This is an optimization exercise on Yosys and OpenROAD, whose aim is small area, not a production implementation. In this exercise RTL edits were held to simulation tests only and were not proved equivalent to the original. Some runs may be left out. An edit can pass the tests and still lose a function that they never use. Power and IR drop assume default switching activity.

$ cat flow/config.mk
export PLATFORM = sky130hd
export DESIGN_NAME = procesador_singlecycle
export DESIGN_NICKNAME = procesador_singlecycle
export VERILOG_FILES = /design/flow/design.v
export SDC_FILE = /design/flow/constraint.sdc
export NUM_CORES = 4
export LEC_CHECK = 0
export CAP_MARGIN = 20
export CORE_MARGIN = 2
export CORE_UTILIZATION = 40
export SLEW_MARGIN = 20
$ cat flow/constraint.sdc
create_clock -name core_clock -period 13.0 [get_ports {CLK}]
set_input_delay 2.6000 -clock core_clock [delete_from_list [all_inputs] [get_ports {CLK}]]
set_output_delay 2.6000 -clock core_clock [all_outputs]
set_load 0.01 [all_outputs]
$ cat flow/design.v
module ALU (A, B, sub, f3, ALU_result, eq);
input  [31:0] A, B;
input  sub;
input  [2:0] f3;
output [31:0] ALU_result;
output eq;
wire [31:0] Bx = B ^ {32{sub}};
wire [31:0] p  = A ^ Bx;
wire [31:0] g  = A & Bx;
wire [31:0] c;
adder_carry ac (.g(g), .p(p), .cin(sub), .c(c));
wire [31:0] s  = p ^ c;
assign ALU_result = f3[2] ? (f3[1] ? (g | (p & {32{~f3[0]}})) : p) : s;
assign eq = ~|p;
endmodule
module adder_carry (g, p, cin, c);
input  [31:0] g, p;
input  cin;
output [31:0] c;    
wire g0c = g[0] | (p[0] & cin);
wire G1 = g[1] | (p[1] & g0c);
wire P2 = p[1] & p[0];
wire G3 = g[3] | (p[3] & g[2]);
wire P4 = p[3] & p[2];
wire G5 = g[5] | (p[5] & g[4]);
wire P6 = p[5] & p[4];
wire G7 = g[7] | (p[7] & g[6]);
wire P8 = p[7] & p[6];
wire G9 = g[9] | (p[9] & g[8]);
wire P10 = p[9] & p[8];
wire G11 = g[11] | (p[11] & g[10]);
wire P12 = p[11] & p[10];
wire G13 = g[13] | (p[13] & g[12]);
wire P14 = p[13] & p[12];
wire G15 = g[15] | (p[15] & g[14]);
wire P16 = p[15] & p[14];
wire G17 = g[17] | (p[17] & g[16]);
wire P18 = p[17] & p[16];
wire G19 = g[19] | (p[19] & g[18]);
wire P20 = p[19] & p[18];
wire G21 = g[21] | (p[21] & g[20]);
wire P22 = p[21] & p[20];
wire G23 = g[23] | (p[23] & g[22]);
wire P24 = p[23] & p[22];
wire G25 = g[25] | (p[25] & g[24]);
wire P26 = p[25] & p[24];
wire G27 = g[27] | (p[27] & g[26]);
wire P28 = p[27] & p[26];
wire G29 = g[29] | (p[29] & g[28]);
wire P30 = p[29] & p[28];
wire G31 = g[31] | (p[31] & g[30]);
wire P32 = p[31] & p[30];
wire G33 = g[2] | (p[2] & G1);
wire P34 = p[2] & P2;
wire G35 = G3 | (P4 & G1);
wire P36 = P4 & P2;
wire G37 = g[6] | (p[6] & G5);
wire P38 = p[6] & P6;
wire G39 = G7 | (P8 & G5);
wire P40 = P8 & P6;
wire G41 = g[10] | (p[10] & G9);
wire P42 = p[10] & P10;
wire G43 = G11 | (P12 & G9);
wire P44 = P12 & P10;
wire G45 = g[14] | (p[14] & G13);
wire P46 = p[14] & P14;
wire G47 = G15 | (P16 & G13);
wire P48 = P16 & P14;
wire G49 = g[18] | (p[18] & G17);
wire P50 = p[18] & P18;
wire G51 = G19 | (P20 & G17);
wire P52 = P20 & P18;
wire G53 = g[22] | (p[22] & G21);
wire P54 = p[22] & P22;
wire G55 = G23 | (P24 & G21);
wire P56 = P24 & P22;
wire G57 = g[26] | (p[26] & G25);
wire P58 = p[26] & P26;
wire G59 = G27 | (P28 & G25);
wire P60 = P28 & P26;
wire G61 = g[30] | (p[30] & G29);
wire P62 = p[30] & P30;
wire G63 = G31 | (P32 & G29);
wire P64 = P32 & P30;
wire G65 = g[4] | (p[4] & G35);
wire P66 = p[4] & P36;
wire G67 = G5 | (P6 & G35);
wire P68 = P6 & P36;
wire G69 = G37 | (P38 & G35);
wire P70 = P38 & P36;
wire G71 = G39 | (P40 & G35);
wire P72 = P40 & P36;
wire G73 = g[12] | (p[12] & G43);
wire P74 = p[12] & P44;
wire G75 = G13 | (P14 & G43);
wire P76 = P14 & P44;
wire G77 = G45 | (P46 & G43);
wire P78 = P46 & P44;
wire G79 = G47 | (P48 & G43);
wire P80 = P48 & P44;
wire G81 = g[20] | (p[20] & G51);
wire P82 = p[20] & P52;
wire G83 = G21 | (P22 & G51);
wire P84 = P22 & P52;
wire G85 = G53 | (P54 & G51);
wire P86 = P54 & P52;
wire G87 = G55 | (P56 & G51);
wire P88 = P56 & P52;
wire G89 = g[28] | (p[28] & G59);
wire P90 = p[28] & P60;
wire G91 = G29 | (P30 & G59);
wire P92 = P30 & P60;
wire G93 = G61 | (P62 & G59);
wire P94 = P62 & P60;
wire G95 = G63 | (P64 & G59);
wire P96 = P64 & P60;
wire G97 = g[8] | (p[8] & G71);
wire P98 = p[8] & P72;
wire G99 = G9 | (P10 & G71);
wire P100 = P10 & P72;
wire G101 = G41 | (P42 & G71);
wire P102 = P42 & P72;
wire G103 = G43 | (P44 & G71);
wire P104 = P44 & P72;
wire G105 = G73 | (P74 & G71);
wire P106 = P74 & P72;
wire G107 = G75 | (P76 & G71);
wire P108 = P76 & P72;
wire G109 = G77 | (P78 & G71);
wire P110 = P78 & P72;
wire G111 = G79 | (P80 & G71);
wire P112 = P80 & P72;
wire G113 = g[24] | (p[24] & G87);
wire P114 = p[24] & P88;
wire G115 = G25 | (P26 & G87);
wire P116 = P26 & P88;
wire G117 = G57 | (P58 & G87);
wire P118 = P58 & P88;
wire G119 = G59 | (P60 & G87);
wire P120 = P60 & P88;
wire G121 = G89 | (P90 & G87);
wire P122 = P90 & P88;
wire G123 = G91 | (P92 & G87);
wire P124 = P92 & P88;
wire G125 = G93 | (P94 & G87);
wire P126 = P94 & P88;
wire G127 = G95 | (P96 & G87);
wire P128 = P96 & P88;
wire G129 = g[16] | (p[16] & G111);
wire P130 = p[16] & P112;
wire G131 = G17 | (P18 & G111);
wire P132 = P18 & P112;
wire G133 = G49 | (P50 & G111);
wire P134 = P50 & P112;
wire G135 = G51 | (P52 & G111);
wire P136 = P52 & P112;
wire G137 = G81 | (P82 & G111);
wire P138 = P82 & P112;
wire G139 = G83 | (P84 & G111);
wire P140 = P84 & P112;
wire G141 = G85 | (P86 & G111);
wire P142 = P86 & P112;
wire G143 = G87 | (P88 & G111);
wire P144 = P88 & P112;
wire G145 = G113 | (P114 & G111);
wire P146 = P114 & P112;
wire G147 = G115 | (P116 & G111);
wire P148 = P116 & P112;
wire G149 = G117 | (P118 & G111);
wire P150 = P118 & P112;
wire G151 = G119 | (P120 & G111);
wire P152 = P120 & P112;
wire G153 = G121 | (P122 & G111);
wire P154 = P122 & P112;
wire G155 = G123 | (P124 & G111);
wire P156 = P124 & P112;
wire G157 = G125 | (P126 & G111);
wire P158 = P126 & P112;
wire G159 = G127 | (P128 & G111);
wire P160 = P128 & P112;
assign c[0] = cin;
assign c[1] = g0c;
assign c[2] = G1;
assign c[3] = G33;
assign c[4] = G35;
assign c[5] = G65;
assign c[6] = G67;
assign c[7] = G69;
assign c[8] = G71;
assign c[9] = G97;
assign c[10] = G99;
assign c[11] = G101;
assign c[12] = G103;
assign c[13] = G105;
assign c[14] = G107;
assign c[15] = G109;
assign c[16] = G111;
assign c[17] = G129;
assign c[18] = G131;
assign c[19] = G133;
assign c[20] = G135;
assign c[21] = G137;
assign c[22] = G139;
assign c[23] = G141;
assign c[24] = G143;
assign c[25] = G145;
assign c[26] = G147;
assign c[27] = G149;
assign c[28] = G151;
assign c[29] = G153;
assign c[30] = G155;
assign c[31] = G157;
endmodule
module ALUcontrol (Instruction, sub);
input  [31:0] Instruction;
output sub;
assign sub = Instruction[5] & Instruction[4] & Instruction[30];
endmodule
module control (Instruction, RegWrite, MemWrite, MemtoReg, UseRs2, Branch, SType);
input  [6:0] Instruction;
output RegWrite, MemWrite, MemtoReg, UseRs2, Branch, SType;
wire b4 = Instruction[4];
wire b5 = Instruction[5];
wire b6 = Instruction[6];
assign RegWrite = b4 | ~b5;             
assign MemWrite = b5 & ~b4 & ~b6;       
assign MemtoReg = ~b4;                  
assign UseRs2   = b5 & (b4 | b6);       
assign Branch   = b6;                   
assign SType    = b5;                   
endmodule
module generador_inmediato (instruction, SType, ImmIS, ImmB);
input  [31:0] instruction;
input  SType;
output [31:0] ImmIS;
output [31:1] ImmB;
assign ImmIS = {{21{instruction[31]}}, instruction[30:25],
                SType ? instruction[11:7] : instruction[24:20]};
assign ImmB  = {{20{instruction[31]}}, instruction[7], instruction[30:25], instruction[11:8]};
endmodule
module Register (CLK, RESET_N, RegWrite, RegRead_1, RegRead_2, w_reg, w_data, r_data1, r_data2);
input  CLK, RESET_N, RegWrite;
input  [4:0] RegRead_1, RegRead_2, w_reg;
input  [31:0] w_data;
output [31:0] r_data1, r_data2;
reg  [31:1] valid;
wire [31:0] rf [1:31];
wire [31:1] we;
wire [31:0] t1 [0:31];
wire [31:0] t2 [0:31];
assign t1[0] = 32'b0;
assign t2[0] = 32'b0;
genvar i;
generate
  for (i = 1; i < 32; i = i + 1) begin : r
    reg [31:0] q;
    assign we[i] = RegWrite & (w_reg == i);
    always @(posedge CLK or negedge RESET_N)
      if (!RESET_N) valid[i] <= 1'b0;
      else if (we[i]) valid[i] <= 1'b1;
    always @(posedge CLK)
      q <= (w_data & {32{we[i]}}) | (q & {32{~we[i]}});
    wire s1 = (RegRead_1 == i) & valid[i];
    wire s2 = (RegRead_2 == i) & valid[i];
    assign t1[i] = t1[i-1] | (q & {32{s1}});
    assign t2[i] = t2[i-1] | (q & {32{s2}});
  end
endgenerate
assign r_data1 = t1[31];
assign r_data2 = t2[31];
endmodule
module procesador_singlecycle (CLK,RESET_N,idata,ddata_r,iaddr,daddr,ddata_w,d_rw);
input CLK, RESET_N;
input  [31:0] idata;
input  [31:0] ddata_r;
output [31:0] iaddr, daddr;
output [31:0] ddata_w;
output d_rw;
wire RegWrite, MemtoReg, UseRs2, Branch, SType, sub, eq;
wire [31:0] ImmIS, rs1v, rs2v, alu;
wire [31:1] ImmB;
control control (.Instruction(idata[6:0]), .RegWrite(RegWrite), .MemWrite(d_rw),
                 .MemtoReg(MemtoReg), .UseRs2(UseRs2), .Branch(Branch), .SType(SType));
ALUcontrol ALUCONTROL (.Instruction(idata), .sub(sub));
generador_inmediato gen_Imm (.instruction(idata), .SType(SType), .ImmIS(ImmIS), .ImmB(ImmB));
Register Register (.CLK(CLK), .RESET_N(RESET_N), .RegWrite(RegWrite),
                   .RegRead_1(idata[19:15]), .RegRead_2(idata[24:20]), .w_reg(idata[11:7]),
                   .w_data(MemtoReg ? ddata_r : alu), .r_data1(rs1v), .r_data2(rs2v));
ALU ALU (.A(rs1v), .B(UseRs2 ? rs2v : ImmIS), .sub(sub), .f3(idata[14:12]),
         .ALU_result(alu), .eq(eq));
reg  [31:1] PC;
wire taken = Branch & (eq ^ idata[12]);      
wire [31:0] px = {PC, 1'b0};
wire [31:0] py = {taken ? ImmB : 31'd2, 1'b0};
wire [31:0] pc_c;
pc_carry pc_add (.g(px & py), .p(px ^ py), .cin(1'b0), .c(pc_c));
wire [31:0] npc = px ^ py ^ pc_c;
always @(posedge CLK or negedge RESET_N)
  if (!RESET_N) PC <= 31'b0;
  else PC <= npc[31:1];
assign iaddr   = {PC, 1'b0};
assign daddr   = alu;
assign ddata_w = rs2v;
endmodule
module pc_carry (g, p, cin, c);
input  [31:0] g, p;
input  cin;
output [31:0] c;    
wire g0c = g[0] | (p[0] & cin);
wire G1 = g[1] | (p[1] & g0c);
wire P2 = p[1] & p[0];
wire G3 = g[3] | (p[3] & g[2]);
wire P4 = p[3] & p[2];
wire G5 = g[5] | (p[5] & g[4]);
wire P6 = p[5] & p[4];
wire G7 = g[7] | (p[7] & g[6]);
wire P8 = p[7] & p[6];
wire G9 = g[9] | (p[9] & g[8]);
wire P10 = p[9] & p[8];
wire G11 = g[11] | (p[11] & g[10]);
wire P12 = p[11] & p[10];
wire G13 = g[13] | (p[13] & g[12]);
wire P14 = p[13] & p[12];
wire G15 = g[15] | (p[15] & g[14]);
wire P16 = p[15] & p[14];
wire G17 = g[17] | (p[17] & g[16]);
wire P18 = p[17] & p[16];
wire G19 = g[19] | (p[19] & g[18]);
wire P20 = p[19] & p[18];
wire G21 = g[21] | (p[21] & g[20]);
wire P22 = p[21] & p[20];
wire G23 = g[23] | (p[23] & g[22]);
wire P24 = p[23] & p[22];
wire G25 = g[25] | (p[25] & g[24]);
wire P26 = p[25] & p[24];
wire G27 = g[27] | (p[27] & g[26]);
wire P28 = p[27] & p[26];
wire G29 = g[29] | (p[29] & g[28]);
wire P30 = p[29] & p[28];
wire G31 = g[31] | (p[31] & g[30]);
wire P32 = p[31] & p[30];
wire G33 = G3 | (P4 & G1);
wire P34 = P4 & P2;
wire G35 = G7 | (P8 & G5);
wire P36 = P8 & P6;
wire G37 = G11 | (P12 & G9);
wire P38 = P12 & P10;
wire G39 = G15 | (P16 & G13);
wire P40 = P16 & P14;
wire G41 = G19 | (P20 & G17);
wire P42 = P20 & P18;
wire G43 = G23 | (P24 & G21);
wire P44 = P24 & P22;
wire G45 = G27 | (P28 & G25);
wire P46 = P28 & P26;
wire G47 = G31 | (P32 & G29);
wire P48 = P32 & P30;
wire G49 = G35 | (P36 & G33);
wire P50 = P36 & P34;
wire G51 = G39 | (P40 & G37);
wire P52 = P40 & P38;
wire G53 = G43 | (P44 & G41);
wire P54 = P44 & P42;
wire G55 = G47 | (P48 & G45);
wire P56 = P48 & P46;
wire G57 = G51 | (P52 & G49);
wire P58 = P52 & P50;
wire G59 = G55 | (P56 & G53);
wire P60 = P56 & P54;
wire G61 = G59 | (P60 & G57);
wire P62 = P60 & P58;
wire G63 = G53 | (P54 & G57);
wire P64 = P54 & P58;
wire G65 = G37 | (P38 & G49);
wire P66 = P38 & P50;
wire G67 = G41 | (P42 & G57);
wire P68 = P42 & P58;
wire G69 = G45 | (P46 & G63);
wire P70 = P46 & P64;
wire G71 = G5 | (P6 & G33);
wire P72 = P6 & P34;
wire G73 = G9 | (P10 & G49);
wire P74 = P10 & P50;
wire G75 = G13 | (P14 & G65);
wire P76 = P14 & P66;
wire G77 = G17 | (P18 & G57);
wire P78 = P18 & P58;
wire G79 = G21 | (P22 & G67);
wire P80 = P22 & P68;
wire G81 = G25 | (P26 & G63);
wire P82 = P26 & P64;
wire G83 = G29 | (P30 & G69);
wire P84 = P30 & P70;
wire G85 = g[2] | (p[2] & G1);
wire P86 = p[2] & P2;
wire G87 = g[4] | (p[4] & G33);
wire P88 = p[4] & P34;
wire G89 = g[6] | (p[6] & G71);
wire P90 = p[6] & P72;
wire G91 = g[8] | (p[8] & G49);
wire P92 = p[8] & P50;
wire G93 = g[10] | (p[10] & G73);
wire P94 = p[10] & P74;
wire G95 = g[12] | (p[12] & G65);
wire P96 = p[12] & P66;
wire G97 = g[14] | (p[14] & G75);
wire P98 = p[14] & P76;
wire G99 = g[16] | (p[16] & G57);
wire P100 = p[16] & P58;
wire G101 = g[18] | (p[18] & G77);
wire P102 = p[18] & P78;
wire G103 = g[20] | (p[20] & G67);
wire P104 = p[20] & P68;
wire G105 = g[22] | (p[22] & G79);
wire P106 = p[22] & P80;
wire G107 = g[24] | (p[24] & G63);
wire P108 = p[24] & P64;
wire G109 = g[26] | (p[26] & G81);
wire P110 = p[26] & P82;
wire G111 = g[28] | (p[28] & G69);
wire P112 = p[28] & P70;
wire G113 = g[30] | (p[30] & G83);
wire P114 = p[30] & P84;
assign c[0] = cin;
assign c[1] = g0c;
assign c[2] = G1;
assign c[3] = G85;
assign c[4] = G33;
assign c[5] = G87;
assign c[6] = G71;
assign c[7] = G89;
assign c[8] = G49;
assign c[9] = G91;
assign c[10] = G73;
assign c[11] = G93;
assign c[12] = G65;
assign c[13] = G95;
assign c[14] = G75;
assign c[15] = G97;
assign c[16] = G57;
assign c[17] = G99;
assign c[18] = G77;
assign c[19] = G101;
assign c[20] = G67;
assign c[21] = G103;
assign c[22] = G79;
assign c[23] = G105;
assign c[24] = G63;
assign c[25] = G107;
assign c[26] = G81;
assign c[27] = G109;
assign c[28] = G69;
assign c[29] = G111;
assign c[30] = G83;
assign c[31] = G113;
endmodule
$ cat flow/flow/run.sh
#!/bin/bash
# Own layout flow: the standard flow (standard.sh, unchanged synthesis, floorplan,
# power grid, placement, routing), with two changes:
#  - port buffers are sky130_fd_sc_hd__buf_1 instead of the default delay buffer;
#  - the clock tree uses small clock buffers and no dummy loads.
set -euo pipefail
bash standard.sh \
  "BUFFER_PORTS_ARGS=-buffer_cell sky130_fd_sc_hd__buf_1" \
  "CTS_ARGS=-sink_clustering_enable -repair_clock_nets -dont_use_dummy_load -buf_list {sky130_fd_sc_hd__clkbuf_4 sky130_fd_sc_hd__clkbuf_8}" \
  finish > make_finish.log 2>&1
$ cat flow/standard.sh
#!/bin/bash
# synth_recipe.tcl (not shown) runs the flow's synth.tcl, then flattens the netlist and writes it again
# the make line also repeats each setting of config.mk as NAME=value (left out here)
make -C /OpenROAD-flow-scripts/flow DESIGN_CONFIG=/design/flow/config.mk WORK_HOME=/design/flow/orfs CLKGATE_MAP_FILE= SYNTH_SCRIPT=/design/flow/synth_recipe.tcl "${@:-finish}"
==> qor.csv, run 1 <==
stage,metric,value,unit
route,wl_met1,72.1,mm
route,wl_met3,44.2,mm
placed_design,port_buffers,157,
yosys,ys_warn_count,2,
floorplanning,pin_count,163,
sta,fmaxAchievable,80.2,MHz
power_and_ir_drop,pg_seq,0.00409,W
worst_hold_path,hold_class,flip-flop to flip-flop,
yosys,synth_top_cell_by_area,edfxtp_1,
cells_and_area,syn2layout_area_growth,10.9,%
yosys,avgSynthCellArea,14.2,um2
worst_hold_path,hold-path-cell-count,1,
yosys,syn_area,47200,um2
grt,grt_use_met2,0.532,
power_and_ir_drop,swShare,0.291,
cells_and_area,nets,3645,
clock_tree,clock_path_buffers,3,
power_and_ir_drop,p_clk_frac,0.302,
yosys,ys_seq_area_frac,0.665,
setup_path,crit_fanout,15,
cells_and_area,drive_above_1_share,0.136,
setup_path,arrival,9.87,ns
floorplanning,die-area,121000,um2
job,drv_cap,0,
route,drt_first_pass_iters,12,
setup_path,endpoint_kind,output port,
route,num_vias,39200,
setup_path,r2r_setup_slack,4.03,ns
yosys,synth_edf_count,992,
route,wl_met2,91.7,mm
grt,antenna_found_initial,14,
clock_tree,postCtsSetupBuffers,0,
power_and_ir_drop,power.density,148,nW/um2
run_status,status,"complete, no violations",
clock_tree,cts_resized,0,
==> run 1: critical path, cell delays in order <==
cell and delay (ns):
buf_1 0.48, and3b_1 0.29, and3_2 0.54, a22o_1 0.32, a221oi_1 0.20, nand3_1 0.12, or4_1 0.82, a22oi_1 0.29
xnor2_1 0.16, o21ai_0 0.18, ha_1 0.39, nor2b_1 0.16, o31ai_1 0.61, a21oi_1 0.24, o21bai_1 0.23, a21boi_0 0.29
nor2_1 0.30, o21ai_0 0.24, fa_1 0.47, xnor2_1 0.13, a21oi_1 0.55, buf_1 0.22
==> run 1: Yosys cell counts, drive strengths merged (28+ instances only) <==
cell type / count
a21oi: 48
mux2: 28
and3: 70
edfxtp: 992
buf: 52
a222oi: 67
inv: 41
a22oi: 577
or4: 63
xnor2: 54
a221oi: 186
dfrtp: 62
clkbuf: 236
nand2: 42
o21ai: 43
nand3: 243
ha: 61
or2: 33
nor2: 58
a22o: 168
nand4: 34
==> run 1: logic make-up after synthesis <==
| logic type | share of synthesized area |
|---|---|
| multiplexers | 0.00817 |
| adder cells (fa/ha/maj) | 0.0247 |
| flip-flops | 0.665 |
| XOR/XNOR | 0.0132 |
| AO/OA/AOI/OAI | 0.190 |
| other | 0.0000795 |
| AND/OR/NAND/NOR | 0.0717 |
| buffers and inverters | 0.0277 |
==> run 1: stage by stage <==
stage          total power, W  hold slack, ns  instances  setup WS [ns]  instance area [um2]
5_1_grt               0.00793           0.500       5022          0.395                52300
3_3_place_gp          0.00540           0.459       4855          0.877                50000
3_5_place_dp          0.00541           0.465       4855          0.842                50000
6_report              0.00775           0.486       5028          0.527                52300
2_1_floorplan         0.00485           0.446       3321           3.12                47200
4_1_cts               0.00766           0.480       5020          0.807                52300
==> run 1: area by class of cell <==
class | count | area, um2
Antenna cell | 8 | 20.0
Clock buffer | 165 | 2270
Fill cell | 10400 | 64200
Inverter | 41 | 154
Multi-Input combinational cell | 1938 | 14900
Sequential cell | 1054 | 31300
Tap cell | 1524 | 1910
Timing Repair Buffer | 298 | 1730
==> run 1: worst max-delay path by stage <==
stage	startpoint	to	slack, ns	cells past startpoint
3_5_place_dp	idata[22]	daddr[17]	0.84	22
5_1_grt	idata[22]	daddr[17]	0.40	22
2_1_floorplan	idata[24]	PC[31]	3.12	32
4_1_cts	idata[22]	daddr[17]	0.81	22
3_3_place_gp	idata[22]	daddr[17]	0.88	22
6_report	idata[22]	daddr[17]	0.53	22
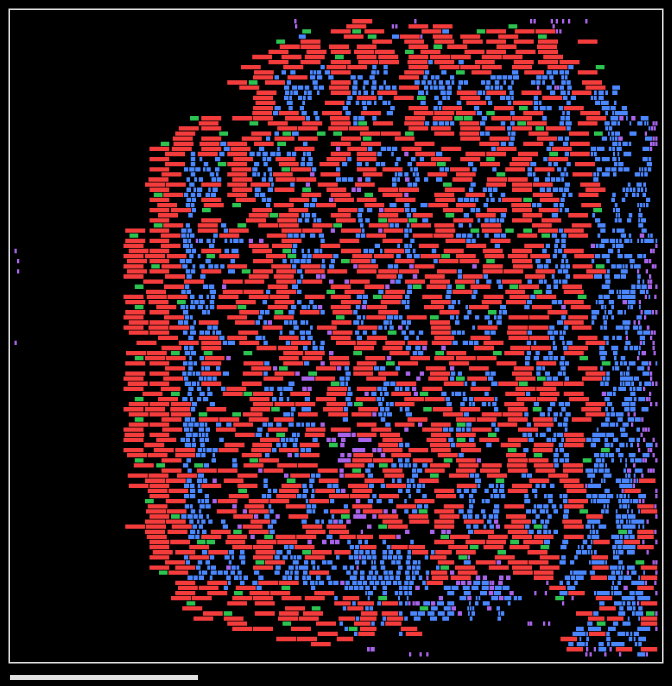
run_1/class_map.png
Scale bar: 100 um.
- purple: remaining buffers and delay cells (cells 298; share of their area 3.4%)
- blue: remaining logic cells (cells 1979; share of their area 30%)
- red: registers (cells 1054; share of their area 62%)
- green: clock-net drivers (cells 165; share of their area 4.5%)

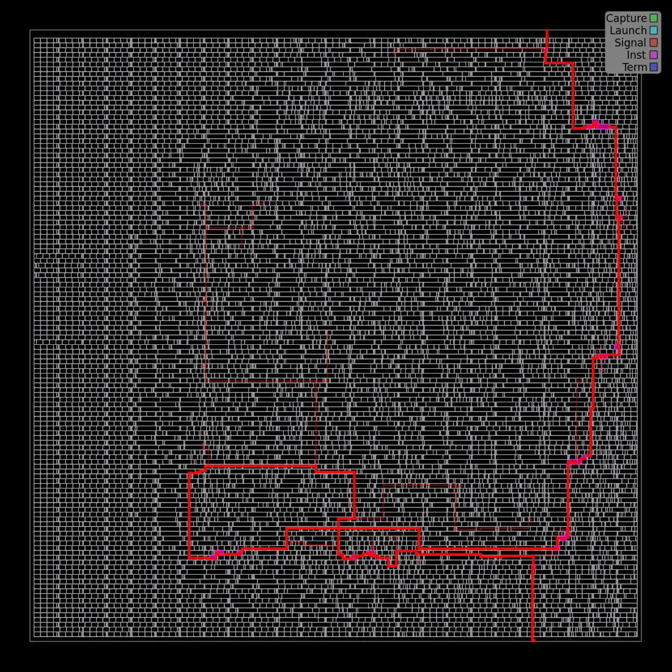
run_1/critical_path.png
Non-Filler Instances: 5028
Final WS setup: 0.527 ns
Core Util, Final: 0.449
crit path time final: 12.47 ns
Total Neg Setup Slack: 0 ns

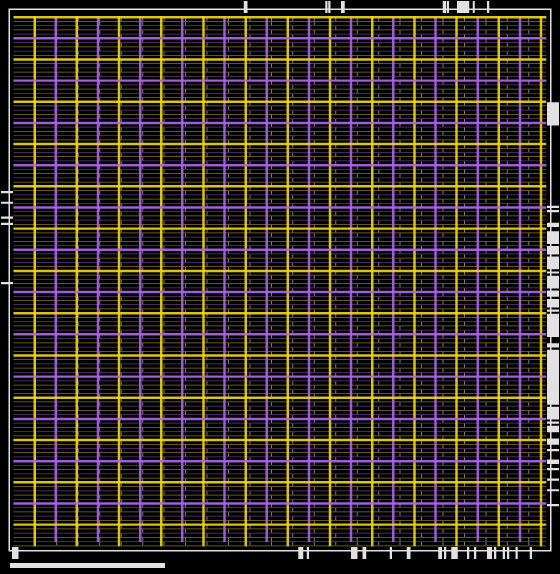
run_1/floorplan.png
Scale bar: 100 um. Pins as bars on the die edge. Tap cells in grey.
- purple: VDD
- yellow: VSS
- met1 rails: 126
- rows: 125
- tap cells: 1524

run_1/port_trees.png
Scale bar: 100 um.
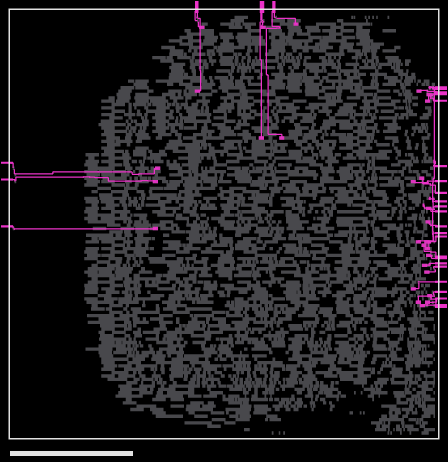

## Run 2: what changed since run 1
--- a/flow/config.mk
+++ b/flow/config.mk
@@ -7,5 +7,6 @@
 export LEC_CHECK = 0
 export CAP_MARGIN = 20
 export CORE_MARGIN = 2
-export CORE_UTILIZATION = 40
+export CORE_UTILIZATION = 60
+export PLACE_DENSITY = 0.7
 export SLEW_MARGIN = 20
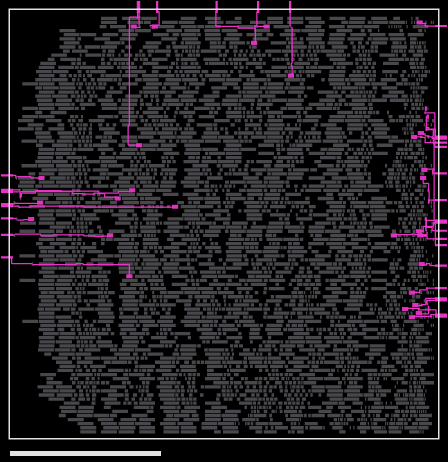
run_2/port_trees.png
Scale bar: 100 um.
- magenta: ddata_r (direction input; edge 18 right, 8 left, 6 top; end cells 32; wire 1180 um)

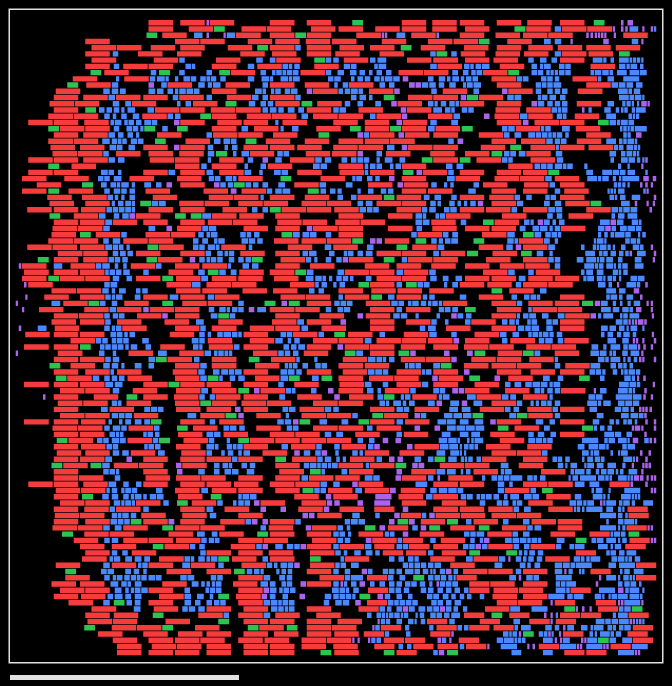
run_2/class_map.png
Scale bar: 100 um.
- blue: remaining logic cells (cells 1979; share of their area 30%)
- purple: remaining buffers and delay cells (cells 301; share of their area 3.4%)
- green: clock-net drivers (cells 164; share of their area 4.5%)
- red: registers (cells 1054; share of their area 62%)

==> qor.csv, run 2 <==
stage,metric,value,unit
setup_path,timing.critical_path.slowest_stage_cell,a21oi_1,
yosys,synth_xor_xnor_area_share,0.0132,
yosys,synth_simple_gate_area_frac,0.0717,
setup_path,cpMostUsedCell,a21oi_1,
yosys,yosysMostFrequentCell,edfxtp_1,
floorplanning,num_rows,102,
worst_hold_path,hold_class,flip-flop to flip-flop,
cells_and_area,syn2layout_area_growth,9.57,%
job,drv_cap,0,
yosys,ys_seq_area_frac,0.665,
yosys,synth_edf_count,992,
placed_design,dp_worst_setup_slack,1.11,ns
setup_path,crit_fanout,13,
clock_tree,postCtsSetupBuffers,0,
cells_and_area,fin_util,0.666,
cells_and_area,fillCellCount,5474,
power_and_ir_drop,p_clk_frac,0.298,
yosys,synth_top_family_by_area,compound AO/OA/AOI/OAI gates,
sta,fmaxAchievable,80.2,MHz
clock_tree,clock_path_buffers,3,
power_and_ir_drop,power.density,151,nW/um2
setup_path,critPathTopFamily,compound AO/OA/AOI/OAI gates,
run_status,status,"complete, no violations",
setup_path,endpoint_kind,output port,
placed_design,port_buffers,157,
yosys,syn_area,47200,um2
setup_path,arrival,9.86,ns
yosys,yosys-top-cells-count,"edfxtp_1, a22oi_1, nand3_1",
grt,grt_pass1_wl,301,mm
floorplanning,die-area,80900,um2
clock_tree,cts_resized,0,
yosys,synth-adder-area-share,0.0247,
yosys,synthMuxAreaShare,0.00817,
floorplanning,pin_count,163,
power_and_ir_drop,swShare,0.294,
setup_path,critPathBufInv,4,
cells_and_area,seq_area,31300,um2
yosys,avgSynthCellArea,14.2,um2
yosys,synth_top_cell_by_area,edfxtp_1,
cells_and_area,multi_input_area,14900,um2
setup_path,cpPeakStageDelay,0.85,ns
route,drt_first_pass_iters,14,
sta,setup_ws,0.539,ns
grt,antenna_found_initial,18,
yosys,ys_warn_count,2,
cells_and_area,nets,3647,
-- run 2: cell counts after synthesis --
Identical to the previous run, type by type.
-- run 2: layer usage --
metal / up-vias / global-route usage / wire, um
met5: - / 0.0500 / 805
met4: 30 / 0.387 / 25100
met3: 2031 / 0.348 / 49900
met2: 5673 / 0.723 / 84300
met1: 19100 / 0.638 / 64700
li1: 14200 / - / -
-- run 2: power groups by stage --
| stage | sequential (W) | clock [W] | combinational (W) |
|---|---|---|---|
| 6_report | 0.00409 | 0.00232 | 0.00137 |
| 3_5_place_dp | 0.00415 | 0 | 0.00126 |
| 4_1_cts | 0.00409 | 0.00227 | 0.00127 |
| 2_1_floorplan | 0.00415 | 0 | 0.000697 |
| 5_1_grt | 0.00410 | 0.00241 | 0.00141 |
| 3_3_place_gp | 0.00415 | 0 | 0.00123 |
-- run 2: cells by family after synthesis --
group                      count (synthesis)
and+or+nand+nor                          612
DFF                                     1054
AOI/OAI and AO/OA                       1138
buffers and inverters                    329
muxes                                     35
xor gates and xnor gates                  71
other                                      1
adders and majority gates                 81
-- run 2: area by class of cell --
cell class,count,share of cell area
Multi-Input combinational cell,1938,0.288
Clock buffer,164,0.0437
Antenna cell,23,0.00111
Tap cell,1040,0.0252
Inverter,41,0.00298
Sequential cell,1054,0.607
Timing Repair Buffer,301,0.0329
-- run 2: final timing paths --
check / startpoint / end / slack, ns / cells past startpoint
max reg2reg: Register.valid[30] / PC[31] / 3.55 / 29
min: Register.valid[27] / Register.valid[27] / 0.49 / 1
min in group asynchronous: RESET_N / Register.valid[28] / 1.93 / 2
max in group asynchronous: RESET_N / Register.valid[27] / 10.52 / 2
min reg2reg: Register.valid[27] / Register.valid[27] / 0.49 / 1
max: idata[21] / daddr[26] / 0.54 / 20
-- run 2: per-stage QoR --
| step | hold slack (ns) | cell area [um2] | total power (W) | instances |
|---|---|---|---|---|
| after floorplan | 0.446 | 47200 | 0.00485 | 3321 |
| after global placement | 0.457 | 49300 | 0.00537 | 4373 |
| after detailed placement | 0.471 | 49300 | 0.00542 | 4373 |
| after CTS | 0.481 | 51600 | 0.00762 | 4537 |
| after global routing | 0.502 | 51600 | 0.00791 | 4547 |
| final | 0.489 | 51700 | 0.00778 | 4561 |
run_2/critical_path.png
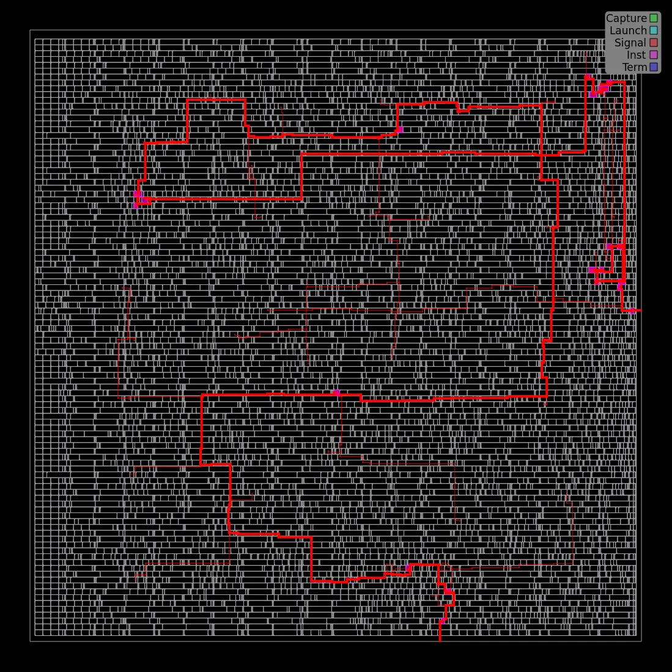

## Run 3: what changed since run 2
--- a/flow/design.v
+++ b/flow/design.v
@@ -244,12 +244,12 @@
 input  [31:0] w_data;
 output [31:0] r_data1, r_data2;
 reg  [31:1] valid;
-wire [31:0] rf [1:31];
 wire [31:1] we;
 wire [31:0] t1 [0:31];
 wire [31:0] t2 [0:31];
-assign t1[0] = 32'b0;
-assign t2[0] = 32'b0;
+wire [31:1] a1, a2;    
+assign t1[0] = {32{|a1}};
+assign t2[0] = {32{|a2}};
 genvar i;
 generate
   for (i = 1; i < 32; i = i + 1) begin : r
@@ -262,8 +262,10 @@
       q <= (w_data & {32{we[i]}}) | (q & {32{~we[i]}});
     wire s1 = (RegRead_1 == i) & valid[i];
     wire s2 = (RegRead_2 == i) & valid[i];
-    assign t1[i] = t1[i-1] | (q & {32{s1}});
-    assign t2[i] = t2[i-1] | (q & {32{s2}});
+    assign t1[i] = t1[i-1] & (q | {32{~s1}});
+    assign t2[i] = t2[i-1] & (q | {32{~s2}});
+    assign a1[i] = s1;
+    assign a2[i] = s2;
   end
 endgenerate
 assign r_data1 = t1[31];
==> flow/flow/run.sh (replaced) <==
#!/bin/bash
# Own layout flow: the standard flow (standard.sh, unchanged synthesis, floorplan,
# power grid, placement, routing), with these changes:
#  - port buffers are sky130_fd_sc_hd__buf_1 instead of the default delay buffer;
#  - after global routing, gates off the critical paths are downsized (RECOVER_POWER).
set -euo pipefail
bash standard.sh \
  "RECOVER_POWER=100" \
  "BUFFER_PORTS_ARGS=-buffer_cell sky130_fd_sc_hd__buf_1" \
  "CTS_ARGS=-sink_clustering_enable -repair_clock_nets -dont_use_dummy_load -sink_clustering_size 24 -sink_clustering_max_diameter 70 -root_buf sky130_fd_sc_hd__clkbuf_8 -buf_list {sky130_fd_sc_hd__clkbuf_8 sky130_fd_sc_hd__clkbuf_16}" \
  finish > make_finish.log 2>&1
--- a/flow/config.mk
+++ b/flow/config.mk
@@ -7,6 +7,5 @@
 export LEC_CHECK = 0
 export CAP_MARGIN = 20
 export CORE_MARGIN = 2
-export CORE_UTILIZATION = 60
-export PLACE_DENSITY = 0.7
+export CORE_UTILIZATION = 40
 export SLEW_MARGIN = 20
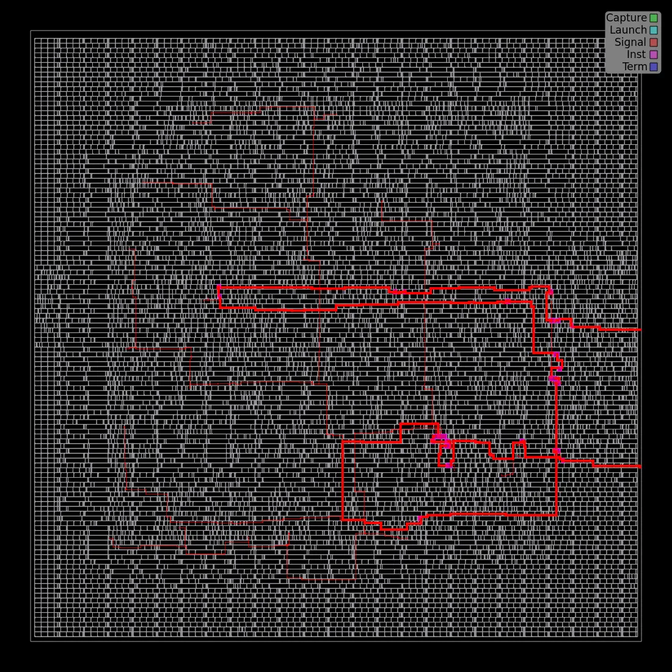
run_3/critical_path.png
Non-Filler Instances: 5251
Final WS setup: 0.275 ns

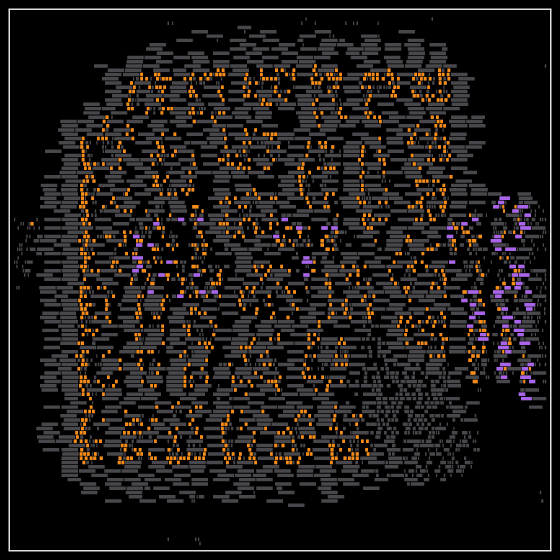
run_3/gates.png
- orange: aoi and oai cells (cells 1119; where all over the die)
- purple: fa/ha/maj cells (cells 81)

==> qor.csv, run 3 <==
stage,metric,value,unit
cells_and_area,nets,3883,
sta,min_period,12.72,ns
setup_path,startpoint,idata[22],
yosys,synthMuxAreaShare,0.00896,
setup_path,reg2reg_from,Register.valid[12],
run_status,status,"complete, but fails checks",
power_and_ir_drop,power.density,151,nW/um2
yosys,yosysMostFrequentCell,edfxtp_1,
job,drv_cap,36,
yosys,synth_compound_gate_area_share,0.156,
setup_path,endpoint_kind,output port,
route,num_vias,40900,
yosys,synth_simple_gate_area_frac,0.0978,
floorplanning,num_rows,124,
setup_path,crit_fanout,25,
worst_hold_path,min-delay-start,PC[1],
cells_and_area,fin_util,0.445,
cells_and_area,drive_above_1_share,0.0763,
yosys,syn_area,46400,um2
sta,fmaxAchievable,78.6,MHz
placed_design,port_buffers,157,
setup_path,crit_chain,buf_1 > nor2b_1 > nand3_2 > and4_1 > nand4_1 > nor4_1 > buf_12 > nor3_1 > a222oi_1 > xnor2_1 > ha_1 > nor2b_1 > o31a_1 > o211ai_1 > a21oi_1 > nor3_1 > a21oi_1 > clkbuf_1 > a31oi_1 > xnor2_1 > o21ai_0 > buf_1,
route,drt_first_pass_iters,10,
yosys,synth_top_family_by_area,compound AO/OA/AOI/OAI gates,
grt,grt_pass1_wl,309,mm
yosys,synth_top_cell_by_area,edfxtp_1,
sta,setup-tns-final,0,ns
placed_design,dp_worst_setup_slack,0.888,ns
clock_tree,clock_path_buffers,3,
yosys,synth_edf_count,992,
run_status,violatedChecks,"max-capacitance violations, max-slew violations",
setup_path,timing.critical_path.slowest_stage_cell,nor2b_1,
setup_path,reg2reg_depth,31,
yosys,ys_seq_area_frac,0.676,
setup_path,critPathTopFamily,simple AND/OR/NAND/NOR gates,
sta,slew_violations,1155,
yosys,avgSynthCellArea,12.9,um2
grt,antenna_found_initial,8,
yosys,ys_warn_count,2,
floorplanning,die-area,119000,um2
clock_tree,cts_resized,0,
yosys,synth-adder-area-share,0.0251,
cells_and_area,syn2layout_area_growth,9.97,%
yosys,synth_xor_xnor_area_share,0.0128,
clock_tree,postCtsSetupBuffers,0,
setup_path,cp-endpoint,daddr[31],
setup_path,worstReg2RegEnd,PC[31],
-- run 3: logic make-up (layout without fill, tap and decap cells) --
| kind of cell | Yosys count | after routing |
|---|---|---|
| xor gates and xnor gates | 68 | 68 |
| and+or+nand+nor | 928 | 928 |
| DFF | 1054 | 1054 |
| buffers and inverters | 283 | 416 |
| other | 1 | 6 |
| adders and majority gates | 81 | 81 |
| AOI/OAI and AO/OA | 1148 | 1148 |
| muxes | 38 | 38 |
-- run 3: metal layers --
| metal | vias up | track usage | routed length [um] |
|---|---|---|---|
| met5 | - | 0.00280 | 64 |
| met4 | 10 | 0.223 | 19600 |
| met3 | 1398 | 0.196 | 48500 |
| met2 | 5127 | 0.518 | 89900 |
| met1 | 19500 | 0.488 | 75400 |
| li1 | 14900 | - | - |
-- run 3: layout make-up --
type | count | area [um2] | area share
flip-flops and latches | 1054 | 31300 | 0.615
multi-input cells | 2264 | 14400 | 0.283
well taps | 1512 | 1890 | 0.0371
repair buffers | 309 | 1660 | 0.0326
clock buffers | 61 | 1470 | 0.0288
inverters | 46 | 173 | 0.00339
diodes | 5 | 12.5 | 0.000245
-- run 3: power breakdown --
group / leakage, nW / switching [W] / internal [W] / total (W)
Sequential: 9.64 / 0.000100 / 0.00407 / 0.00417
Combinational: 5.86 / 0.00120 / 0.000448 / 0.00165
Clock: 0.726 / 0.00110 / 0.000785 / 0.00188
-- run 3: per-stage QoR --
step	hold WS, ns	instance area (um2)	std cells
after CTS	0.517	51200	5245
after floorplan	0.462	46400	3601
after global placement	0.487	49700	5182
after global routing	0.550	51000	5247
final	0.512	51000	5251
after detailed placement	0.501	49800	5184
-- run 3: worst min-delay path by stage --
stage	end
final	PC[1]
after global routing	PC[1]
after CTS	PC[1]
after detailed placement	PC[1]
after global placement	PC[1]
after floorplan	Register.valid[10]
run_3/class_map.png
Scale bar: 100 um.
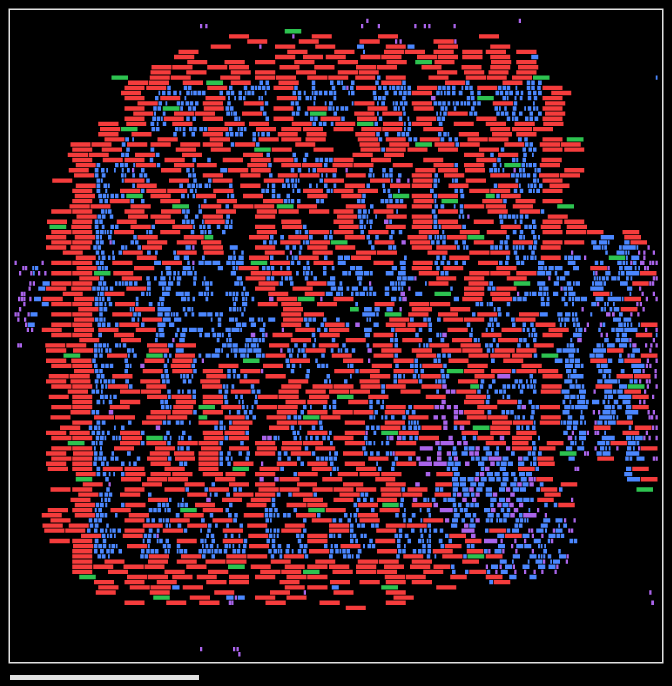

## Run 4: what changed since run 3
==> flow/flow/run.sh (replaced) <==
#!/bin/bash
# Own layout flow: the standard flow (standard.sh, unchanged synthesis, floorplan,
# power grid, placement, routing), with these changes:
#  - port buffers are sky130_fd_sc_hd__buf_1 instead of the default delay buffer;
set -euo pipefail
bash standard.sh \
  "BUFFER_PORTS_ARGS=-buffer_cell sky130_fd_sc_hd__buf_1" \
  "CTS_ARGS=-sink_clustering_enable -repair_clock_nets -dont_use_dummy_load -sink_clustering_size 24 -sink_clustering_max_diameter 70 -root_buf sky130_fd_sc_hd__clkbuf_8 -buf_list {sky130_fd_sc_hd__clkbuf_8 sky130_fd_sc_hd__clkbuf_16}" \
  finish > make_finish.log 2>&1
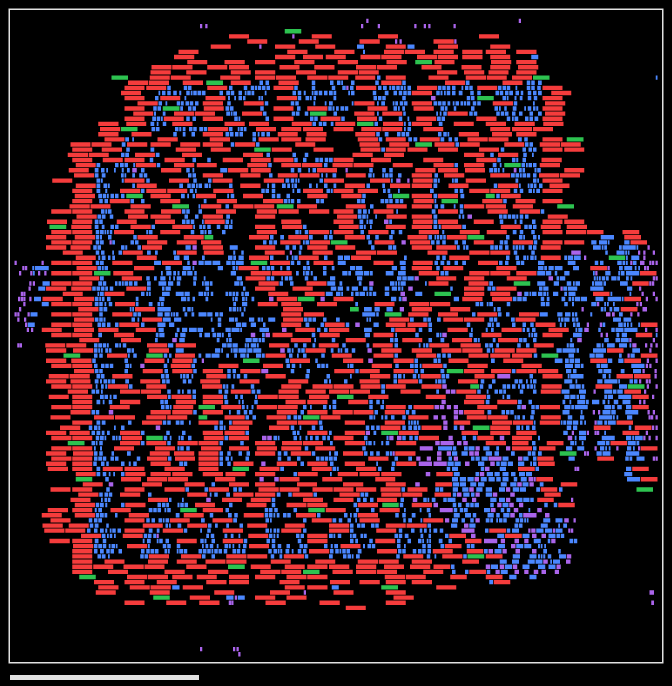
run_4/class_map.png
Scale bar: 100 um.
- green: clock-net drivers (cells 61; share of their area 3.0%)
- blue: remaining logic cells (cells 2310; share of their area 30%)
- purple: remaining buffers and delay cells (cells 309; share of their area 3.8%)
- red: registers (cells 1054; share of their area 64%)

==> qor.csv, run 4 <==
stage,metric,value,unit
power_and_ir_drop,power.density,151,nW/um2
placed_design,placed_cell_area,49800,um2
setup_path,arrival,10.15,ns
placed_design,dpl.cell_count,5184,
yosys,avgSynthCellArea,12.9,um2
route,num_vias,41100,
run_status,status,"complete, no violations",
cells_and_area,nets,3883,
sta,hold_ws,0.509,ns
grt,antenna_found_initial,7,
yosys,yosysMostFrequentCell,edfxtp_1,
yosys,ys_seq_area_frac,0.676,
route,wl_met2,89.0,mm
clock_tree,postCtsSetupBuffers,0,
yosys,synth_top_cell_by_area,edfxtp_1,
route,drt_first_pass_iters,10,
route,top_layer_used,met5,
cells_and_area,design_area,51300,um2
job,drv_cap,0,
setup_path,crit_fanout,25,
cells_and_area,fin_cells,5252,
placed_design,dp_worst_setup_slack,0.888,ns
route,wl_met1,76.0,mm
yosys,syn_area,46400,um2
sta,slew_violations,0,
clock_tree,cts_resized,0,
cells_and_area,drive_above_1_share,0.0996,
cells_and_area,fillCellCount,10300,
yosys,yosys-top-cells-count,"edfxtp_1, o22ai_1, nor2_1",
clock_tree,clock_path_buffers,3,
cells_and_area,fin_util,0.447,
yosys,synth_edf_count,992,
floorplanning,num_rows,124,
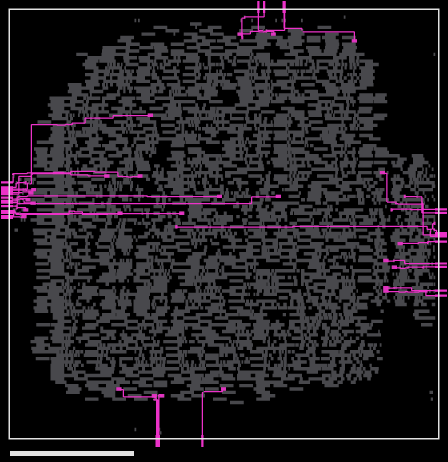
run_4/port_trees.png
Scale bar: 100 um.
- magenta: ddata_r (direction input; edge 14 left, 10 right, 4 top, 4 bottom; end cells 32; wire 2140 um)

-- run 4: final cells by class --
| type | instances | area, um2 | share of cell area |
|---|---|---|---|
| sequential | 1054 | 31300 | 0.611 |
| multi-input combinational | 2264 | 14500 | 0.283 |
| tap | 1512 | 1890 | 0.0369 |
| timing repair buffer | 309 | 1870 | 0.0365 |
| clock buffer | 61 | 1470 | 0.0287 |
| inverter | 46 | 173 | 0.00337 |
| antenna | 6 | 15.0 | 0.000293 |
-- run 4: final timing paths --
path | start | endpoint | slack (ns) | cells past startpoint
max | idata[22] | daddr[31] | 0.25 | 22
min | PC[1] | PC[1] | 0.51 | 1
max reg2reg | Register.valid[13] | PC[31] | 3.63 | 31
min reg2reg | PC[1] | PC[1] | 0.51 | 1
max in group asynchronous | RESET_N | PC[27] | 10.44 | 2
min in group asynchronous | RESET_N | PC[23] | 1.97 | 2
-- run 4: kinds of logic after synthesis --
kind of cell | synth area share
muxes | 0.00896
other | 0.0000809
xor gates and xnor gates | 0.0128
buffers and inverters | 0.0232
and+or+nand+nor | 0.0978
DFF | 0.676
adders and majority gates | 0.0251
AOI/OAI and AO/OA | 0.156
-- run 4: power by group --
| part | switching (W) | internal [W] |
|---|---|---|
| clock network | 0.00110 | 0.000785 |
| registers | 0.000100 | 0.00406 |
| logic | 0.00121 | 0.000478 |
| total | 0.00241 | 0.00533 |
-- run 4: worst max-delay path, stage by stage --
cell	delay (ns)
buf_1	0.19
nor2b_1	0.83
nand3_2	0.64
and4_1	0.42
nand4_1	0.12
nor4_4	0.06
buf_12	0.22
nor3_1	0.66
a222oi_1	0.25
xnor2_1	0.21
ha_1	0.40
nor2b_1	0.17
o31a_1	0.30
o211ai_1	0.82
a21oi_1	0.14
nor3_1	0.85
a21oi_1	0.17
buf_4	0.21
a31oi_1	0.33
xnor2_1	0.10
o21ai_0	0.16
buf_1	0.22
-- run 4: metal layers --
| metal | global-route usage | vias up |
|---|---|---|
| met4 | 0.223 | 10 |
| met2 | 0.518 | 5177 |
| met5 | 0.00280 | - |
| met3 | 0.196 | 1431 |
| li1 | - | 14900 |
| met1 | 0.488 | 19600 |
run_4/critical_path.png
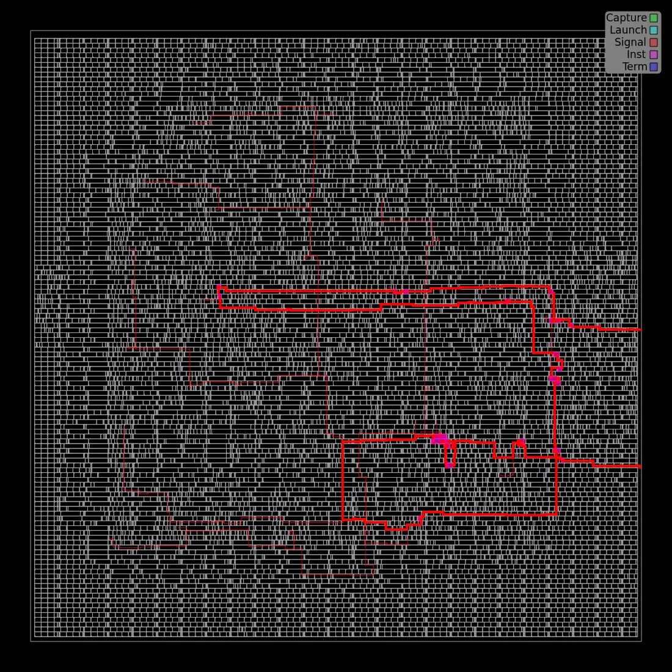

## Run 5: what changed since run 4
--- a/flow/design.v
+++ b/flow/design.v
@@ -11,7 +11,7 @@
 adder_carry ac (.g(g), .p(p), .cin(sub), .c(c));
 wire [31:0] s  = p ^ c;
 assign ALU_result = f3[2] ? (f3[1] ? (g | (p & {32{~f3[0]}})) : p) : s;
-assign eq = ~|p;
+assign eq = &p;
 endmodule
 module adder_carry (g, p, cin, c);
 input  [31:0] g, p;
@@ -214,7 +214,7 @@
 module ALUcontrol (Instruction, sub);
 input  [31:0] Instruction;
 output sub;
-assign sub = Instruction[5] & Instruction[4] & Instruction[30];
+assign sub = (Instruction[5] & Instruction[4] & Instruction[30]) | Instruction[6];
 endmodule
 module control (Instruction, RegWrite, MemWrite, MemtoReg, UseRs2, Branch, SType);
 input  [6:0] Instruction;
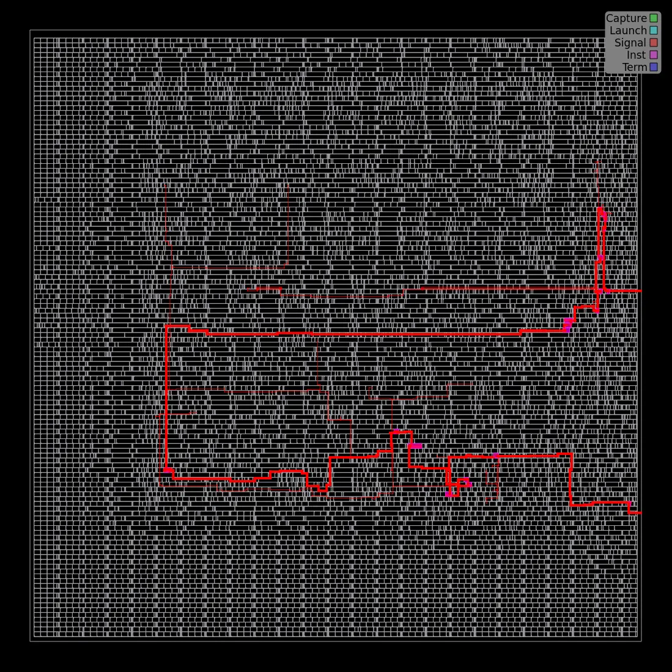
run_5/critical_path.png
crit path time final: 12.28 ns
Final WS setup: 0.723 ns
Core Util, Final: 0.448
Non-Filler Instances: 5266

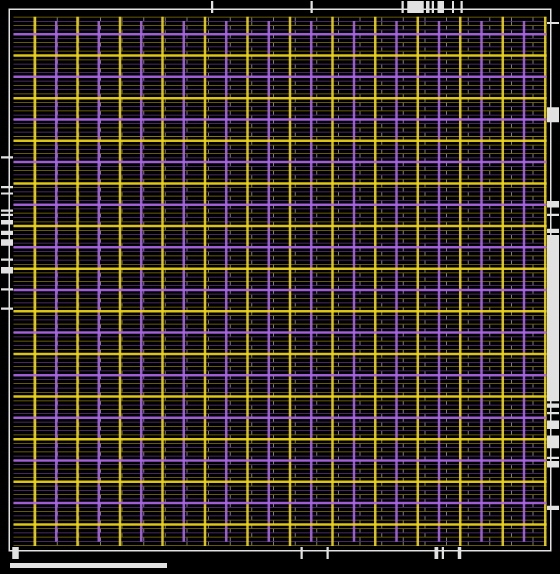
run_5/floorplan.png
Scale bar: 100 um. Pins as bars on the die edge. Tap cells in grey.
- purple: VDD
- yellow: VSS
- met4 straps: 25
- signal pins: 163
- tap cells: 1512

==> qor.csv, run 5 <==
stage,metric,value,unit
cells_and_area,syn2layout_area_growth,10.7,%
clock_tree,cts_resized,0,
floorplanning,pin_count,163,
cells_and_area,seq_area,31300,um2
floorplanning,num_rows,124,
power_and_ir_drop,power.density,154,nW/um2
setup_path,cpPeakStageDelay,1.06,ns
placed_design,dpl.cell_count,5193,
run_status,status,"complete, no violations",
setup_path,timing.critical_path.slowest_stage_cell,nor3_2,
job,drv_cap,0,
sta,hold_ws,0.525,ns
yosys,synth_edf_count,992,
route,drt_first_pass_iters,10,
grt,use_met3,0.216,
setup_path,arrival,9.68,ns
setup_path,crit_fanout,14,
yosys,yosys-top-cells-count,"edfxtp_1, o22ai_1, nor2_1",
power_and_ir_drop,p_total,0.00791,W
grt,met1_usage,0.463,
yosys,avgSynthCellArea,12.9,um2
sta,setup-tns-final,0,ns
grt,grt_use_met2,0.506,
cells_and_area,drive_above_1_share,0.104,
cells_and_area,nets,3893,
yosys,ys_seq_area_frac,0.676,
route,num_vias,40500,
yosys,syn_area,46400,um2
yosys,yosysMostFrequentCell,edfxtp_1,
grt,top_usage_layer,met2,
floorplanning,die-area,119000,um2
grt,grt_pass1_wl,303,mm
sta,fmaxAchievable,81.5,MHz
setup_path,critPathBufInv,3,
sta,slew_violations,0,
placed_design,port_buffers,157,
grt,antenna_found_initial,18,
cells_and_area,multi_input_area,14600,um2
-- run 5: area by class of cell --
| class | instances | area share |
|---|---|---|
| Inverter | 33 | 0.00241 |
| Sequential cell | 1054 | 0.610 |
| Tap cell | 1512 | 0.0368 |
| Clock buffer | 61 | 0.0286 |
| Multi-Input combinational cell | 2278 | 0.285 |
| Timing Repair Buffer | 318 | 0.0366 |
| Antenna cell | 10 | 0.000487 |
-- run 5: worst reg2reg max path: cells and delay by family (launching register included) --
family	cells	cell delay [ns]
AOI/OAI and AO/OA	7	1.60
adders and majority gates	3	1.15
xor gates and xnor gates	4	0.72
buffers and inverters	4	1.49
DFF	1	0.43
and+or+nand+nor	13	3.55
-- run 5: worst paths after layout --
check,from,end,cells past startpoint
min in group asynchronous,RESET_N,PC[28],2
hold reg to reg,PC[1],PC[1],1
hold / removal,PC[1],PC[1],1
setup reg to reg,Register.valid[7],PC[31],31
setup / recovery,idata[24],daddr[20],19
max in group asynchronous,RESET_N,PC[23],2
-- run 5: logic make-up after synthesis --
| logic type | after synthesis | synth area share |
|---|---|---|
| AOI/OAI and AO/OA | 1150 | 0.156 |
| DFF | 1054 | 0.676 |
| and+or+nand+nor | 941 | 0.0996 |
| buffers and inverters | 263 | 0.0216 |
| adders and majority gates | 81 | 0.0251 |
| xor gates and xnor gates | 67 | 0.0126 |
| muxes | 38 | 0.00901 |
| other | 1 | 0.0000808 |
-- run 5: layer usage --
layer  wire (um)  vias up
li1            -    14900
met1       73400    19300
met2       87000     4865
met3       48600     1448
met4       19400       38
met5         934        -
-- run 5: per-stage QoR --
step,area (um2),worst slack [ns],util
global route,51300,0.807,0.448
CTS,51300,1.36,0.447
detailed placement,49800,1.24,0.435
floorplan,46400,3.35,-
global placement,49800,1.23,0.435
finish,51300,0.723,0.448
-- run 5: power breakdown --
part | internal, W | switching (W)
combinational | 0.000524 | 0.00131
sequential | 0.00408 | 0.0000971
clock | 0.000785 | 0.00111
run_5/class_map.png
Scale bar: 100 um.
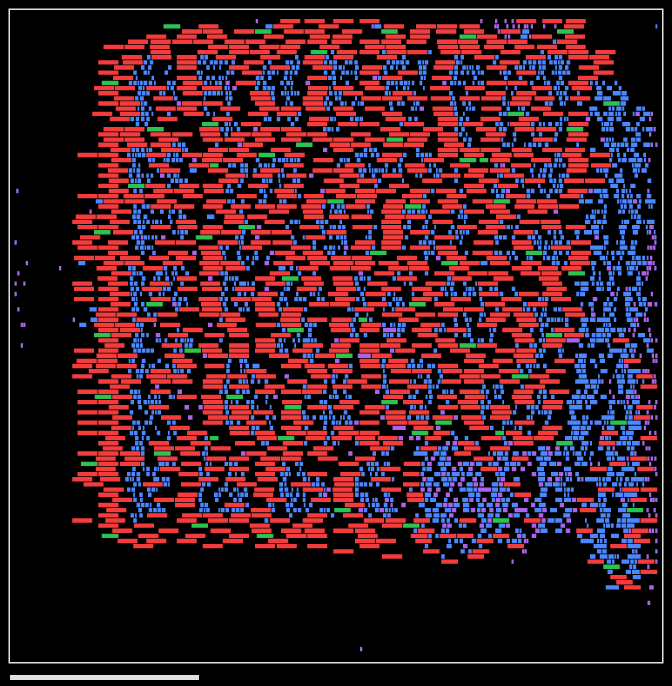

## Run 6: what changed since run 5
--- a/flow/design.v
+++ b/flow/design.v
@@ -243,29 +243,23 @@
 input  [4:0] RegRead_1, RegRead_2, w_reg;
 input  [31:0] w_data;
 output [31:0] r_data1, r_data2;
-reg  [31:1] valid;
 wire [31:1] we;
+wire [31:0] wd = w_data & {32{RESET_N}};
 wire [31:0] t1 [0:31];
 wire [31:0] t2 [0:31];
-wire [31:1] a1, a2;    
-assign t1[0] = {32{|a1}};
-assign t2[0] = {32{|a2}};
+assign t1[0] = {32{|RegRead_1}};
+assign t2[0] = {32{|RegRead_2}};
 genvar i;
 generate
   for (i = 1; i < 32; i = i + 1) begin : r
     reg [31:0] q;
-    assign we[i] = RegWrite & (w_reg == i);
-    always @(posedge CLK or negedge RESET_N)
-      if (!RESET_N) valid[i] <= 1'b0;
-      else if (we[i]) valid[i] <= 1'b1;
+    assign we[i] = (RegWrite & (w_reg == i)) | ~RESET_N;
     always @(posedge CLK)
-      q <= (w_data & {32{we[i]}}) | (q & {32{~we[i]}});
-    wire s1 = (RegRead_1 == i) & valid[i];
-    wire s2 = (RegRead_2 == i) & valid[i];
+      q <= (wd & {32{we[i]}}) | (q & {32{~we[i]}});
+    wire s1 = (RegRead_1 == i);
+    wire s2 = (RegRead_2 == i);
     assign t1[i] = t1[i-1] & (q | {32{~s1}});
     assign t2[i] = t2[i-1] & (q | {32{~s2}});
-    assign a1[i] = s1;
-    assign a2[i] = s2;
   end
 endgenerate
 assign r_data1 = t1[31];
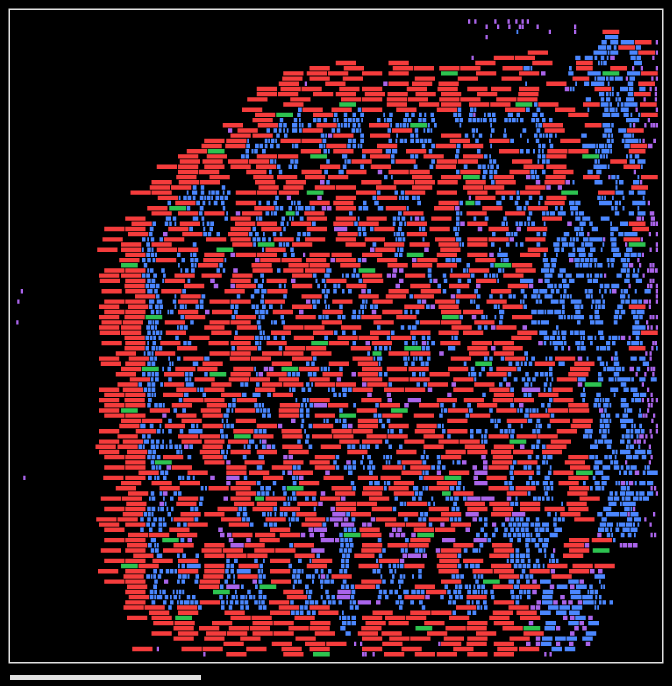
run_6/class_map.png
Scale bar: 100 um.
- green: clock-net drivers (cells 55; share of their area 2.7%)
- purple: remaining buffers and delay cells (cells 385; share of their area 5.3%)
- blue: remaining logic cells (cells 2295; share of their area 30%)
- red: registers (cells 1023; share of their area 62%)

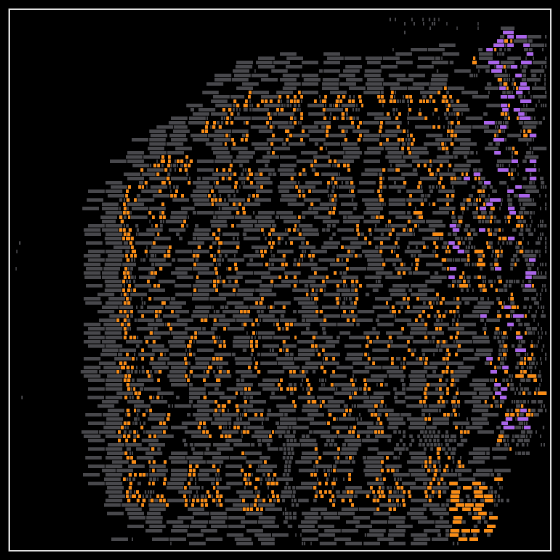
run_6/gates.png
- purple: fa/ha/maj cells (cells 81; where a vertical strip on the right)
- orange: aoi and oai cells (cells 1132; where all over the die)

==> qor.csv, run 6 <==
stage,metric,value,unit
setup_path,worstReg2RegEnd,PC[31],
setup_path,arrival,9.24,ns
power_and_ir_drop,power.density,157,nW/um2
yosys,avgSynthCellArea,12.9,um2
cells_and_area,drive_above_1_share,0.113,
power_and_ir_drop,p_clk_frac,0.220,
setup_path,timing.critical_path.slowest_stage_cell,nor2_1,
clock_tree,cts_resized,0,
yosys,syn_area,45700,um2
setup_path,cpMostUsedCell,buf_1,
route,wl_met1,76.0,mm
cells_and_area,multi_input_area,14700,um2
job,drv_cap,0,
worst_hold_path,hold-path-cell-count,1,
sta,setup-tns-final,0,ns
route,num_vias,41000,
power_and_ir_drop,swShare,0.324,
route,wl_met2,92.6,mm
grt,antenna_found_initial,11,
setup_path,cpPeakStageDelay,0.94,ns
worst_hold_path,hold_class,flip-flop to flip-flop,
run_status,status,"complete, no violations",
power_and_ir_drop,pwr-share-comb,0.222,
clock_tree,postCtsSetupBuffers,0,
clock_tree,clock_path_buffers,3,
worst_hold_path,worstHoldEndpoint,PC[1],
cells_and_area,seq_area,30600,um2
cells_and_area,syn2layout_area_growth,12.2,%
yosys,ys_seq_area_frac,0.669,
setup_path,critPathBufInv,3,
power_and_ir_drop,p_seq_frac,0.559,
yosys,yosys-top-cells-count,"edfxtp_1, o22ai_1, nor2_1",
setup_path,reg2reg_depth,25,
grt,grt_pass1_wl,312,mm
floorplanning,pin_count,163,
setup_path,crit_fanout,16,
cells_and_area,nets,3907,
sta,min_period,11.84,ns
yosys,yosysMostFrequentCell,edfxtp_1,
yosys,synth_edf_count,992,
floorplanning,die-area,117000,um2
sta,slew_violations,0,
placed_design,dp_worst_setup_slack,1.48,ns
route,wl_met3,45.4,mm
setup_path,endpoint_kind,output port,
power_and_ir_drop,p_int,0.00546,W
[run 6: cell count changes in the layout (fill, tap and decap cells not counted), moves of 34 or more]
| cell | before | now |
|---|---|---|
| o21ai_0 | 19 | 53 |
| nand3_2 | 58 | 0 |
| o22ai_1 | 961 | 872 |
| nand3_1 | 111 | 47 |
| nand2_2 | 0 | 62 |
| nor4_1 | 145 | 92 |
| nor2_1 | 314 | 361 |
| buf_4 | 154 | 203 |
[run 6: cell type report]
cell class                      instances  area share
Sequential cell                      1023       0.596
Multi-Input combinational cell       2255       0.286
Timing Repair Buffer                  385      0.0513
Tap cell                             1500      0.0366
Clock buffer                           55      0.0258
Inverter                               40     0.00293
Antenna cell                           17    0.000830
[run 6: power groups by stage]
stage / sequential, W / clock [W] / combinational [W]
3_3_place_gp: 0.00456 / 0 / 0.00167
6_report: 0.00451 / 0.00177 / 0.00179
5_1_grt: 0.00455 / 0.00184 / 0.00185
3_5_place_dp: 0.00456 / 0 / 0.00169
4_1_cts: 0.00450 / 0.00174 / 0.00170
2_1_floorplan: 0.00450 / 0 / 0.000915
[run 6: cells by family (layout without fill, tap and decap cells)]
family,count (synthesis),count (layout),synth area share
and+or+nand+nor,863,863,0.0901
other,1,18,0.0000821
xor gates and xnor gates,65,65,0.0125
muxes,29,29,0.00646
buffers and inverters,277,480,0.0252
AOI/OAI and AO/OA,1216,1216,0.171
DFF,1023,1023,0.669
adders and majority gates,81,81,0.0255
[run 6: worst max-delay path by stage]
stage                         start   endpoint  slack, ns  depth (start not counted)
after floorplan           idata[21]     PC[31]       3.90                         31
after CTS                 idata[20]  daddr[17]       1.56                         18
after global placement    idata[24]     PC[31]       1.61                         30
after detailed placement  idata[24]     PC[31]       1.48                         30
final                     idata[24]  daddr[29]       1.16                         19
after global routing      idata[20]  daddr[17]       1.23                         18
[run 6: metal layers]
| metal | GRT usage | vias up |
|---|---|---|
| met5 | 0.00776 | - |
| met4 | 0.264 | 20 |
| met3 | 0.197 | 1503 |
| met2 | 0.543 | 4906 |
| met1 | 0.472 | 19700 |
| li1 | - | 14900 |
[run 6: stage by stage]
stage               cells  utilization  cell area, um2  power (W)  hold WS (ns)
finish               5275        0.454           51300    0.00807         0.516
CTS                  5258        0.453           51200    0.00793         0.516
global placement     5202        0.441           49800    0.00624         0.496
global route         5259        0.453           51200    0.00824         0.553
detailed placement   5203        0.441           49800    0.00626         0.499
floorplan            3555            -           45700    0.00542         0.545
run_6/floorplan.png
Scale bar: 100 um. Pins as bars on the die edge. Tap cells in grey.
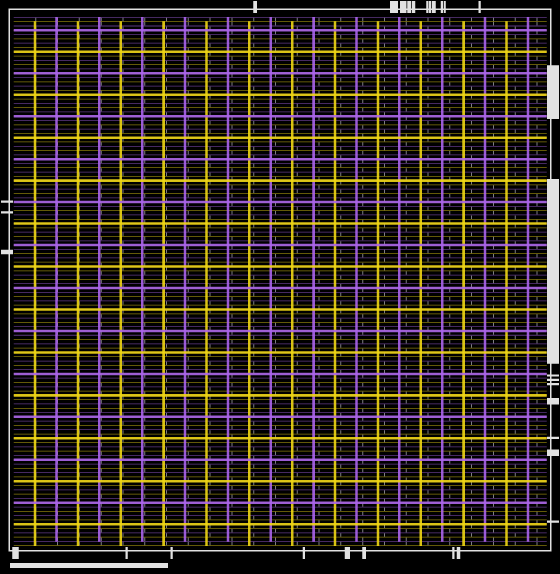

## Run 7: what changed since run 6
--- a/flow/design.v
+++ b/flow/design.v
@@ -11,7 +11,7 @@
 adder_carry ac (.g(g), .p(p), .cin(sub), .c(c));
 wire [31:0] s  = p ^ c;
 assign ALU_result = f3[2] ? (f3[1] ? (g | (p & {32{~f3[0]}})) : p) : s;
-assign eq = &p;
+assign eq = ~|p;
 endmodule
 module adder_carry (g, p, cin, c);
 input  [31:0] g, p;
@@ -214,7 +214,7 @@
 module ALUcontrol (Instruction, sub);
 input  [31:0] Instruction;
 output sub;
-assign sub = (Instruction[5] & Instruction[4] & Instruction[30]) | Instruction[6];
+assign sub = Instruction[5] & Instruction[4] & Instruction[30];
 endmodule
 module control (Instruction, RegWrite, MemWrite, MemtoReg, UseRs2, Branch, SType);
 input  [6:0] Instruction;
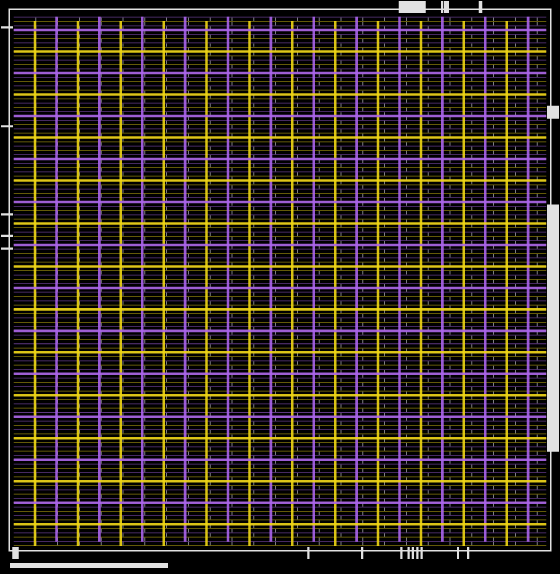
run_7/floorplan.png
Scale bar: 100 um. Pins as bars on the die edge. Tap cells in grey.
- purple: VDD
- yellow: VSS
- tap cells: 1500
- met4 straps: 24
- met1 rails: 124

==> qor.csv, run 7 <==
stage,metric,value,unit
run_status,status,"complete, no violations",
clock_tree,postCtsSetupBuffers,0,
yosys,ys_warn_count,2,
worst_hold_path,hold_class,flip-flop to flip-flop,
setup_path,crit_chain,buf_1 > nor3_1 > nand2b_1 > inv_1 > nand2_2 > buf_4 > o21ai_0 > nor4_1 > nand4_1 > nor3_1 > ha_1 > nand4_1 > o211ai_1 > a21o_1 > a221o_1 > xor2_1 > o21ai_0 > inv_1 > buf_1,
cells_and_area,syn2layout_area_growth,11.4,%
yosys,avgSynthCellArea,12.8,um2
yosys,synth-adder-area-share,0.0255,
power_and_ir_drop,p_seq_frac,0.562,
power_and_ir_drop,pwr-share-comb,0.219,
placed_design,dp_worst_setup_slack,1.57,ns
sta,setup-tns-final,0,ns
sta,fmaxAchievable,85.4,MHz
power_and_ir_drop,power.density,157,nW/um2
route,drt_first_pass_iters,9,
setup_path,crit_fanout,17,
yosys,yosys-top-cells-count,"edfxtp_1, o22ai_1, nor2_1",
floorplanning,num_rows,123,
yosys,synth_compound_gate_area_share,0.174,
setup_path,arrival,9.11,ns
power_and_ir_drop,p_clk_frac,0.219,
yosys,synth_simple_gate_area_frac,0.0874,
sta,min_period,11.71,ns
floorplanning,die-area,117000,um2
power_and_ir_drop,p_sw,0.00258,W
setup_path,critPathBufInv,5,
yosys,yosysMostFrequentCell,edfxtp_1,
yosys,synth_top_family_by_area,compound AO/OA/AOI/OAI gates,
clock_tree,clock_path_buffers,3,
yosys,synthMuxAreaShare,0.00685,
job,drv_cap,0,
sta,slew_violations,0,
route,num_vias,40800,
clock_tree,cts_resized,0,
power_and_ir_drop,swShare,0.323,
yosys,syn_area,45700,um2
placed_design,port_buffers,157,
grt,grt_pass1_wl,308,mm
setup_path,cpPeakStageDelay,0.84,ns
cells_and_area,nets,3879,
yosys,synth_xor_xnor_area_share,0.0130,
power_and_ir_drop,p_int,0.00541,W
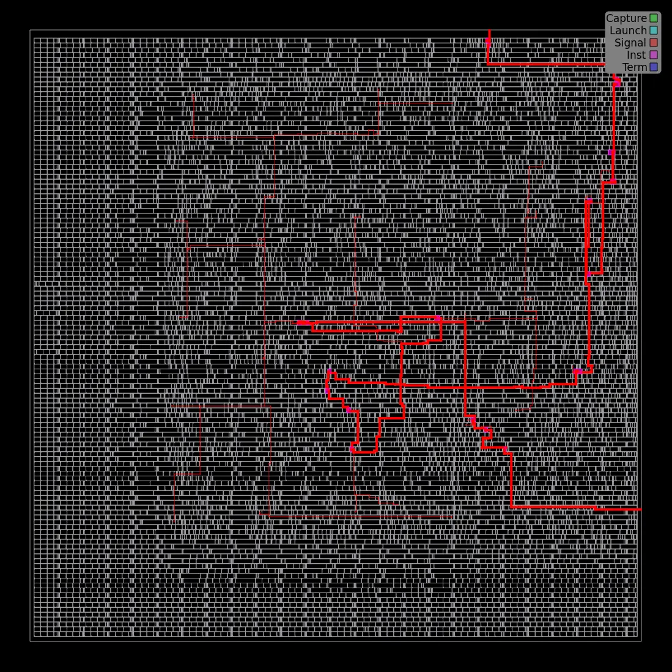
run_7/critical_path.png
Non-Filler Instances: 5243
Core Util, Final: 0.451
Final WS setup: 1.29 ns

[run 7: changes by cell type after synthesis, sizes merged, moves of 17 or more]
cell    change
clkbuf     +69
buf        -60
nor3       -26
nor2b      +21
o21ai      +21
nor4       +17
[run 7: final timing paths]
kind,startpoint,end,slack (ns),cells after the start
hold reg to reg,PC[1],PC[1],0.54,1
max in group asynchronous,RESET_N,PC[26],9.54,3
setup / recovery,idata[18],daddr[25],1.29,19
setup reg to reg,flip-flop,PC[31],5.05,27
hold / removal,PC[1],PC[1],0.54,1
min in group asynchronous,RESET_N,PC[1],1.70,1
[run 7: cell families (layout without fill, tap and decap cells)]
group	after synthesis	count (layout)
compound gates	1239	1239
flops	1023	1023
simple gates	838	838
buf+inv	287	449
fa+ha+maj	81	81
xor+xnor	68	68
mux	31	31
other cells	1	14
[run 7: layout make-up]
type                       count  area, um2
tap                         1500       1880
timing repair buffer         354       2250
multi-input combinational   2258      14700
sequential                  1023      30600
clock buffer                  54       1290
antenna                       13       32.5
fill                       10200      62000
inverter                      41        154
[run 7: per-layer routing]
metal | track usage | up-vias | wire length (um)
met3 | 0.211 | 1504 | 46900
met1 | 0.463 | 19700 | 73700
met5 | 0.0131 | - | 464
met4 | 0.249 | 26 | 21900
met2 | 0.538 | 4857 | 91600
li1 | - | 14800 | -
[run 7: metrics by stage]
stage,util,instance area (um2),std cells,power (W),hold WS (ns)
CTS,0.450,50800,5230,0.00785,0.533
finish,0.451,50900,5243,0.00799,0.535
global route,0.451,50800,5231,0.00816,0.548
detailed placement,0.439,49500,5176,0.00620,0.509
global placement,0.439,49500,5176,0.00618,0.490
floorplan,-,45700,3568,0.00539,0.545
[run 7: power groups by stage]
stage | Clock [W] | Sequential (W) | Combinational (W)
floorplan | 0 | 0.00449 | 0.000903
global placement | 0 | 0.00454 | 0.00164
detailed placement | 0 | 0.00455 | 0.00165
CTS | 0.00172 | 0.00448 | 0.00166
global route | 0.00181 | 0.00453 | 0.00181
finish | 0.00175 | 0.00449 | 0.00175
[run 7: worst register-to-register path: cells and delay by family (launching register included)]
kind            cells  cell delay (ns)
compound gates     10             1.98
flops               1             0.37
xor+xnor            2             0.32
fa+ha+maj           3             1.27
simple gates       10             3.28
buf+inv             2             0.60
run_7/gates.png
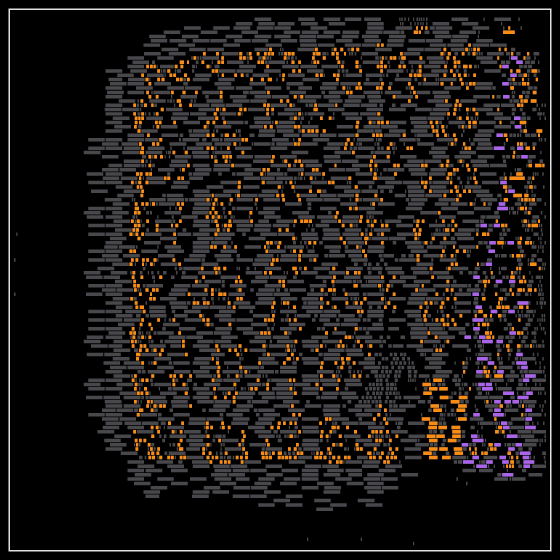

## Run 8: what changed since run 7
--- a/flow/design.v
+++ b/flow/design.v
@@ -11,7 +11,7 @@
 adder_carry ac (.g(g), .p(p), .cin(sub), .c(c));
 wire [31:0] s  = p ^ c;
 assign ALU_result = f3[2] ? (f3[1] ? (g | (p & {32{~f3[0]}})) : p) : s;
-assign eq = ~|p;
+assign eq = &p;
 endmodule
 module adder_carry (g, p, cin, c);
 input  [31:0] g, p;
@@ -214,7 +214,7 @@
 module ALUcontrol (Instruction, sub);
 input  [31:0] Instruction;
 output sub;
-assign sub = Instruction[5] & Instruction[4] & Instruction[30];
+assign sub = (Instruction[5] & Instruction[4] & Instruction[30]) | Instruction[6];
 endmodule
 module control (Instruction, RegWrite, MemWrite, MemtoReg, UseRs2, Branch, SType);
 input  [6:0] Instruction;
@@ -244,7 +244,17 @@
 input  [31:0] w_data;
 output [31:0] r_data1, r_data2;
 wire [31:1] we;
-wire [31:0] wd = w_data & {32{RESET_N}};
+wire [3:0] we_lo;
+wire [7:0] we_hi;
+genvar k;
+generate
+  for (k = 0; k < 4; k = k + 1) begin : lo
+    assign we_lo[k] = (RegWrite & (w_reg[1:0] == k)) | ~RESET_N;
+  end
+  for (k = 0; k < 8; k = k + 1) begin : hi
+    assign we_hi[k] = (w_reg[4:2] == k) | ~RESET_N;
+  end
+endgenerate
 wire [31:0] t1 [0:31];
 wire [31:0] t2 [0:31];
 assign t1[0] = {32{|RegRead_1}};
@@ -253,9 +263,9 @@
 generate
   for (i = 1; i < 32; i = i + 1) begin : r
     reg [31:0] q;
-    assign we[i] = (RegWrite & (w_reg == i)) | ~RESET_N;
+    assign we[i] = we_lo[i % 4] & we_hi[i / 4];
     always @(posedge CLK)
-      q <= (wd & {32{we[i]}}) | (q & {32{~we[i]}});
+      q <= (w_data & {32{we[i]}}) | (q & {32{~we[i]}});
     wire s1 = (RegRead_1 == i);
     wire s2 = (RegRead_2 == i);
     assign t1[i] = t1[i-1] & (q | {32{~s1}});
@@ -279,9 +289,12 @@
                  .MemtoReg(MemtoReg), .UseRs2(UseRs2), .Branch(Branch), .SType(SType));
 ALUcontrol ALUCONTROL (.Instruction(idata), .sub(sub));
 generador_inmediato gen_Imm (.instruction(idata), .SType(SType), .ImmIS(ImmIS), .ImmB(ImmB));
+wire sel_mem = MemtoReg & RESET_N;
+wire sel_alu = ~MemtoReg & RESET_N;
+wire [31:0] wdata = (ddata_r & {32{sel_mem}}) | (alu & {32{sel_alu}});
 Register Register (.CLK(CLK), .RESET_N(RESET_N), .RegWrite(RegWrite),
                    .RegRead_1(idata[19:15]), .RegRead_2(idata[24:20]), .w_reg(idata[11:7]),
-                   .w_data(MemtoReg ? ddata_r : alu), .r_data1(rs1v), .r_data2(rs2v));
+                   .w_data(wdata), .r_data1(rs1v), .r_data2(rs2v));
 ALU ALU (.A(rs1v), .B(UseRs2 ? rs2v : ImmIS), .sub(sub), .f3(idata[14:12]),
          .ALU_result(alu), .eq(eq));
 reg  [31:1] PC;
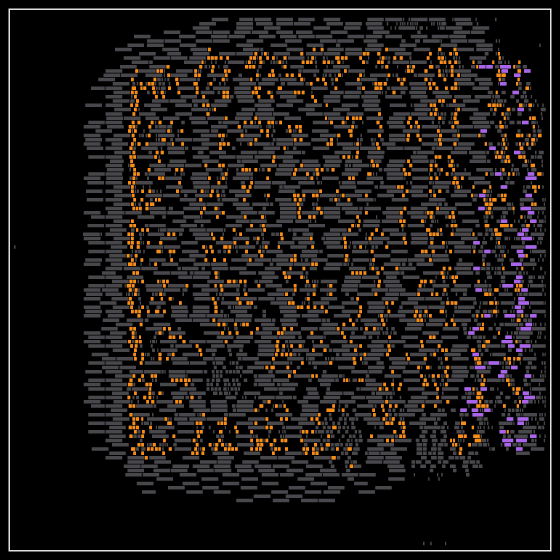
run_8/gates.png
- purple: fa/ha/maj cells (cells 81)
- orange: aoi and oai cells (cells 1117; where all over the die)

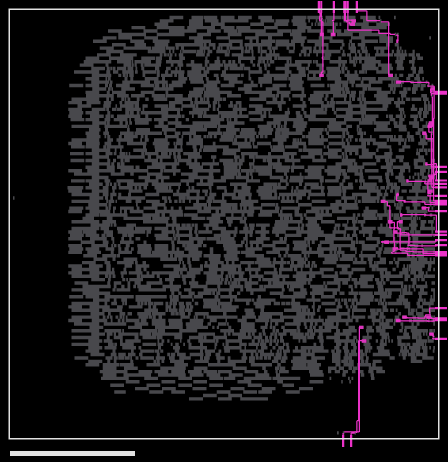
run_8/port_trees.png
Scale bar: 100 um.
- magenta: ddata_r (direction input; edge 23 right, 7 top, 2 bottom; end cells 32; wire 1330 um)

==> qor.csv, run 8 <==
stage,metric,value,unit
run_status,status,"complete, no violations",
setup_path,reg2reg_depth,26,
route,detail_route.vias_per_cell,7.72,
setup_path,path_depth,21,
yosys,avgSynthCellArea,12.8,um2
cells_and_area,nets,3880,
worst_hold_path,hold-path-cell-count,1,
yosys,synth_top_family_by_area,compound AO/OA/AOI/OAI gates,
yosys,syn_area,45700,um2
floorplanning,num_rows,123,
job,drv_cap,0,
setup_path,cpPeakStageDelay,0.89,ns
yosys,synth-adder-area-share,0.0255,
cells_and_area,drive_above_1_share,0.103,
setup_path,timing.critical_path.slowest_stage_cell,nor2_1,
sta,setup-tns-final,0,ns
route,num_vias,40500,
cells_and_area,fillCellCount,10200,
yosys,synth_edf_count,992,
grt,met1_usage,0.457,
floorplanning,die-area,117000,um2
grt,grt_pass1_wl,305,mm
setup_path,critPathTopFamily,simple AND/OR/NAND/NOR gates,
route,drt_first_pass_iters,9,
worst_hold_path,min-delay-start,PC[1],
worst_hold_path,hold_class,flip-flop to flip-flop,
placed_design,dpl.cell_count,5175,
setup_path,startpoint,idata[22],
grt,use_met3,0.181,
cells_and_area,fin_cells,5246,
clock_tree,clock_path_buffers,3,
placed_design,port_buffers,157,
yosys,synth_simple_gate_area_frac,0.0935,
grt,antenna_found_initial,18,
yosys,synthMuxAreaShare,0.00600,
power_and_ir_drop,p_leak,17.1,nW
power_and_ir_drop,power.density,157,nW/um2
sta,final.setup_skew,0.0959,ns
yosys,synth_top_cell_by_area,edfxtp_1,
floorplanning,pin_count,163,
cells_and_area,syn2layout_area_growth,11.0,%
clock_tree,cts_resized,0,
clock_tree,postCtsSetupBuffers,0,
sta,finalSetupViolCount,0,
yosys,synth_xor_xnor_area_share,0.0127,
setup_path,critPathBufInv,4,
yosys,ys_seq_area_frac,0.669,
==> run 8: metrics by stage <==
stage          hold slack (ns)  utilization  setup slack, ns  area [um2]  total power [W]
4_1_cts                  0.525        0.448             1.41       50600          0.00781
2_1_floorplan            0.545            -             3.78       45700          0.00532
3_3_place_gp             0.488        0.436             1.41       49200          0.00612
5_1_grt                  0.537        0.449            0.886       50700          0.00812
3_5_place_dp             0.518        0.437             1.38       49300          0.00614
6_report                 0.513        0.449            0.858       50700          0.00795
==> run 8: worst paths after layout <==
path,end,slack [ns]
max,daddr[31],0.86
min,PC[1],0.51
max reg2reg,PC[31],5.18
min reg2reg,PC[1],0.51
max in group asynchronous,PC[13],10.76
min in group asynchronous,PC[30],1.84
==> run 8: cell families (layout without fill, tap and decap cells) <==
logic type	after synthesis	count (layout)
and+or+nand+nor	893	893
muxes	27	27
AOI/OAI and AO/OA	1195	1195
adders and majority gates	81	81
buffers and inverters	283	445
xor gates and xnor gates	66	66
DFF	1023	1023
other	1	16
==> run 8: final cells by class <==
cell class | count | area [um2] | share of cell area
inverters | 45 | 169 | 0.00333
well taps | 1500 | 1880 | 0.0370
multi-input cells | 2263 | 14500 | 0.286
diodes | 15 | 37.5 | 0.000740
clock buffers | 55 | 1320 | 0.0260
repair buffers | 345 | 2220 | 0.0438
flip-flops and latches | 1023 | 30600 | 0.603
==> run 8: routing by layer <==
metal | share of wire | wire length (um) | vias to the layer above
li1 | - | - | 14800
met1 | 0.32 | 73300 | 19500
met2 | 0.40 | 91600 | 4742
met3 | 0.19 | 43200 | 1455
met4 | 0.094 | 21600 | 32
met5 | 0.0013 | 300 | -
==> run 8: worst reg2reg max path, stage by stage, from the launching register on <==
cell and delay, ns:
edfxtp_1 0.39, o22ai_1 0.10, nor4_1 0.38, nand3_1 0.12, nor2_1 0.93, a21oi_1 0.22
xnor2_1 0.20, ha_1 0.48, nand4_1 0.24, nor3_1 0.26, nand3_1 0.12, xnor2_1 0.33
and2_1 0.47, nand2_1 0.34, inv_1 0.25, buf_4 0.30, ha_1 0.33, a21o_1 0.17
a21o_1 0.18, a31o_2 0.21, o211ai_1 0.16, a21oi_1 0.16, nor4b_1 0.37, o31ai_1 0.18
fa_1 0.44, xor2_1 0.18, xnor2_1 0.12
==> run 8: where the power goes <==
part           total (W)  internal (W)  switching (W)
logic            0.00175      0.000491        0.00126
clock network    0.00176      0.000708        0.00106
registers        0.00443       0.00418       0.000246

==> gallery <==
Floorplan with the power grid.
Scale bar: 100 um. Pins as bars on the die edge. Tap cells in grey.
shot_01.png
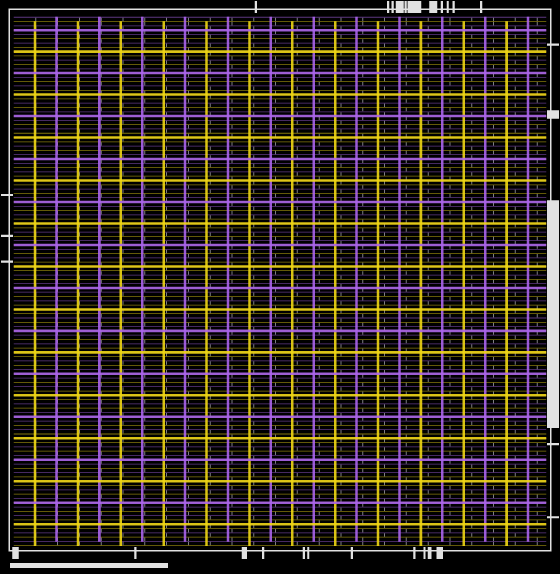
shot_02.png
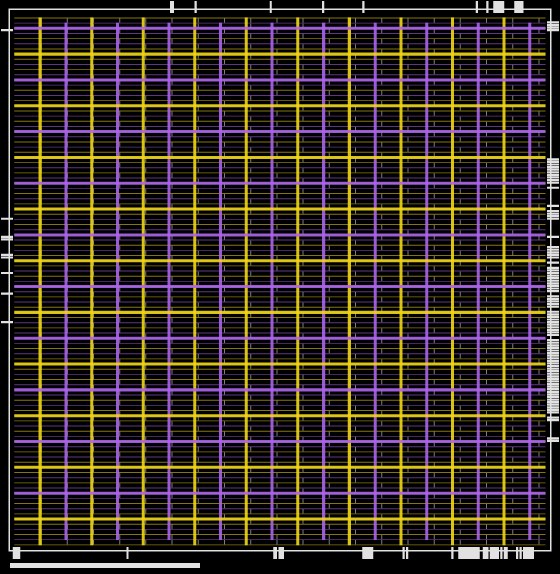
| from | picture |
|---|---|
| run 2 | shot_02.png |
| run 8 | shot_01.png |


## Gallery

Wires at chosen ports, followed through buffers.
Scale bar: 100 um.
panel A
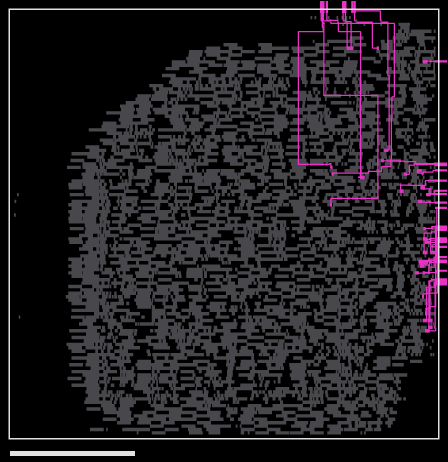
panel B
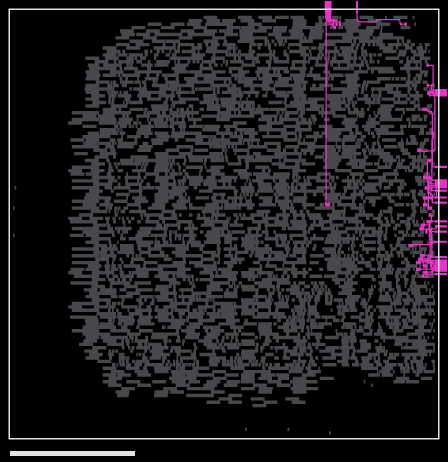
panel C
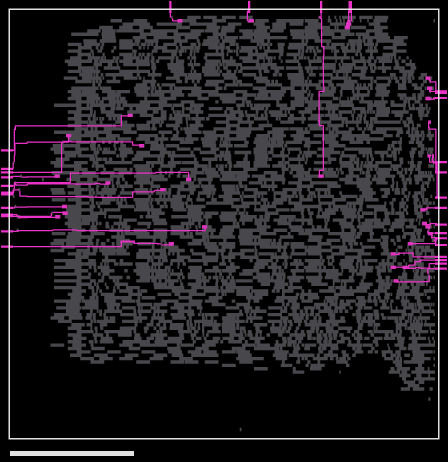
For run 7, see panel B.
For run 6, see panel A.
For run 5, see panel C.

Key to panel A:
- magenta: ddata_r (direction input; edge 24 right, 8 top; end cells 32; wire 1800 um)

==> port drivers added, routing unchanged <==
Ports are ideal in the flow. The routed layouts listed here were re-timed in OpenROAD.
Step 1 assumes that a clkbuf_16 drives the clock port and a buf_2 every other input.
Step 2 times the ports against the registers' clock, not the clock port: input delays grow and output delays shrink by t, the midpoint of the rising clock arrivals with the driver on.
a / b / c = no drivers / after step 1 / after step 2; a / b = the first two.
run | t, ns | setup WS [ns] | worst setup path at the end | worst data-port slew with drivers (ns)
run 1 | 0.903 | 0.527 / 0.470 / 0.470 | input to output | 0.05
run 2 | 0.904 | 0.539 / 0.511 / 0.511 | input to output | 0.07
run 3 | 0.931 | 0.275 / 0.208 / 0.158 | input to register | 0.10
run 4 | 0.936 | 0.253 / 0.186 / 0.186 | input to output | 0.10
run 5 | 0.967 | 0.723 / 0.691 / 0.669 | input to register | 0.13
run 6 | 0.903 | 1.162 / 1.138 / 1.016 | input to register | 0.07
run 7 | 0.899 | 1.293 / 1.185 / 0.948 | input to register | 0.11
run 8 | 0.893 | 0.858 / 0.806 / 0.806 | input to output | 0.11
For run 7, which loses most, drivers alone change the setup slack by -0.108 ns; drivers and shift together by -0.345 ns.
